What follows belongs to an exercise in optimizing a design on an open flow for small area; a production flow would make more cautious choices. The RTL was checked by simulation tests, not by an equivalence proof against the original design. Not every run is shown, and edits may drop behaviour that the tests do not exercise.

==> run_1/port_nets.png <==
Drawn at 1.5 px/um.
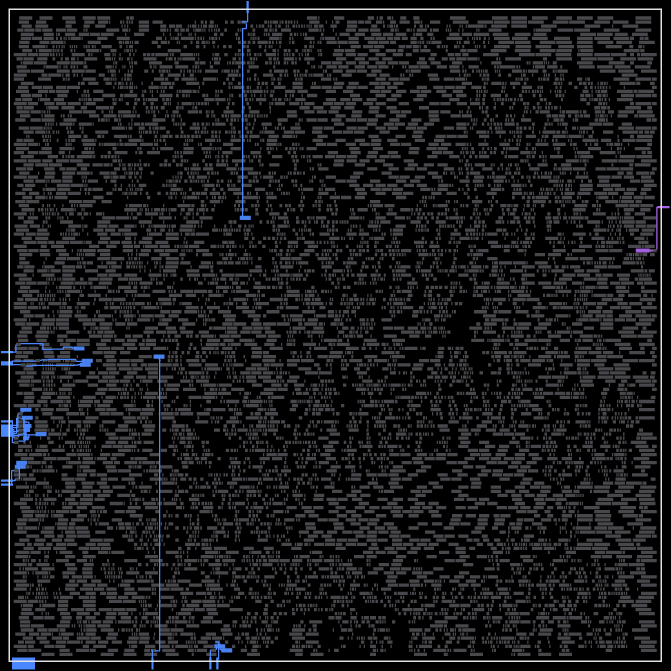
==> run_1/cell_classes.png <==
Drawn at 1 px/um. Fill, decap, tap and diode cells in gray.
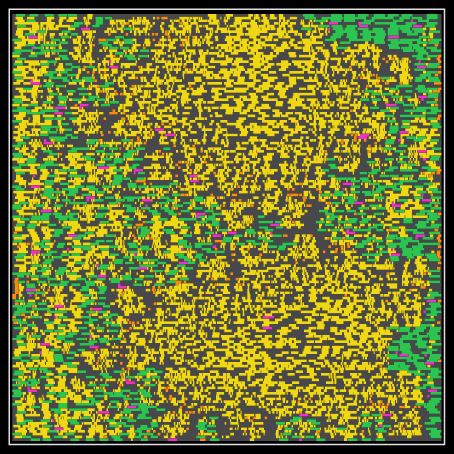
==> run_1/final_placement.png <==
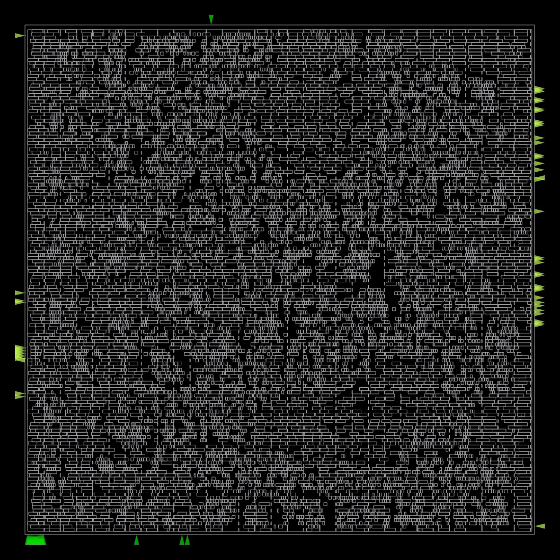
==> flow/design.v, too long to show whole: its modules and the start of the top module <==
// module waveform_generator_v5: 122 lines
// module awg_chsum: 2915 lines
// module awg_phase: 124 lines
// module awg_fa: 4 lines
// module awg_ha: 4 lines
module waveform_generator_v5 #(
    parameter integer DATA_WIDTH    = 16,
    parameter integer IDX_W         = 5,
    parameter integer GAIN_W        = 8,
    parameter integer LUT_ADDR_W    = 6,
    parameter integer PHASE_W       = 16,
    parameter integer STARTUP_DELAY = 0
)(
    input  wire                   clk,
    input  wire                   rst_n,
    input  wire [31:0]            s_axis_tdata,
    input  wire                   s_axis_tvalid,
    output wire                   s_axis_tready,
    output wire                   active_bank_o,
    output wire [31:0]            m_axis_tdata,
    output wire                   m_axis_tvalid,
    input  wire                   m_axis_tready
);
  // ...
==> flow/flow/run.sh <==
#!/bin/bash
# Own flow: the standard synthesis, then netlist clean-up, then the standard flow's
# standard layout from the cleaned netlist to finish.
# Clean-up (flow/fainv.py, flow/reabc.sh), repeated three times:
#  * fainv.py removes redundant inverters around full-adder cells (sky130 fa
#    is self-dual, so an adder may take complemented inputs and give
#    complemented outputs; xor2/xnor2 absorb inverted inputs);
#  * reabc.sh re-maps the remaining combinational cells with ABC for area,
#    keeping flip-flops, adder cells and tie cells as they are.
# Registers (names, count, cell types) are those of the standard synthesis.
set -euo pipefail
R=orfs/results/${FLOW_PLATFORM}/waveform_generator_v5/base
bash standard.sh synth > flow_synth.log 2>&1
cp "$R/1_2_yosys.v" net_0.v
python3 flow/fainv.py net_0.v net_1.v > fainv_1.log 2>&1
bash flow/reabc.sh net_1.v net_2.v reabc_2.log > /dev/null
python3 flow/fainv.py net_2.v net_3.v > fainv_3.log 2>&1
bash flow/reabc.sh net_3.v net_4.v reabc_4.log > /dev/null
python3 flow/fainv.py net_4.v net_5.v > fainv_5.log 2>&1
cp net_5.v "$R/1_2_yosys.v"
rm -f "$R/1_synth.odb" "$R/1_synth.sdc"
bash standard.sh > flow_finish.log 2>&1
==> flow/flow/fainv.py <==
#!/usr/bin/env python3
"""Remove redundant inverters around full-adder cells in a mapped netlist.

sky130 fa (SUM = A^B^CIN, COUT = MAJ(A,B,CIN)) is self-dual: feeding it the
complements of its inputs yields the complements of both outputs.  Each FA
may therefore be "flipped" (inputs and outputs complemented) without changing
the function.  Inverters are removed and re-inserted (one per signal that
some pin needs complemented), choosing flips by greedy local search so that
as few inverters as possible are needed.  Flip-flops and ports are untouched.
Flips are chosen by simulated annealing (fixed seed) then a greedy polish;
XOR/XNOR cells absorb input inversions by swapping xor2 <-> xnor2.
usage: fainv.py in.v out.v
"""
import re, sys, collections

src = open(sys.argv[1]).read()
m = re.search(r'\bmodule\s+(\S+)\s*\(', src)
head_end = src.index(';', m.end()) + 1
body_end = src.rindex('endmodule')
body = src[head_end:body_end]

cell_re = re.compile(r'^\s*(sky130_fd_sc_hd__\w+)\s+(\S+)\s*\((.*?)\);', re.S | re.M)
pin_re = re.compile(r'\.(\w+)\(\s*(.*?)\s*\)\s*(?:,|$)', re.S)
decls, cells = [], []
pos = 0
for cm in cell_re.finditer(body):
    decls.append(body[pos:cm.start()])
    pos = cm.end()
    typ, name, pins = cm.group(1), cm.group(2), cm.group(3)
    pl = [(p, n.strip()) for p, n in pin_re.findall(pins.strip())]
    cells.append([typ, name, pl])
rest = body[pos:]
assert 'assign' not in ''.join(decls) + rest, 'assign statements not supported'

OUTP = {'X', 'Y', 'Q', 'Q_N', 'SUM', 'COUT', 'HI', 'LO'}
ports = set()
for pm in re.finditer(r'^\s*(input|output|inout)\s+(\[[^\]]*\]\s*)?([^;]+);', src[:body_end], re.M):
    for n in pm.group(3).split(','):
        ports.add(n.strip())
def base(net):
    return re.sub(r'\s*\[\d+\]$', '', net)
def isport(net):
    return net in ports or base(net) in ports

invs = {}     # out net -> in net (inverters we may remove)
for c in cells:
    typ, name, pl = c
    if re.match(r'sky130_fd_sc_hd__(clk)?inv_\d+$', typ):
        d = dict(pl)
        if not isport(d['Y']):
            invs[d['Y']] = d['A']
def root(net):
    par = 0
    while net in invs:
        net = invs[net]; par ^= 1
    return net, par

XRE = re.compile(r'sky130_fd_sc_hd__(xor2|xnor2|xor3|xnor3)_(\d+)$')
fas = [c for c in cells if c[0] == 'sky130_fd_sc_hd__fa_1' or XRE.match(c[0])]
def isx(c):
    return XRE.match(c[0]) is not None
fa_of_out = {}
for i, c in enumerate(fas):
    for p, n in c[2]:
        if p in OUTP:
            fa_of_out[n] = i
# consumers: (cell index in cells, pin) for every non-inverter input pin
uses = collections.defaultdict(list)   # root signal -> list of (fa index or -1, parity literal)
fa_idx = {id(c): i for i, c in enumerate(fas)}
for c in cells:
    typ, name, pl = c
    d = dict(pl)
    if re.match(r'sky130_fd_sc_hd__(clk)?inv_\d+$', typ) and d['Y'] in invs:
        continue
    for p, n in pl:
        if p in OUTP or n.startswith("1'") or n == '':
            continue
        r, par = root(n)
        if isx(c):
            uses.setdefault(r, [])
            continue
        uses[r].append((fa_idx.get(id(c), -1), par))
# nets feeding ports through removable inverters: ports are never inverter outputs
# (excluded above), but a port may be a root signal; fine.

f = [0] * len(fas)
def sig_cost(r):
    pol = f[fa_of_out[r]] if r in fa_of_out else 0
    need = False
    for j, par in uses[r]:
        req = par ^ (f[j] if j >= 0 else 0)
        if req != pol:
            return 1
    return 0
fa_sigs = []
for i, c in enumerate(fas):
    s = set()
    for p, n in c[2]:
        if p in OUTP:
            s.add(n)
        elif not isx(c):
            s.add(root(n)[0])
    fa_sigs.append(s)
total = sum(sig_cost(r) for r in uses)
orig_inv = sum(1 for c in cells if re.match(r'sky130_fd_sc_hd__(clk)?inv_\d+$', c[0]))
import random, math, os
random.seed(1)
def local(i):
    return sum(sig_cost(r) for r in fa_sigs[i])
cur = total
best = cur
bestf = list(f)
N = len(fas)
steps = int(os.environ.get("FAINV_STEPS", "400")) * N
for step in range(steps):
    T = 1.5 * (1 - step / steps) + 0.01
    i = random.randrange(N)
    before = local(i)
    f[i] ^= 1
    after = local(i)
    dlt = after - before
    if dlt <= 0 or random.random() < math.exp(-dlt / T):
        cur += dlt
        if cur < best:
            best = cur; bestf = list(f)
    else:
        f[i] ^= 1
f = bestf
# final greedy polish
improved = True
while improved:
    improved = False
    for i in range(N):
        before = local(i)
        f[i] ^= 1
        if local(i) < before:
            improved = True
        else:
            f[i] ^= 1
total = sum(sig_cost(r) for r in uses)
sys.stderr.write(f"fainv: {len(fas)} FA/XOR cells, {sum(f)} flipped, inverters {orig_inv} -> {total + (orig_inv - len(invs))}\n")

# rewrite: every removable inverter disappears; pins get root signal or its complement
tag = 0
while f"_fainv{tag}x" in src:
    tag += 1
comp_net = {}
new_cells = []
newwires = []
k = 0
def comp(r):
    global k
    if r not in comp_net:
        n = f"_fainv{tag}x{k}_"; k += 1
        comp_net[r] = n
        newwires.append(n)
        new_cells.append(['sky130_fd_sc_hd__inv_1', f"_fainv{tag}xi{k}_", [('A', physical[r]), ('Y', n)]])
    return comp_net[r]
# physical net carrying each FA output: keep net names; a flipped FA's output net
# now carries the complement, so its name keeps meaning "physical value".
physical = collections.defaultdict(lambda: None)
for r in uses:
    physical[r] = r
out_cells = []
for c in cells:
    typ, name, pl = c
    d = dict(pl)
    if re.match(r'sky130_fd_sc_hd__(clk)?inv_\d+$', typ) and d['Y'] in invs:
        continue
    j = fa_idx.get(id(c), -1)
    npl = []
    if isx(c):
        mm = XRE.match(typ)
        parity = (1 if mm.group(1).startswith('xnor') else 0) ^ f[j]
        for p, n in pl:
            if p in OUTP:
                continue
            r, par = root(n)
            pol = f[fa_of_out[r]] if r in fa_of_out else 0
            parity ^= par ^ pol
            npl.append((p, r))
        outn = [n for p, n in pl if p in OUTP][0]
        kind = mm.group(1)[-1]
        if kind == '2':
            typ = f"sky130_fd_sc_hd__{'xnor2' if parity else 'xor2'}_{mm.group(2)}"
            npl.append(('Y' if parity else 'X', outn))
        else:
            typ = f"sky130_fd_sc_hd__{'xnor3' if parity else 'xor3'}_{mm.group(2)}"
            npl.append(('X', outn))
        out_cells.append([typ, name, npl])
        continue
    for p, n in pl:
        if p in OUTP or n.startswith("1'") or n == '':
            npl.append((p, n)); continue
        r, par = root(n)
        pol = f[fa_of_out[r]] if r in fa_of_out else 0
        req = par ^ (f[j] if j >= 0 else 0)
        npl.append((p, r if req == pol else comp(r)))
    out_cells.append([typ, name, npl])
out_cells += new_cells
def fmt(c):
    def q(n):
        return n + ' ' if n.startswith('\\') else n
    return f"  {c[0]} {q(c[1])} (\n" + ",\n".join(f"    .{p}({q(n)})" for p, n in c[2]) + "\n  );\n"
txt = src[:head_end] + ''.join(decls) + ''.join(f"  wire {w};\n" for w in newwires) + ''.join(fmt(c) for c in out_cells) + rest + src[body_end:]
open(sys.argv[2], 'w').write(txt)
==> flow/flow/reabc.sh <==
#!/bin/bash
# Re-map the combinational standard cells of a mapped netlist with ABC for
# area; flip-flops, adder cells (fa/ha) and tie cells are kept as they are
# (same instances, same names).  usage: reabc.sh in.v out.v log
set -euo pipefail
LIB=${FLOW_HOME}/platforms/${FLOW_PLATFORM}/lib/sky130_fd_sc_hd__tt_025C_1v80.lib
CFG=${FLOW_HOME}/platforms/${FLOW_PLATFORM}/config.mk
DU=""
for c in $(grep -o "sky130_fd_sc_hd__[a-z0-9_]*" $CFG | sort -u | grep -v "conb\|buf_4\|buf_1\|fill"); do DU="$DU -dont_use $c"; done
DU="$DU -dont_use sky130_fd_sc_hd__clkinv_* -dont_use sky130_fd_sc_hd__clkbuf_* -dont_use sky130_fd_sc_hd__clkdly* -dont_use sky130_fd_sc_hd__dly* -dont_use sky130_fd_sc_hd__probe*"
KEEP=$(grep -o "sky130_fd_sc_hd__\(fa\|ha\|df\|edf\|sdf\|conb\)[a-z0-9_]*" $1 | sort -u | tr '\n' ' ')
yosys -l $3 -p "read_liberty -ignore_miss_func $LIB; read_verilog $1; hierarchy -top ${FLOW_TOP}; setattr -mod -set keep_hierarchy 1 $KEEP; flatten; opt_clean; abc -liberty $LIB $DU -script +strash;dc2;dch,-f;map,-a;amap;topo; opt_clean -purge; select ${FLOW_TOP}; write_verilog -noattr -selected $2; tee -o /dev/null stat -liberty $LIB"
==> flow/standard.sh <==
#!/bin/bash
# synth_recipe.tcl (not shown) runs the flow's synth.tcl, then flattens the netlist and writes it again
# the make line also repeats each setting of config.mk as NAME=value (left out here)
make -C /OpenROAD-flow-scripts/flow DESIGN_CONFIG=/design/flow/config.mk WORK_HOME=/design/flow/orfs CLKGATE_MAP_FILE= SYNTH_SCRIPT=/design/flow/synth_recipe.tcl "${@:-finish}"
==> flow/config.mk <==
export PLATFORM = sky130hd
export DESIGN_NAME = waveform_generator_v5
export DESIGN_NICKNAME = waveform_generator_v5
export VERILOG_FILES = /design/flow/design.v
export SDC_FILE = /design/flow/constraint.sdc
export NUM_CORES = 4
export LEC_CHECK = 0
export ABC_AREA = 1
export ABC_CLOCK_PERIOD_IN_PS = 11000
export CAP_MARGIN = 20
export CORE_MARGIN = 2
export CORE_UTILIZATION = 50
export CTS_BUF_LIST = sky130_fd_sc_hd__clkbuf_16
export CTS_CLUSTER_DIAMETER = 100
export CTS_CLUSTER_SIZE = 20
export SLEW_MARGIN = 20
==> flow/constraint.sdc <==
create_clock -name core_clock -period 11.0 [get_ports {clk}]
set_input_delay 2.2000 -clock core_clock [delete_from_list [all_inputs] [get_ports {clk}]]
set_output_delay 2.2000 -clock core_clock [all_outputs]
set_load 0.01 [all_outputs]
==> run notes, run 1 <==
Yosys warnings 3; Gate Count Post-Synth between 9k and 10k; clk latency of the worst-skew pair 780 ps; Final min period 10200 ps; Vias 76.6k; CTS Hold Buffers Added 0; Max Slew Vio Count 0; Inst Count DP between 10k and 15k; Critical Path Slowest Stage Cell o21ai_0; GRT Util Overall 0.325; Tcrit/Tclk final 0.927; RSZ-0062 raised after global routing no; Clk Tree Root Cell clkbuf_16; initial core utilization 0.504; max reg flops 256; Setup CP Type flip-flop to flip-flop; Final Hold Viols 0; Clock transition at path regs about 90 ps; Die Ht 434 um; CP max FO 15; Bufs on Longest Clock Path 3; total wire length 302 mm; FILL cells 16.2k; hold path depth 0; Critical Path Most Common Cell fa_1; Hold WC Path Type flip-flop to flip-flop; number of H-tree levels 2; area of the mapped netlist ~0.092 sq mm; antenna-violating nets left 0; num rows roughly 160; relative slew slack 0.190; register-to-register setup slack roughly 800 ps; Pre-antenna DRT Iters 8; TNS Setup 0 ps; Fmax 0.0980 GHz; clock skew 40.3 ps; most frequent cells in the layout nand2_1 (1483), o21ai_0 (1446), fa_1 (1445); area growth from synthesis to layout 8.90%; final setup fails 0; initial antenna violation count 8; # DRC 0; clk sinks between 1k and 1.5k; status timing/DRC/antenna clean; worst r2r path cells 31; Routed WL per cell 24.3 um; Mapped Nets between 10k and 15k; GPL Wtd Cong ~1.0; CTS tree yes; vias in the first global route 74.0k; die width 434 um; endpoint class of the critical path flip-flop; pre-CTS setup slack between 300 and 400 ps; final setup margin 798 ps; first-pass GRT wire length 463 mm; HPWL Detailed 239 mm; share of cells above drive strength 1 0.0454; CTS Buf Count 60; grt ovf 0; DRT iter0 DRCs 9642; Worst Path Required 11490 ps; CP peak stage delay around 870 ps; commonest non-fill, non-tap cell in the layout nand2_1; maxcap violations 0; via/cell ratio approximately 6; Die Area 0.188 sq mm; WP data arrival approximately 11000 ps; largest net degree at the start of global routing 170; Post-Syn Area per Cell 9.71 sq um; Slew @ Worst Pin 1200 ps; CP Launch Type flip-flop; Final nets 11.7k
Back to the opening pictures, port_nets.png:
legend:
  purple:
    port: m_axis_tvalid
    direction: output
    edge: right
    end_cells: 1
    wire: 33.4 um
  blue:
    port: s_axis_tdata
    direction: input
    edge: 19 bottom, 12 left, 1 top
    end_cells: 20
    wire: 701 um
PortBufs: 53
top-level I/O count: 71

Back to the opening pictures, cell_classes.png:
legend:
  yellow:
    class: all other logic
    cells: 8498
    share_of_their_area: 69%
  orange:
    class: other buffers and delay cells
    cells: 340
    share_of_their_area: 2.8%
  magenta:
    class: clock drivers and dummy loads
    cells: 114
    share_of_their_area: 1.9%
  green:
    class: flip-flops
    cells: 1015
    share_of_their_area: 27%

Back to the opening pictures, final_placement.png:
core area: 0.183 sq mm
Tapcells: 2464
sequential cell area share: 0.258
Non-Filler Instances: 12.4k
Seq Cell Count: 1015

-- run 1: metal layers --
metal  global-route usage  share of wire  vias up
met4               0.0879          0.031        2
li1                     -              -    34900
met2                0.456           0.42     3372
met1                0.505           0.45    38000
met5                    0       0.000043        -
met3               0.0733           0.10      351
-- run 1: what timing repair did --
| action | 4_1_cts | 5_1_grt |
|---|---|---|
| setup buffers | 0 | 0 |
| resized for setup | 0 | 13 |
| endpoints found under the setup margin | 0 | 15 |
| hold endpoints to repair | 0 | 0 |
-- run 1: worst max-delay path, delay by kind of cell (launching register included) --
kind,cells,cell delay (ps)
adder cells (fa/ha/maj),11,4860
AO/OA/AOI/OAI,9,2620
AND/OR/NAND/NOR,9,1570
flip-flops,1,560
buffers and inverters,2,300
-- run 1: cell type report --
cell class	count	area (sq um)	share of cell area
inverter	853	3210	0.0320
multi-input combinational	7645	63700	0.633
clock buffer	61	1530	0.0152
clock inverter	53	333	0.00331
sequential	1015	26000	0.258
antenna	4	10.0	0.0000995
tap	2464	3080	0.0307
timing repair buffer	340	2730	0.0271
-- run 1: metrics by stage --
stage	cell area, sq um	hold slack [ps]	utilization
5_1_grt	101000	419	0.549
3_5_place_dp	98600	381	0.538
3_3_place_gp	98600	378	0.538
2_1_floorplan	92300	368	-
4_1_cts	100000	410	0.548
6_report	101000	403	0.549
==> run 2, diff against run 1 <==
--- a/flow/design.v
+++ b/flow/design.v
@@ -45,5 +45,6 @@
     end
     assign active_bank_o = act;
-    wire swap = act ^ pa;
+    wire [4:0] wdi = rst_n ? wdata[4:0] : 5'd0;
+    wire [7:0] wdg = rst_n ? wdata : 8'd0;
     reg  [2:0] wcnt;
     wire ov = (wcnt == 3'd5);
@@ -61,17 +62,15 @@
             wire [63:0] gv;
             for (t = 0; t < 8; t = t + 1) begin : TN
-                reg [4:0] ci, oi;
-                reg [7:0] cg, og;
+                reg [4:0] bi0, bi1;
+                reg [7:0] bg0, bg1;
                 wire wsel = (wch == c) && (wtone == t);
-                always @(posedge clk or negedge rst_n) begin
-                    if (!rst_n) begin
-                        ci <= 5'd0; oi <= 5'd0; cg <= 8'd0; og <= 8'd0;
-                    end else begin
-                        ci <= swap ? oi : ci;
-                        cg <= swap ? og : cg;
-                        oi <= (we_idx  && wsel) ? wdata[4:0] : (swap ? ci : oi);
-                        og <= (we_gain && wsel) ? wdata      : (swap ? cg : og);
-                    end
+                always @(posedge clk) begin
+                    if ((we_idx  && wsel &&  act) || !rst_n) bi0 <= wdi;
+                    if ((we_idx  && wsel && !act) || !rst_n) bi1 <= wdi;
+                    if ((we_gain && wsel &&  act) || !rst_n) bg0 <= wdg;
+                    if ((we_gain && wsel && !act) || !rst_n) bg1 <= wdg;
                 end
+                wire [4:0] ci = pa ? bi1 : bi0;
+                wire [7:0] cg = pa ? bg1 : bg0;
                 reg  [15:0] ph;
                 wire [15:0] phn;
==> run_2/final_placement.png <==
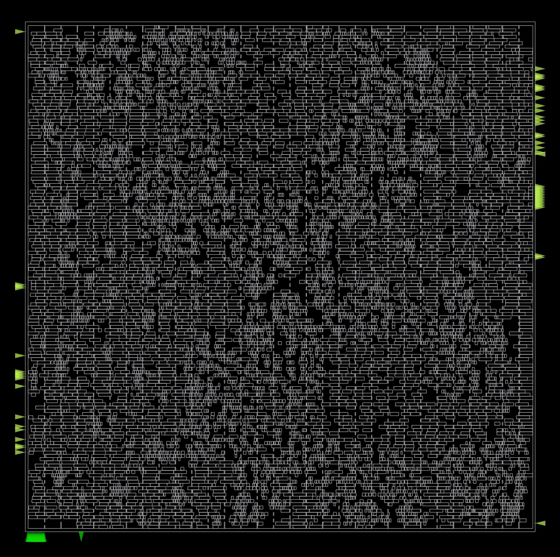
FILL cells: 15.6k
core area: 0.181 sq mm

==> run_2/zoom.png <==
Window x 95 to 120, y 310 to 335 um. Cells in gray, sequential cells in the stronger gray; small squares are vias.
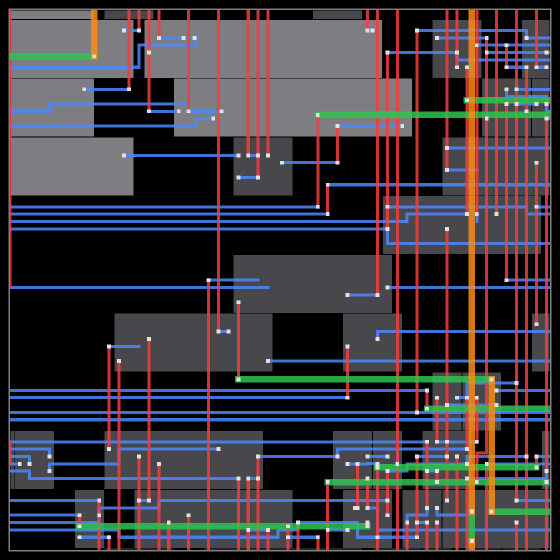
legend:
  orange:
    layer: met4
  red:
    layer: met2
  green:
    layer: met3
  blue:
    layer: met1
cells with their middle in the window: 25
sequential cells in the window: 4
most frequent: fa_1 (7), o22ai_1 (5)

==> run 2 against run 1 <==
Net effect:
- via count decreased by 6.2%
- non-clock buffer count increased by 37
- cell area shrank 0.69%
- first-iteration DRC count shrank 8.8%
- global-route usage fell by 1.3 points
- synthesized cell count shrank 7.6%
- critical path type unchanged
- final cell count shrank 6.1%
- setup slack lost 310 ps
- largest cell class unchanged
- sequential share of layout area increased by 2.3 points
- core utilization is 0.38 points higher
- sequential cell count stayed put
==> run notes, run 2 <==
status timing/DRC/antenna clean; CP Launch Type flip-flop; clk sinks 1015; Max Slew Vio Count 0; Vias 71.8k; pre-CTS setup slack roughly 520 ps; Bufs on Longest Clock Path 3; initial antenna violation count 13; Post-CTS Setup Bufs 0; Final nets 11.0k; Clk Tree Root Cell clkbuf_16; Setup CP Type flip-flop to flip-flop; hold path depth 0; Area after DPL between 0.09 and 0.1 sq mm; # DRC 0; final setup margin 491 ps; Die Area 0.185 sq mm; Final Hold Viols 0; post-route cell area 0.0999 sq mm; CTS tree yes; RSZ-0062 raised after global routing no; top-level I/O count 71; Post-Syn Area per Cell 10.3 sq um; HPWL Detailed 228 mm; CP peak stage delay ~760 ps; Mapped Nets 10.6k; CTS Buf Count between 60 and 70; Clock transition at path regs 90 ps; DRT iter0 DRCs about 8.8k; largest net degree at the start of global routing 115; Die Ht 430 um; via/cell ratio slightly above 6; critical path's top delay family adder cells; CP Buf/Inv Count 5; Crit. path cell count 36; commonest non-fill, non-tap cell in the layout fa_1; number of H-tree levels 3; Slew @ Worst Pin 1080 ps; area of the mapped netlist 0.0909 sq mm; Yosys warnings 3; PortBufs 53; CP max FO 56; GPL Wtd Cong 1.00; Hold WC Path Type flip-flop to flip-flop; WP data arrival approximately 11000 ps; Gate Count Post-Synth 8794; Worst Path Required ~11000 ps; max reg flops 256; maxcap violations 0; Critical Path Slowest Stage Cell fa_1; first-pass GRT wire length 438 mm; clk latency of the worst-skew pair 710 ps; num rows 156; WHS 401 ps; Pre-antenna DRT Iters 6; worst r2r path cells 36; antenna-violating nets left 0; area of the multi-input gates 0.0613 sq mm; Tcrit/Tclk final 0.955; Fmax ~0.095 GHz; final setup fails 0; die width 430 um; register-to-register setup slack between 400 and 500 ps; clock skew 42.6 ps; Final min period 10510 ps; initial core utilization 0.503; vias in the first global route about 70k; FF+latch area roughly 0.028 sq mm; relative slew slack 0.279; most frequent cells in the layout fa_1 (1378), o21ai_0 (1300), nand2_1 (1234); grt ovf 0; CTS Hold Buffers Added 0; share of cells above drive strength 1 0.0650; total wire length 287 mm; area growth from synthesis to layout 9.91%; TNS Setup 0 ps; endpoint class of the critical path flip-flop
==> run_2/port_nets.png <==
Drawn at 1.5 px/um.
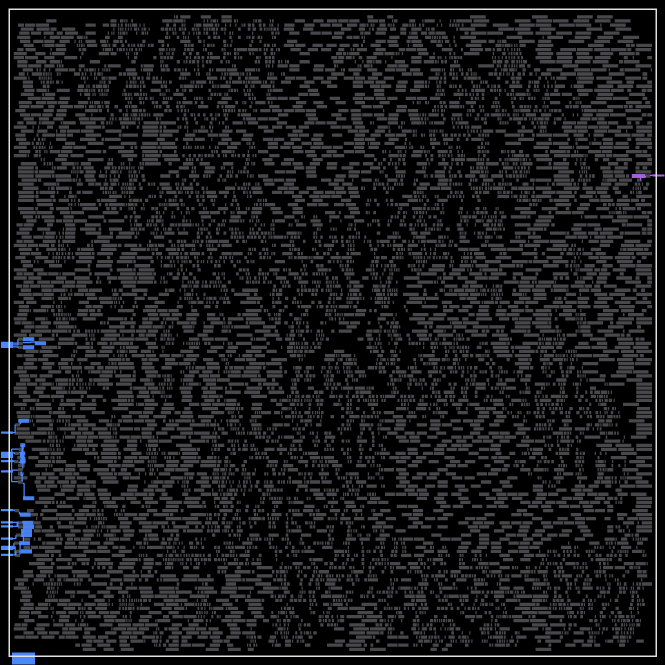
legend:
  purple:
    port: m_axis_tvalid
    direction: output
    edge: right
    end_cells: 1
    wire: 9.40 um
  blue:
    port: s_axis_tdata
    direction: input
    edge: 16 left, 16 bottom
    end_cells: 20
    wire: 211 um

==> run_2/final_congestion.png <==
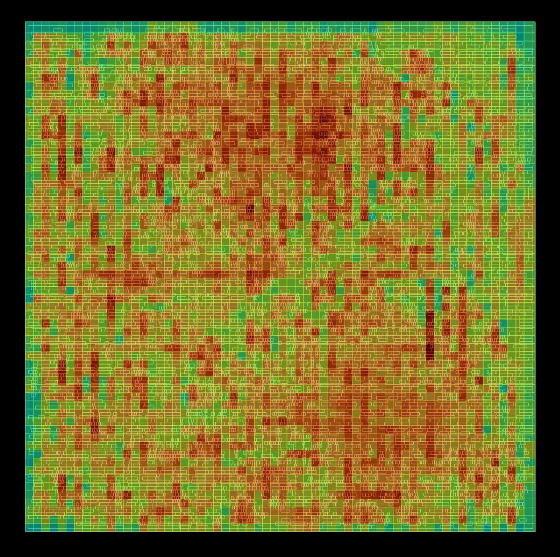
M2 GR Usage: 0.456
Final Util: 0.552
Routed WL per cell: 24.6 um
met3 Usage GRT: 0.0653
GRT Util Overall: 0.313

run 2: metal layers:
layer	vias up	GRT usage	routed length [um]
met1	35500	0.485	130000
met3	287	0.0653	28600
met4	4	0.0614	6020
met2	3180	0.456	123000
met5	-	0	26
li1	32800	-	-
run 2: repair_timing:
| action | in CTS | in global routing |
|---|---|---|
| setup endpoints to repair | 0 | 27 |
| gates resized for setup | 0 | 15 |
| endpoints found under the hold margin | 0 | 0 |
run 2: per-stage QoR:
step                std cells   util
floorplan                8794      -
global placement        11500  0.541
detailed placement      11500  0.541
CTS                     11700  0.552
global route            11700  0.552
finish                  11700  0.552
run 2: cell type report:
| type | count | share of cell area |
|---|---|---|
| sequential | 1015 | 0.281 |
| inverter | 621 | 0.0234 |
| multi-input combinational | 7158 | 0.614 |
| antenna | 13 | 0.000326 |
| clock inverter | 52 | 0.00357 |
| clock buffer | 68 | 0.0170 |
| timing repair buffer | 377 | 0.0305 |
| tap | 2370 | 0.0297 |
==> run_2/cell_classes.png <==
Drawn at 1 px/um. Fill, decap, tap and diode cells in gray.
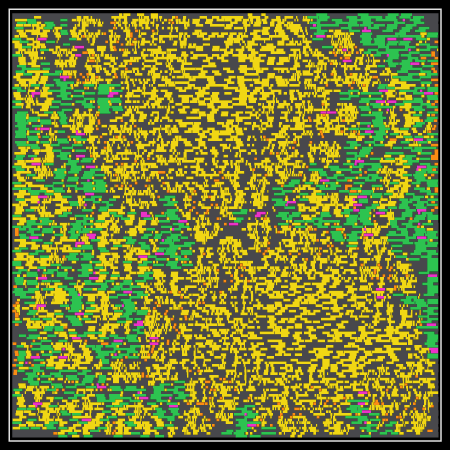

==> run 3, diff against run 2 <==
--- a/flow/flow/run.sh
+++ b/flow/flow/run.sh
@@ -7,5 +7,5 @@
 #    complemented outputs; xor2/xnor2 absorb inverted inputs);
 #  * reabc.sh re-maps the remaining combinational cells with ABC for area,
-#    keeping flip-flops, adder cells and tie cells as they are.
+#    keeping flip-flops, full-adder cells and tie cells as they are.
 # Registers (names, count, cell types) are those of the standard synthesis.
 set -euo pipefail
==> flow/flow/reabc.sh (replaced) <==
#!/bin/bash
# Re-map the combinational standard cells of a mapped netlist with ABC for
# area; flip-flops, adder cells (fa/ha) and tie cells are kept as they are
# (same instances, same names); half adders are re-mapped too.  usage: reabc.sh in.v out.v log
set -euo pipefail
LIB=${FLOW_HOME}/platforms/${FLOW_PLATFORM}/lib/sky130_fd_sc_hd__tt_025C_1v80.lib
CFG=${FLOW_HOME}/platforms/${FLOW_PLATFORM}/config.mk
DU=""
for c in $(grep -o "sky130_fd_sc_hd__[a-z0-9_]*" $CFG | sort -u | grep -v "conb\|buf_4\|buf_1\|fill"); do DU="$DU -dont_use $c"; done
DU="$DU -dont_use sky130_fd_sc_hd__clkinv_* -dont_use sky130_fd_sc_hd__clkbuf_* -dont_use sky130_fd_sc_hd__clkdly* -dont_use sky130_fd_sc_hd__dly* -dont_use sky130_fd_sc_hd__probe*"
KEEP=$(grep -o "sky130_fd_sc_hd__\(fa\|df\|edf\|sdf\|conb\)[a-z0-9_]*" $1 | sort -u | tr '\n' ' ')
yosys -l $3 -p "read_liberty -ignore_miss_func $LIB; read_verilog $1; hierarchy -top ${FLOW_TOP}; setattr -mod -set keep_hierarchy 1 $KEEP; flatten; opt_clean; abc -liberty $LIB $DU -script +strash;dc2;dch,-f;map,-a;amap;topo; opt_clean -purge; select ${FLOW_TOP}; write_verilog -noattr -selected $2; tee -o /dev/null stat -liberty $LIB"
==> run_3/cell_classes.png <==
Drawn at 1 px/um. Fill, decap, tap and diode cells in gray.
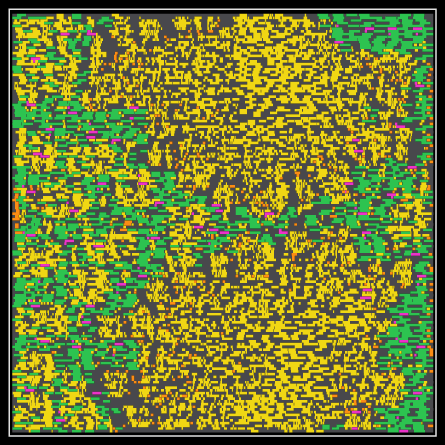
num rows: 154
core area: 0.176 sq mm
post-route cell area: 0.0972 sq mm

==> run_3/final_placement.png <==
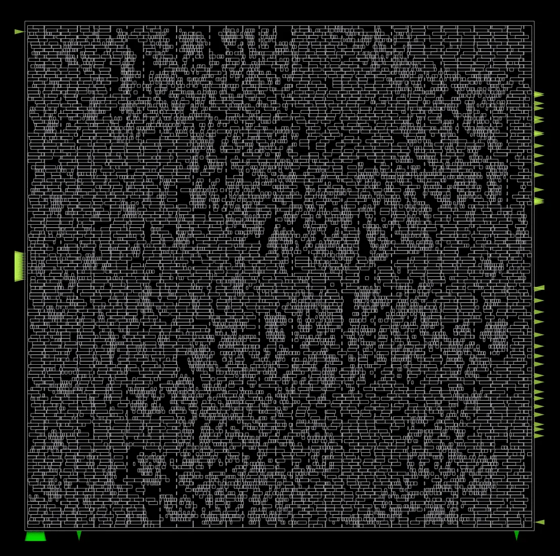
Final Util: 0.552
sequential cell area share: 0.289

==> run_3/final_congestion.png <==
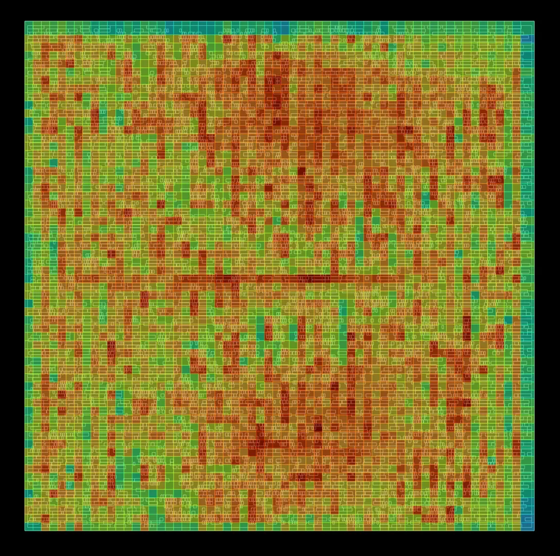
met3 Usage GRT: 0.0660
Routed WL per cell: 24.2 um
GRT Util Overall: 0.316
layer with the highest usage: met1
M2 GR Usage: 0.465

==> run_3/port_nets.png <==
Drawn at 1.5 px/um.
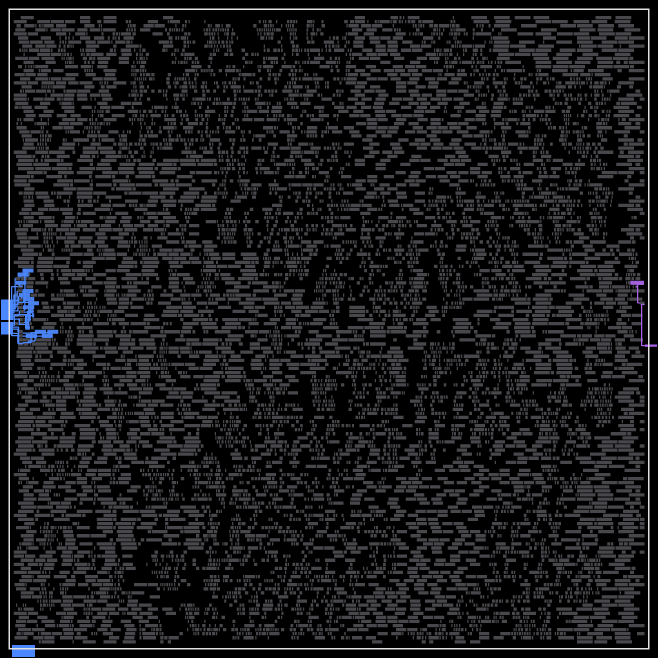
legend:
  blue:
    port: s_axis_tdata
    direction: input
    edge: 16 left, 16 bottom
    end_cells: 20
    wire: 345 um
  purple:
    port: m_axis_tvalid
    direction: output
    edge: right
    end_cells: 1
    wire: 51.9 um

==> run 3 against run 2 <==
Net effect:
- critical path depth grew 1
- via count shrank 0.56%
- core utilization shrank 0.093 points
==> run notes, run 3 <==
Bufs on Longest Clock Path 3; WHS 397 ps; maxcap violations 0; status timing/DRC/antenna clean; Gate Count Post-Synth 8832; HPWL Detailed 225 mm; Mapped Nets 10.3k; via/cell ratio 6.12; Slew @ Worst Pin 1130 ps; top-level I/O count 71; area of the mapped netlist 0.0888 sq mm; Clk Tree Root Cell clkbuf_16; CP peak stage delay 670 ps; Final nets about 11k; CTS Buf Count 59; register-to-register setup slack 630 ps; CTS tree yes; relative slew slack 0.240; hold path depth 0; total wire length 283 mm; Die Area 0.181 sq mm; worst r2r path cells 37; Critical Path Slowest Stage Cell fa_1; most frequent cells in the layout fa_1 (1425), o21ai_0 (1344), nand2_1 (1261); # DRC 0; max reg flops between 200 and 300; GPL Wtd Cong between 1 and 1.5; CP Launch Type flip-flop; PortBufs 53; vias in the first global route 68.4k; die width 425 um; Final min period 10370 ps; share of cells above drive strength 1 0.0576; Vias 71.4k; initial antenna violation count 4; area growth from synthesis to layout 9.57%; initial core utilization 0.503; Tcrit/Tclk final 0.943; Max Slew Vio Count 0; Post-Syn Area per Cell roughly 10 sq um; number of H-tree levels 2; largest net degree at the start of global routing about 160; antenna-violating nets left 0; RSZ-0062 raised after global routing no; first-pass GRT wire length 431 mm; Yosys warnings 3; Fmax 0.0964 GHz; DRT iter0 DRCs 8607; Pre-antenna DRT Iters 7; Setup CP Type flip-flop to flip-flop; clk latency of the worst-skew pair ~760 ps; Final Hold Viols 0; clock skew 65.7 ps; FILL cells between 15k and 20k; grt ovf 0; final setup fails 0; Hold WC Path Type flip-flop to flip-flop; Clock transition at path regs approximately 90 ps
-- run 3: worst max-delay path, delay by kind of cell (launching register included) --
kind / cells / cell delay, ps
flops: 1 / 480
simple gates: 7 / 910
compound gates: 19 / 4050
buf+inv: 3 / 1010
fa+ha+maj: 8 / 3660
-- run 3: final cells by class --
type | instances | area (sq um) | share of cell area
Multi-Input combinational cell | 7201 | 59000 | 0.607
Tap cell | 2340 | 2930 | 0.0301
Timing Repair inverter | 1 | 5.00 | 0.0000515
Clock buffer | 60 | 1500 | 0.0154
Antenna cell | 2 | 5.00 | 0.0000515
Timing Repair Buffer | 387 | 3120 | 0.0321
Clock inverter | 51 | 283 | 0.00291
Sequential cell | 1015 | 28100 | 0.289
Inverter | 616 | 2320 | 0.0239
-- run 3: through the flow --
step | cell area (sq um) | cells | setup slack, ps
after floorplan | 89200 | 8832 | -1630
after global placement | 95400 | 11600 | 701
after detailed placement | 95400 | 11600 | 625
after CTS | 97200 | 11700 | 534
after global routing | 97200 | 11700 | 67.0
final | 97200 | 11700 | 628
-- run 3: layer usage --
metal	part of all wire	wire, um	global-route usage	vias up
met5	0	0	0	-
met3	0.097	27400	0.0660	259
met2	0.43	123000	0.465	3028
li1	-	-	-	32900
met4	0.020	5710	0.0594	0
met1	0.45	127000	0.486	35200
-- run 3: timing repair --
action                                  in CTS  in global routing
gates resized for setup                      0                  3
endpoints found under the setup margin       0                 15
setup buffers                                0                  0
hold buffers                                 0                  0
==> run 4, diff against run 3 <==
--- a/flow/config.mk
+++ b/flow/config.mk
@@ -10,7 +10,7 @@
 export CAP_MARGIN = 20
 export CORE_MARGIN = 2
-export CORE_UTILIZATION = 50
+export CORE_UTILIZATION = 62
 export CTS_BUF_LIST = sky130_fd_sc_hd__clkbuf_16
-export CTS_CLUSTER_DIAMETER = 100
-export CTS_CLUSTER_SIZE = 20
+export CTS_CLUSTER_DIAMETER = 120
+export CTS_CLUSTER_SIZE = 24
 export SLEW_MARGIN = 20
==> run 4 against run 3 <==
Net effect:
- sequential cell count unchanged
- cell area fell by 0.96%
- core utilization is 13 points higher
- register-to-register slack lost 230 ps
- via count up 3.1%
- clock-buffer cell count decreased by 10
- clock skew grew 34 ps
- still clean on timing, DRC and antenna
- highest routed layer is now met5
- global-route usage increased by 6.8 points
- final cell count down 4.2%
- critical path type unchanged
- die area down 19%
==> run notes, run 4 <==
CP max FO 23; Hold WC Path Type flip-flop to flip-flop; Mapped Nets 10.3k; CP peak stage delay 580 ps; via/cell ratio ~6.6; area growth from synthesis to layout 8.51%; WP data arrival about 11000 ps; RSZ-0062 raised after global routing no; Worst Path Required 11530 ps; Critical Path Slowest Stage Cell dfrtp_4; Clk Tree Root Cell clkbuf_16; top-level I/O count just over 70; clk sinks 1015; final setup fails 0; HPWL Detailed 220 mm; Clock transition at path regs 100 ps; final setup margin 394 ps; relative slew slack 0.181; GPL Wtd Cong 1.07; Inst Count DP 11.1k; Tcrit/Tclk final 0.964; Max Slew Vio Count 0; Gate Count Post-Synth 8832; Final Hold Viols 0; CTS Buf Count 50; Die Ht ~380 um; DRT iter0 DRCs 10.3k; clock skew 99.8 ps; Vias 73.6k; Fmax 0.0943 GHz; maxcap violations 0; number of H-tree levels 2; Area after DPL between 0.09 and 0.1 sq mm; Critical Path Most Common Cell fa_1; commonest non-fill, non-tap cell in the layout fa_1; Die Area 0.146 sq mm; CTS tree yes; worst r2r path cells 33; Post-Syn Area per Cell 10.0 sq um; Bufs on Longest Clock Path 3; clk latency of the worst-skew pair between 700 and 800 ps; first-pass GRT wire length 426 mm; share of cells above drive strength 1 0.0544; max reg flops 256; status timing/DRC/antenna clean; pre-CTS setup slack 459 ps; grt ovf 0; endpoint class of the critical path flip-flop; antenna-violating nets left 0; PortBufs between 50 and 60; TNS Setup 0 ps; register-to-register setup slack 390 ps
-- run 4: repair_timing --
item / 4_1_cts / 5_1_grt
buffers inserted: 0 / 2
resized for setup: 0 / 11
endpoints found under the setup margin: 0 / 24
-- run 4: per-stage QoR --
step                hold slack [ps]  utilization
finish                          399        0.679
global route                    409        0.679
CTS                             403        0.678
detailed placement              379        0.667
global placement                378        0.667
floorplan                       365            -
-- run 4: cell type report --
cell class	count	area [sq um]
Antenna cell	5	12.5
Clock buffer	50	1250
Clock inverter	44	288
Fill cell	10700	45500
Inverter	616	2320
Multi-Input combinational cell	7201	59000
Sequential cell	1015	28100
Tap cell	1890	2360
Timing Repair Buffer	364	2980
Timing Repair inverter	1	5.00
-- run 4: layer usage --
layer  global-route usage  vias up  routed length [um]
met5                    0        -                  73
met4                0.101       10                9080
met3                0.115      552               37000
met2                0.562     4392              121000
met1                0.565    35800              112000
li1                     -    32800                   -
-- run 4: worst max-delay path, delay by kind of cell (launching register included) --
kind            cells  cell delay [ps]
simple gates        3              480
fa+ha+maj           8             4090
compound gates     16             4130
buf+inv             6             1130
flops               1              580
==> run_4/density.png <==
Drawn at 1 px/um. 38 x 38 tiles, from black (low) to pale yellow (high), 0 to 100% covered.
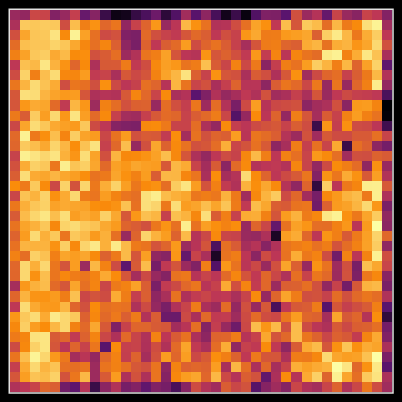
densest ninth of the die: middle left
tiles over 75% full: 31%
mean over tiles: 64%
nearly empty tiles: 0.10%
fullest tile: 100%

==> run_4/cell_classes.png <==
Drawn at 1 px/um. Fill, decap, tap and diode cells in gray.
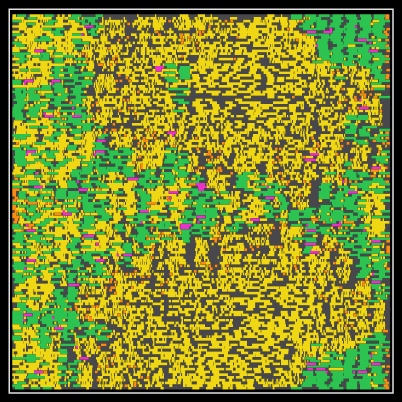
legend:
  orange:
    class: other buffers and delay cells
    cells: 364
    share_of_their_area: 3.2%
  magenta:
    class: clock drivers and dummy loads
    cells: 94
    share_of_their_area: 1.6%
  yellow:
    class: all other logic
    cells: 7818
    share_of_their_area: 65%
  green:
    class: flip-flops
    cells: 1015
    share_of_their_area: 30%
post-route cell area: 0.0963 sq mm
num rows: 138
Final Util: 0.679

==> run_4/final_placement.png <==
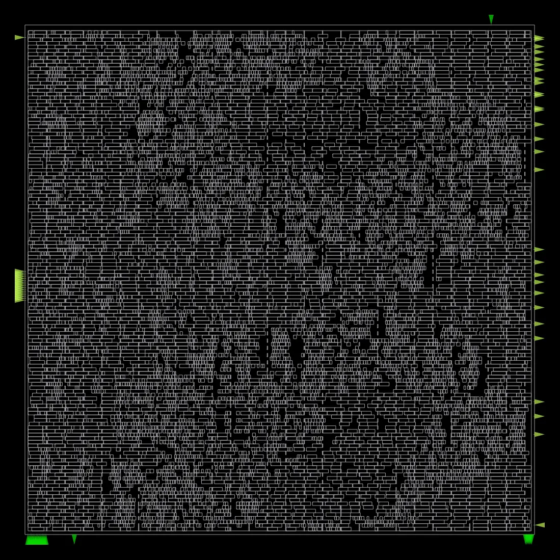
core area: 0.142 sq mm
Tapcells: 1890
FILL cells: 10.7k
sequential cell area share: 0.291

==> run_4/final_congestion.png <==
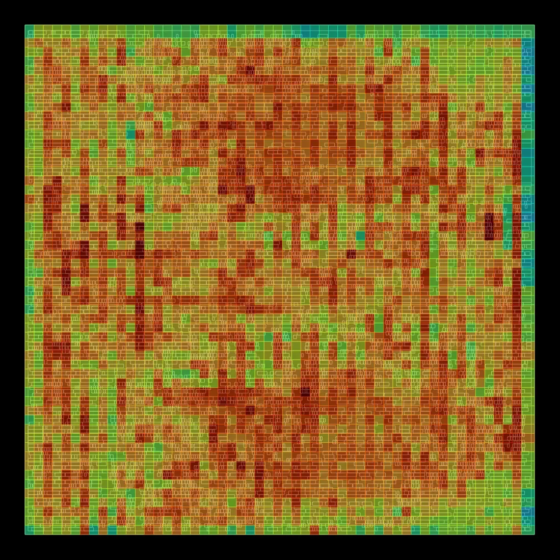
GR Layer Usage met1: 0.565
met3 Usage GRT: 0.115
Routed WL per cell: 24.9 um

==> run 5, diff against run 4 <==
--- a/flow/config.mk
+++ b/flow/config.mk
@@ -8,5 +8,5 @@
 export ABC_AREA = 1
 export ABC_CLOCK_PERIOD_IN_PS = 11000
-export CAP_MARGIN = 20
+export CAP_MARGIN = 10
 export CORE_MARGIN = 2
 export CORE_UTILIZATION = 62
@@ -14,3 +14,3 @@
 export CTS_CLUSTER_DIAMETER = 120
 export CTS_CLUSTER_SIZE = 24
-export SLEW_MARGIN = 20
+export SLEW_MARGIN = 10
==> run_5/cell_classes.png <==
Drawn at 1 px/um. Fill, decap, tap and diode cells in gray.
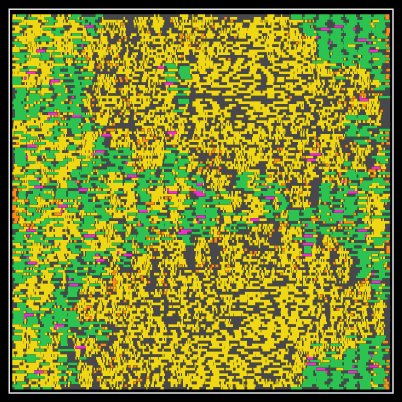
legend:
  green:
    class: flip-flops
    cells: 1015
    share_of_their_area: 30%
  magenta:
    class: clock drivers and dummy loads
    cells: 94
    share_of_their_area: 1.6%
  orange:
    class: other buffers and delay cells
    cells: 366
    share_of_their_area: 3.2%
  yellow:
    class: all other logic
    cells: 7818
    share_of_their_area: 65%
sequential cell area share: 0.292
post-route cell area: 0.0963 sq mm

==> run_5/port_nets.png <==
Drawn at 1.5 px/um.
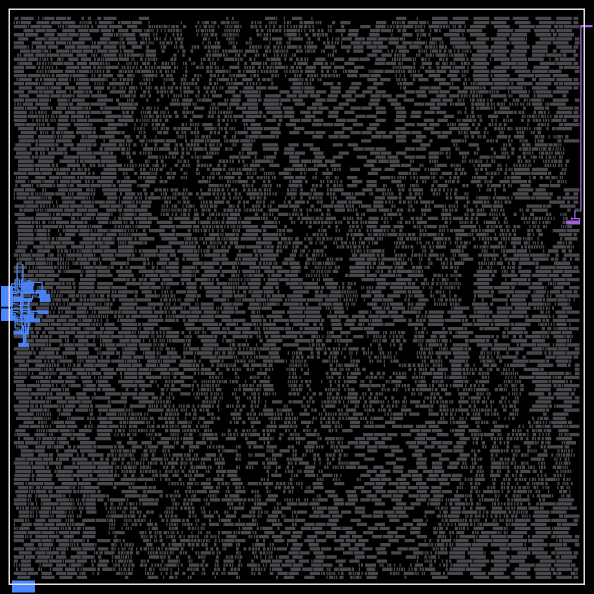
legend:
  purple:
    port: m_axis_tvalid
    direction: output
    edge: right
    end_cells: 1
    wire: 138 um
  blue:
    port: s_axis_tdata
    direction: input
    edge: 16 left, 16 bottom
    end_cells: 20
    wire: 419 um

==> run 5 against run 4 <==
Net effect:
- still clean
- register-to-register slack gained 30 ps
- final cell count is essentially flat
- die area is the same
- cell area is essentially flat
- clock-buffer cell count is the same
- sequential share of layout area is essentially flat
- synthesized area is the same
- via count is essentially flat
- global-route usage shrank 0.16 points
- critical path depth shrank 1
- largest cell class unchanged
==> run notes, run 5 <==
status timing/DRC/antenna clean; TNS Setup 0 ps; HPWL Detailed 220 mm; GRT Util Overall 0.383; Clk Tree Root Cell clkbuf_16; Fmax around 0.095 GHz; # DRC 0; Hold WC Path Type flip-flop to flip-flop; Bufs on Longest Clock Path 3; Routed WL per cell between 20 and 25 um; area of the multi-input gates 0.0590 sq mm; Tcrit/Tclk final 0.961; Critical Path Most Common Cell fa_1; relative slew slack 0.160; die width 382 um; clk latency of the worst-skew pair 740 ps; Critical Path Slowest Stage Cell fa_1; clk sinks 1015; antenna-violating nets left 0; PortBufs 53; grt ovf 0; hold path depth 0; Final Hold Viols 0; GPL Wtd Cong 1.07; WP data arrival roughly 11000 ps; Setup CP Type flip-flop to flip-flop; number of H-tree levels 2; Non-Filler Instances 11.2k; top-level I/O count 71; total wire length roughly 280 mm; register-to-register setup slack around 420 ps; share of cells above drive strength 1 0.0540; Max Slew Vio Count 0; Clock transition at path regs 110 ps; worst r2r path cells 32; Inst Count DP 11.1k; endpoint class of the critical path flip-flop; Vias 73.7k; CTS Hold Buffers Added 0; pre-CTS setup slack slightly below 500 ps; initial core utilization 0.626; RSZ-0062 raised after global routing no; Final nets 10.7k; Mapped Nets 10.3k; Worst Path Required around 12000 ps; num rows 138; FILL cells about 11k; CP max FO 23; CTS Buf Count 50; vias in the first global route 70.9k; DRT iter0 DRCs 10.3k; CP peak stage delay ~640 ps; CTS tree yes; CP Launch Type flip-flop; initial antenna violation count 13; largest net degree at the start of global routing 179; Die Ht ~380 um; first-pass GRT wire length 424 mm; max reg flops 256; Pre-antenna DRT Iters 9; Yosys warnings 3; most frequent cells in the layout fa_1 (1425), o21ai_0 (1383), nand2_1 (1261); FF+latch area roughly 0.028 sq mm; via/cell ratio between 6 and 7; clock skew 79.4 ps; area of the mapped netlist 0.0888 sq mm; maxcap violations 0; core area around 0.14 sq mm; commonest non-fill, non-tap cell in the layout fa_1; area growth from synthesis to layout 8.47%; Slew @ Worst Pin 1250 ps; final setup fails 0; Final min period roughly 11000 ps; Gate Count Post-Synth slightly below 9k; final setup margin 424 ps; Die Area 0.146 sq mm; Post-Syn Area per Cell 10.0 sq um
==> run_5/final_congestion.png <==
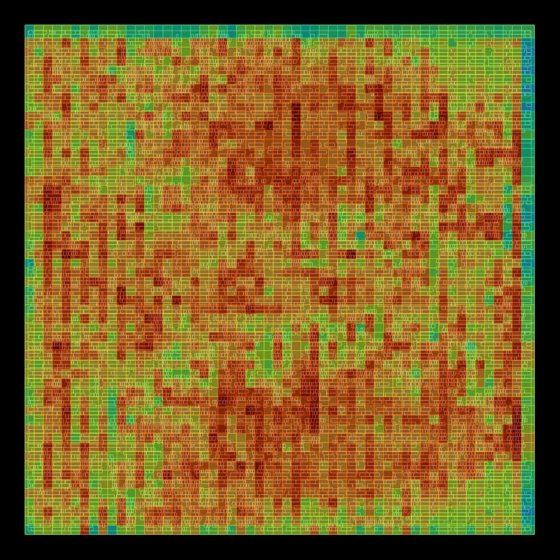
Final Util: 0.679
GR Layer Usage met1: 0.559
met3 Usage GRT: 0.123

==> run_5/density.png <==
Drawn at 1 px/um. 38 x 38 tiles, from black (low) to pale yellow (high), 0 to 100% covered.
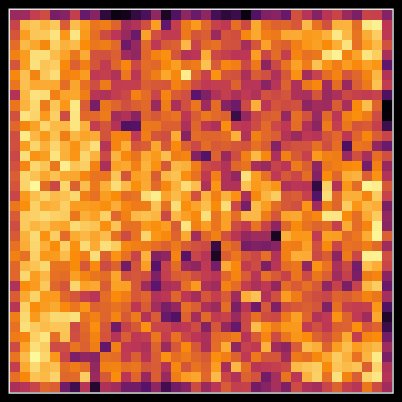
tiles over 75% full: 30%
nearly empty tiles: 0.10%
fullest tile: 99%
densest ninth of the die: middle left
mean over tiles: 64%

-- run 5: per-stage QoR --
stage	util	instance area (sq um)	hold slack, ps
global placement	0.667	94600	378
global route	0.679	96300	409
detailed placement	0.667	94600	379
CTS	0.678	96100	402
finish	0.679	96300	404
floorplan	-	89200	365
-- run 5: area by class of cell --
| cell class | count | area share |
|---|---|---|
| Sequential cell | 1015 | 0.292 |
| Tap cell | 1890 | 0.0246 |
| Timing Repair Buffer | 366 | 0.0308 |
| Antenna cell | 2 | 0.0000520 |
| Timing Repair inverter | 1 | 0.0000520 |
| Clock inverter | 44 | 0.00299 |
| Multi-Input combinational cell | 7201 | 0.613 |
| Clock buffer | 50 | 0.0130 |
| Inverter | 616 | 0.0241 |
-- run 5: per-layer routing --
metal,routed length [um],vias to the layer above,global-route usage,share of wire
met5,163,-,0.00496,0.00059
met2,121000,4374,0.557,0.43
met1,111000,36000,0.559,0.40
met4,8450,12,0.101,0.030
met3,38000,533,0.123,0.14
li1,-,32800,-,-
-- run 5: critical path, delay by kind of cell (launching register included) --
family	cells	cell delay [ps]
AO/OA/AOI/OAI	16	4310
adder cells (fa/ha/maj)	7	3670
buffers and inverters	5	940
flip-flops	1	590
AND/OR/NAND/NOR	4	900
-- run 5: repair_timing --
item / 4_1_cts / 5_1_grt
buffers inserted: 0 / 2
endpoints found under the hold margin: 0 / 0
setup endpoints to repair: 0 / 21
gates resized for setup: 0 / 10
==> run 6, diff against run 5 <==
--- a/flow/design.v
+++ b/flow/design.v
@@ -55,5 +55,5 @@
         else if (!ov) wcnt <= wcnt + 3'd1;
     end
-    wire [15:0] chsum [0:1];
+    wire [18:0] chsum [0:1];
     genvar c, t;
     generate
@@ -89,9 +89,18 @@
         end
     endgenerate
-    reg [31:0] d1, d2, d3, d4, d5;
+    function [15:0] sat16;
+        input [18:0] v;
+    begin
+        sat16 = (v[18:15] == {4{v[15]}}) ? v[15:0] : (v[18] ? 16'h8000 : 16'h7fff);
+    end
+    endfunction
+    reg [18:0] d1a, d1b;
+    reg [31:0] d2, d3, d4, d5;
     always @(posedge clk) begin
         if (cl) begin
-            d1 <= {chsum[0], chsum[1]};
-            d2 <= d1; d3 <= d2; d4 <= d3; d5 <= d4;
+            d1a <= chsum[0];
+            d1b <= chsum[1];
+            d2 <= {sat16(d1a), sat16(d1b)};
+            d3 <= d2; d4 <= d3; d5 <= d4;
         end
     end
@@ -124,5 +133,5 @@
     input  wire [47:0] a,    
     input  wire [63:0] g,    
-    output wire [15:0] y     
+    output wire [18:0] y     
 );
     function [14:0] qrom;
@@ -3034,5 +3043,5 @@
     wire n2855 = n2777 ^ n2818;
     wire [18:0] s = {n2855, n2854, n2853, n2852, n2851, n2850, n2849, n2848, n2847, n2846, n2845, n2844, n2843, n2842, n2841, n2840, n2839, n2838, n2759};
-    assign y = (s[18:15] == {4{s[15]}}) ? s[15:0] : (s[18] ? 16'h8000 : 16'h7fff);
+    assign y = s;
 endmodule
 module awg_phase (
==> run 6 against run 5 <==
Net effect:
- still clean on timing, DRC and antenna
- core utilization down 0.70 points
- wire length decreased by 0.42%
- highest routed layer unchanged
==> run notes, run 6 <==
area of the mapped netlist 0.0892 sq mm; status timing/DRC/antenna clean; Bufs on Longest Clock Path 3; RSZ-0062 raised after global routing no; final setup margin 1020 ps; CTS Hold Buffers Added 0; CP max FO 86; WP data arrival 10410 ps; most frequent cells in the layout fa_1 (1393), o21ai_0 (1389), nand2_1 (1268); Clk Tree Root Cell clkbuf_16; clock skew 49.3 ps; CP peak stage delay 990 ps; maxcap violations 0; Post-CTS Setup Bufs 0; commonest non-fill, non-tap cell in the layout fa_1; post-route cell area 0.0962 sq mm; pre-CTS setup slack 1140 ps; Pre-antenna DRT Iters 7; PortBufs 53; Routed WL per cell around 25 um; DRT iter0 DRCs 10.7k; first-pass GRT wire length around 420 mm; Vias 73.7k; final setup fails 0; area growth from synthesis to layout 7.88%; CTS Buf Count 53; Area after DPL roughly 0.094 sq mm; largest net degree at the start of global routing 151; die width about 380 um; Tcrit/Tclk final 0.908; GPL Wtd Cong 1.05; Hold WC Path Type flip-flop to flip-flop; hold path depth 0; Critical Path Slowest Stage Cell o21ai_2; via/cell ratio around 6.6; CTS tree yes; HPWL Detailed 213 mm; worst r2r path cells 29; Mapped Nets 10.4k
## run 6: metal layers
metal	vias up	GRT usage	share of wire
li1	32800	-	-
met1	35900	0.552	0.39
met2	4412	0.589	0.46
met3	608	0.0644	0.11
met4	22	0.128	0.041
met5	-	0	0.00051
## run 6: area by class of cell
class | count | area [sq um] | area share
multi-input cells | 7199 | 59100 | 0.614
flip-flops and latches | 1021 | 28200 | 0.294
inverters | 675 | 2540 | 0.0264
well taps | 1903 | 2380 | 0.0248
repair buffers | 273 | 2220 | 0.0231
clock buffers | 53 | 1330 | 0.0138
clock inverters | 47 | 373 | 0.00388
diodes | 6 | 15.0 | 0.000156
## run 6: per-stage QoR
stage	util	setup TNS, ps	hold WS (ps)	std cells
detailed placement	0.660	0	386	11100
global placement	0.660	0	378	11100
global route	0.672	0	408	11200
floorplan	-	-12660	365	8895
finish	0.672	0	394	11200
CTS	0.672	0	388	11200
## run 6: worst max-delay path: cells and delay by family, from the launching register on
family | cells | cell delay [ps]
compound gates | 12 | 3390
xor+xnor | 1 | 170
buf+inv | 4 | 1000
simple gates | 3 | 410
flops | 1 | 610
fa+ha+maj | 9 | 4020
==> run_6/cell_classes.png <==
Drawn at 1 px/um. Fill, decap, tap and diode cells in gray.
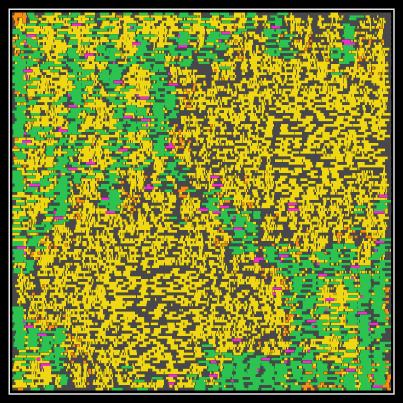
legend:
  orange:
    class: other buffers and delay cells
    cells: 273
    share_of_their_area: 2.4%
  green:
    class: flip-flops
    cells: 1021
    share_of_their_area: 30%
  yellow:
    class: all other logic
    cells: 7874
    share_of_their_area: 66%
  magenta:
    class: clock drivers and dummy loads
    cells: 100
    share_of_their_area: 1.8%

==> run_6/zoom.png <==
Window x 83 to 108, y 275 to 300 um. Cells in gray, sequential cells in the stronger gray; small squares are vias.
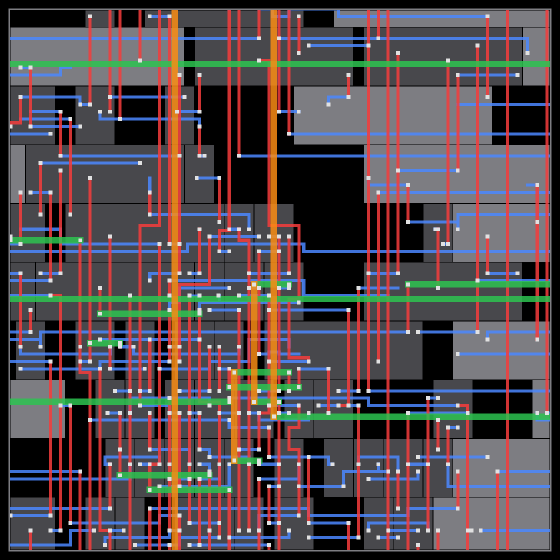
legend:
  orange:
    layer: met4
  blue:
    layer: met1
  red:
    layer: met2
  green:
    layer: met3
sequential cells in the window: 3
cells with their middle in the window: 49
most frequent: nor2_1 (14), inv_1 (8), fa_1 (7)

==> run_6/final_placement.png <==
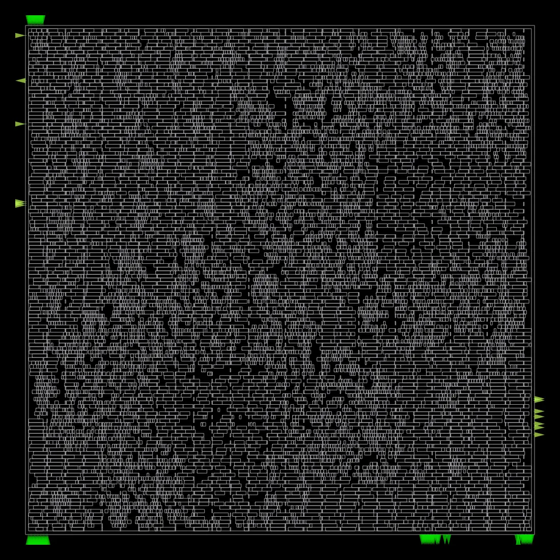
Tapcells: 1903
num rows: 139
core area: 0.143 sq mm

==> run_6/density.png <==
Drawn at 1 px/um. 38 x 38 tiles, from black (low) to pale yellow (high), 0 to 100% covered.
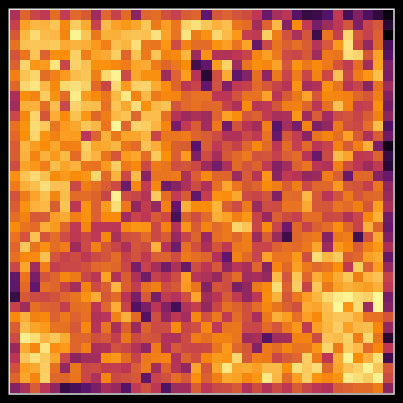
nearly empty tiles: 0.10%
fullest tile: 99%
mean over tiles: 64%
tiles over 75% full: 28%
Final Util: 0.672
initial core utilization: 0.623


==> gallery <==
Cell density map.
shot_01.png
22 x 22 tiles, from black (low) to pale yellow (high), 0 to 100% covered.
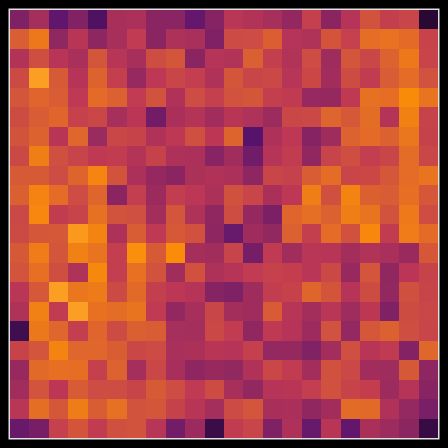
shot_02.png
Drawn at 1 px/um. 21 x 21 tiles, from black (low) to pale yellow (high), 0 to 100% covered.
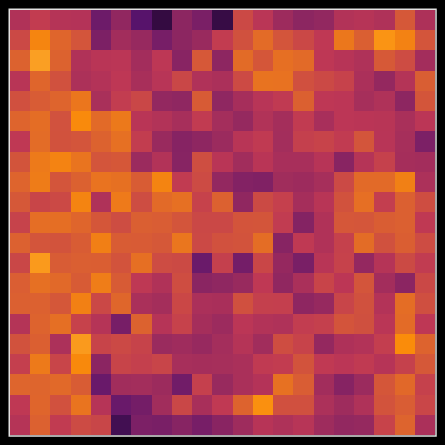
shot_03.png
22 x 22 tiles, from black (low) to pale yellow (high), 0 to 100% covered.
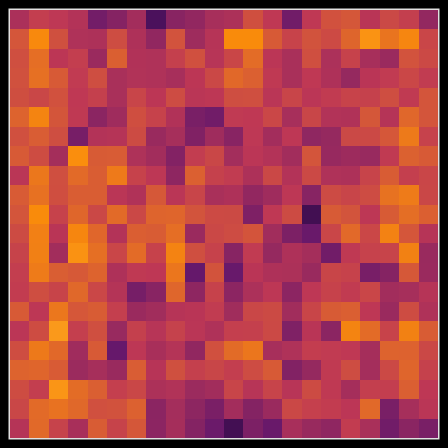
- run 2 = shot_01.png
- run 3 = shot_02.png
- run 1 = shot_03.png

Key to shot_01.png:
fullest tile: 79%
tiles over 75% full: 1.0%
mean over tiles: 52%


## Gallery

Layout detail.
image #1
Window x 83 to 108, y 274 to 299 um. Cells in gray, sequential cells in the stronger gray; small squares are vias.
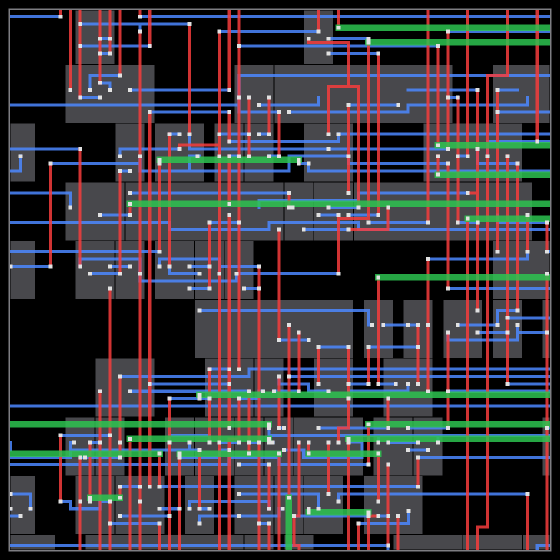
image #2
Window x 94 to 119, y 306 to 331 um. Cells in gray, sequential cells in the stronger gray; small squares are vias.
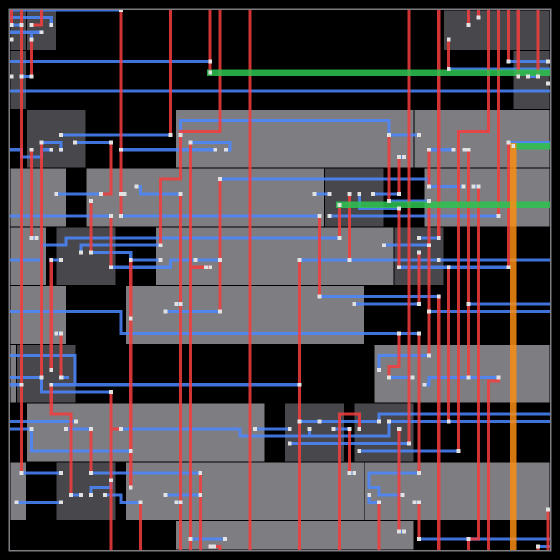
image #3
Window x 83 to 108, y 274 to 299 um. Cells in gray, sequential cells in the stronger gray; small squares are vias.
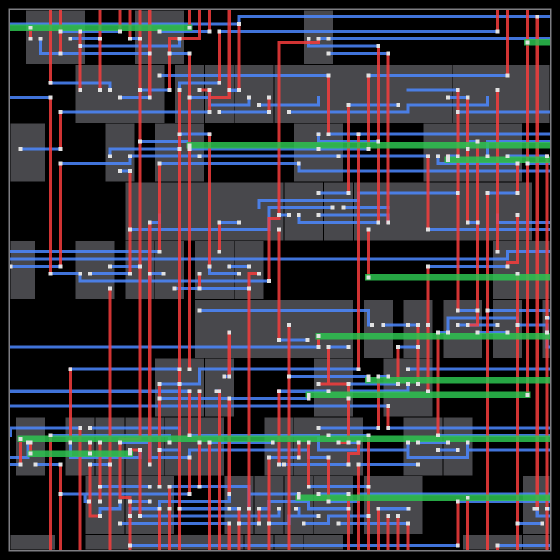
image #4
Window x 96 to 121, y 313 to 338 um. Cells in gray, sequential cells in the stronger gray; small squares are vias.
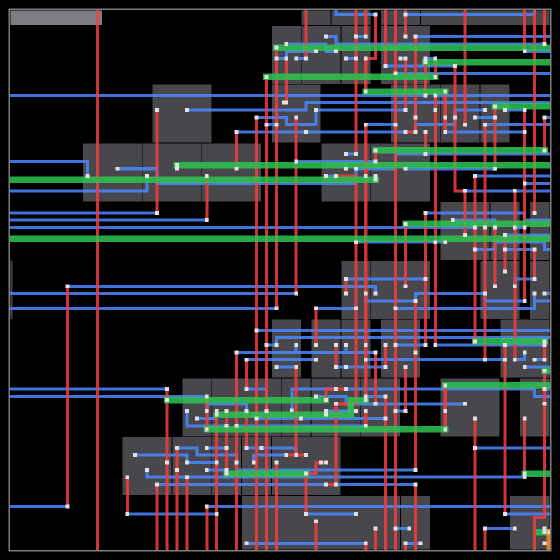
- run 3 = image #2
- run 5 = image #3
- run 4 = image #1
- run 1 = image #4

Key to image #2:
legend:
  blue:
    layer: met1
  red:
    layer: met2
  green:
    layer: met3
  orange:
    layer: met4
cells with their middle in the window: 23
most frequent: edfxtp_1 (11), a22oi_1 (6), nor2_1 (2)
sequential cells in the window: 11

## port drivers added, routing unchanged
How much do the figures lean on ideal ports? The routed layouts below were timed once more, with nothing changed but the port constraints.
Step 1, drivers: a clkbuf_16 drives clk and a buf_2 each remaining input, both assumed.
Step 2 also shifts input and output timing later by t, the mid clock arrival at the registers, as if the neighbouring blocks saw the same clock.
Three values: ideal, step 1, step 2; two values: the first two.
run | t, ns | setup WS [ns] | hold WS [ns] | worst setup path at the end | worst data-port slew with drivers (ns)
run 1 | 0.845 | 0.798 / 0.798 / 0.798 | 0.403 / 0.403 / 0.403 | register to register | 0.23
run 2 | 0.770 | 0.491 / 0.491 / 0.491 | 0.401 / 0.401 / 0.401 | register to register | 0.05
run 3 | 0.810 | 0.628 / 0.628 / 0.628 | 0.397 / 0.397 / 0.397 | register to register | 0.05
run 4 | 0.792 | 0.394 / 0.394 / 0.394 | 0.399 / 0.399 / 0.399 | register to register | 0.13
run 5 | 0.779 | 0.424 / 0.424 / 0.424 | 0.404 / 0.404 / 0.404 | register to register | 0.12
run 6 | 0.782 | 1.017 / 1.017 / 1.017 | 0.394 / 0.394 / 0.394 | register to register | 0.06
After both steps every run listed still meets setup and hold.
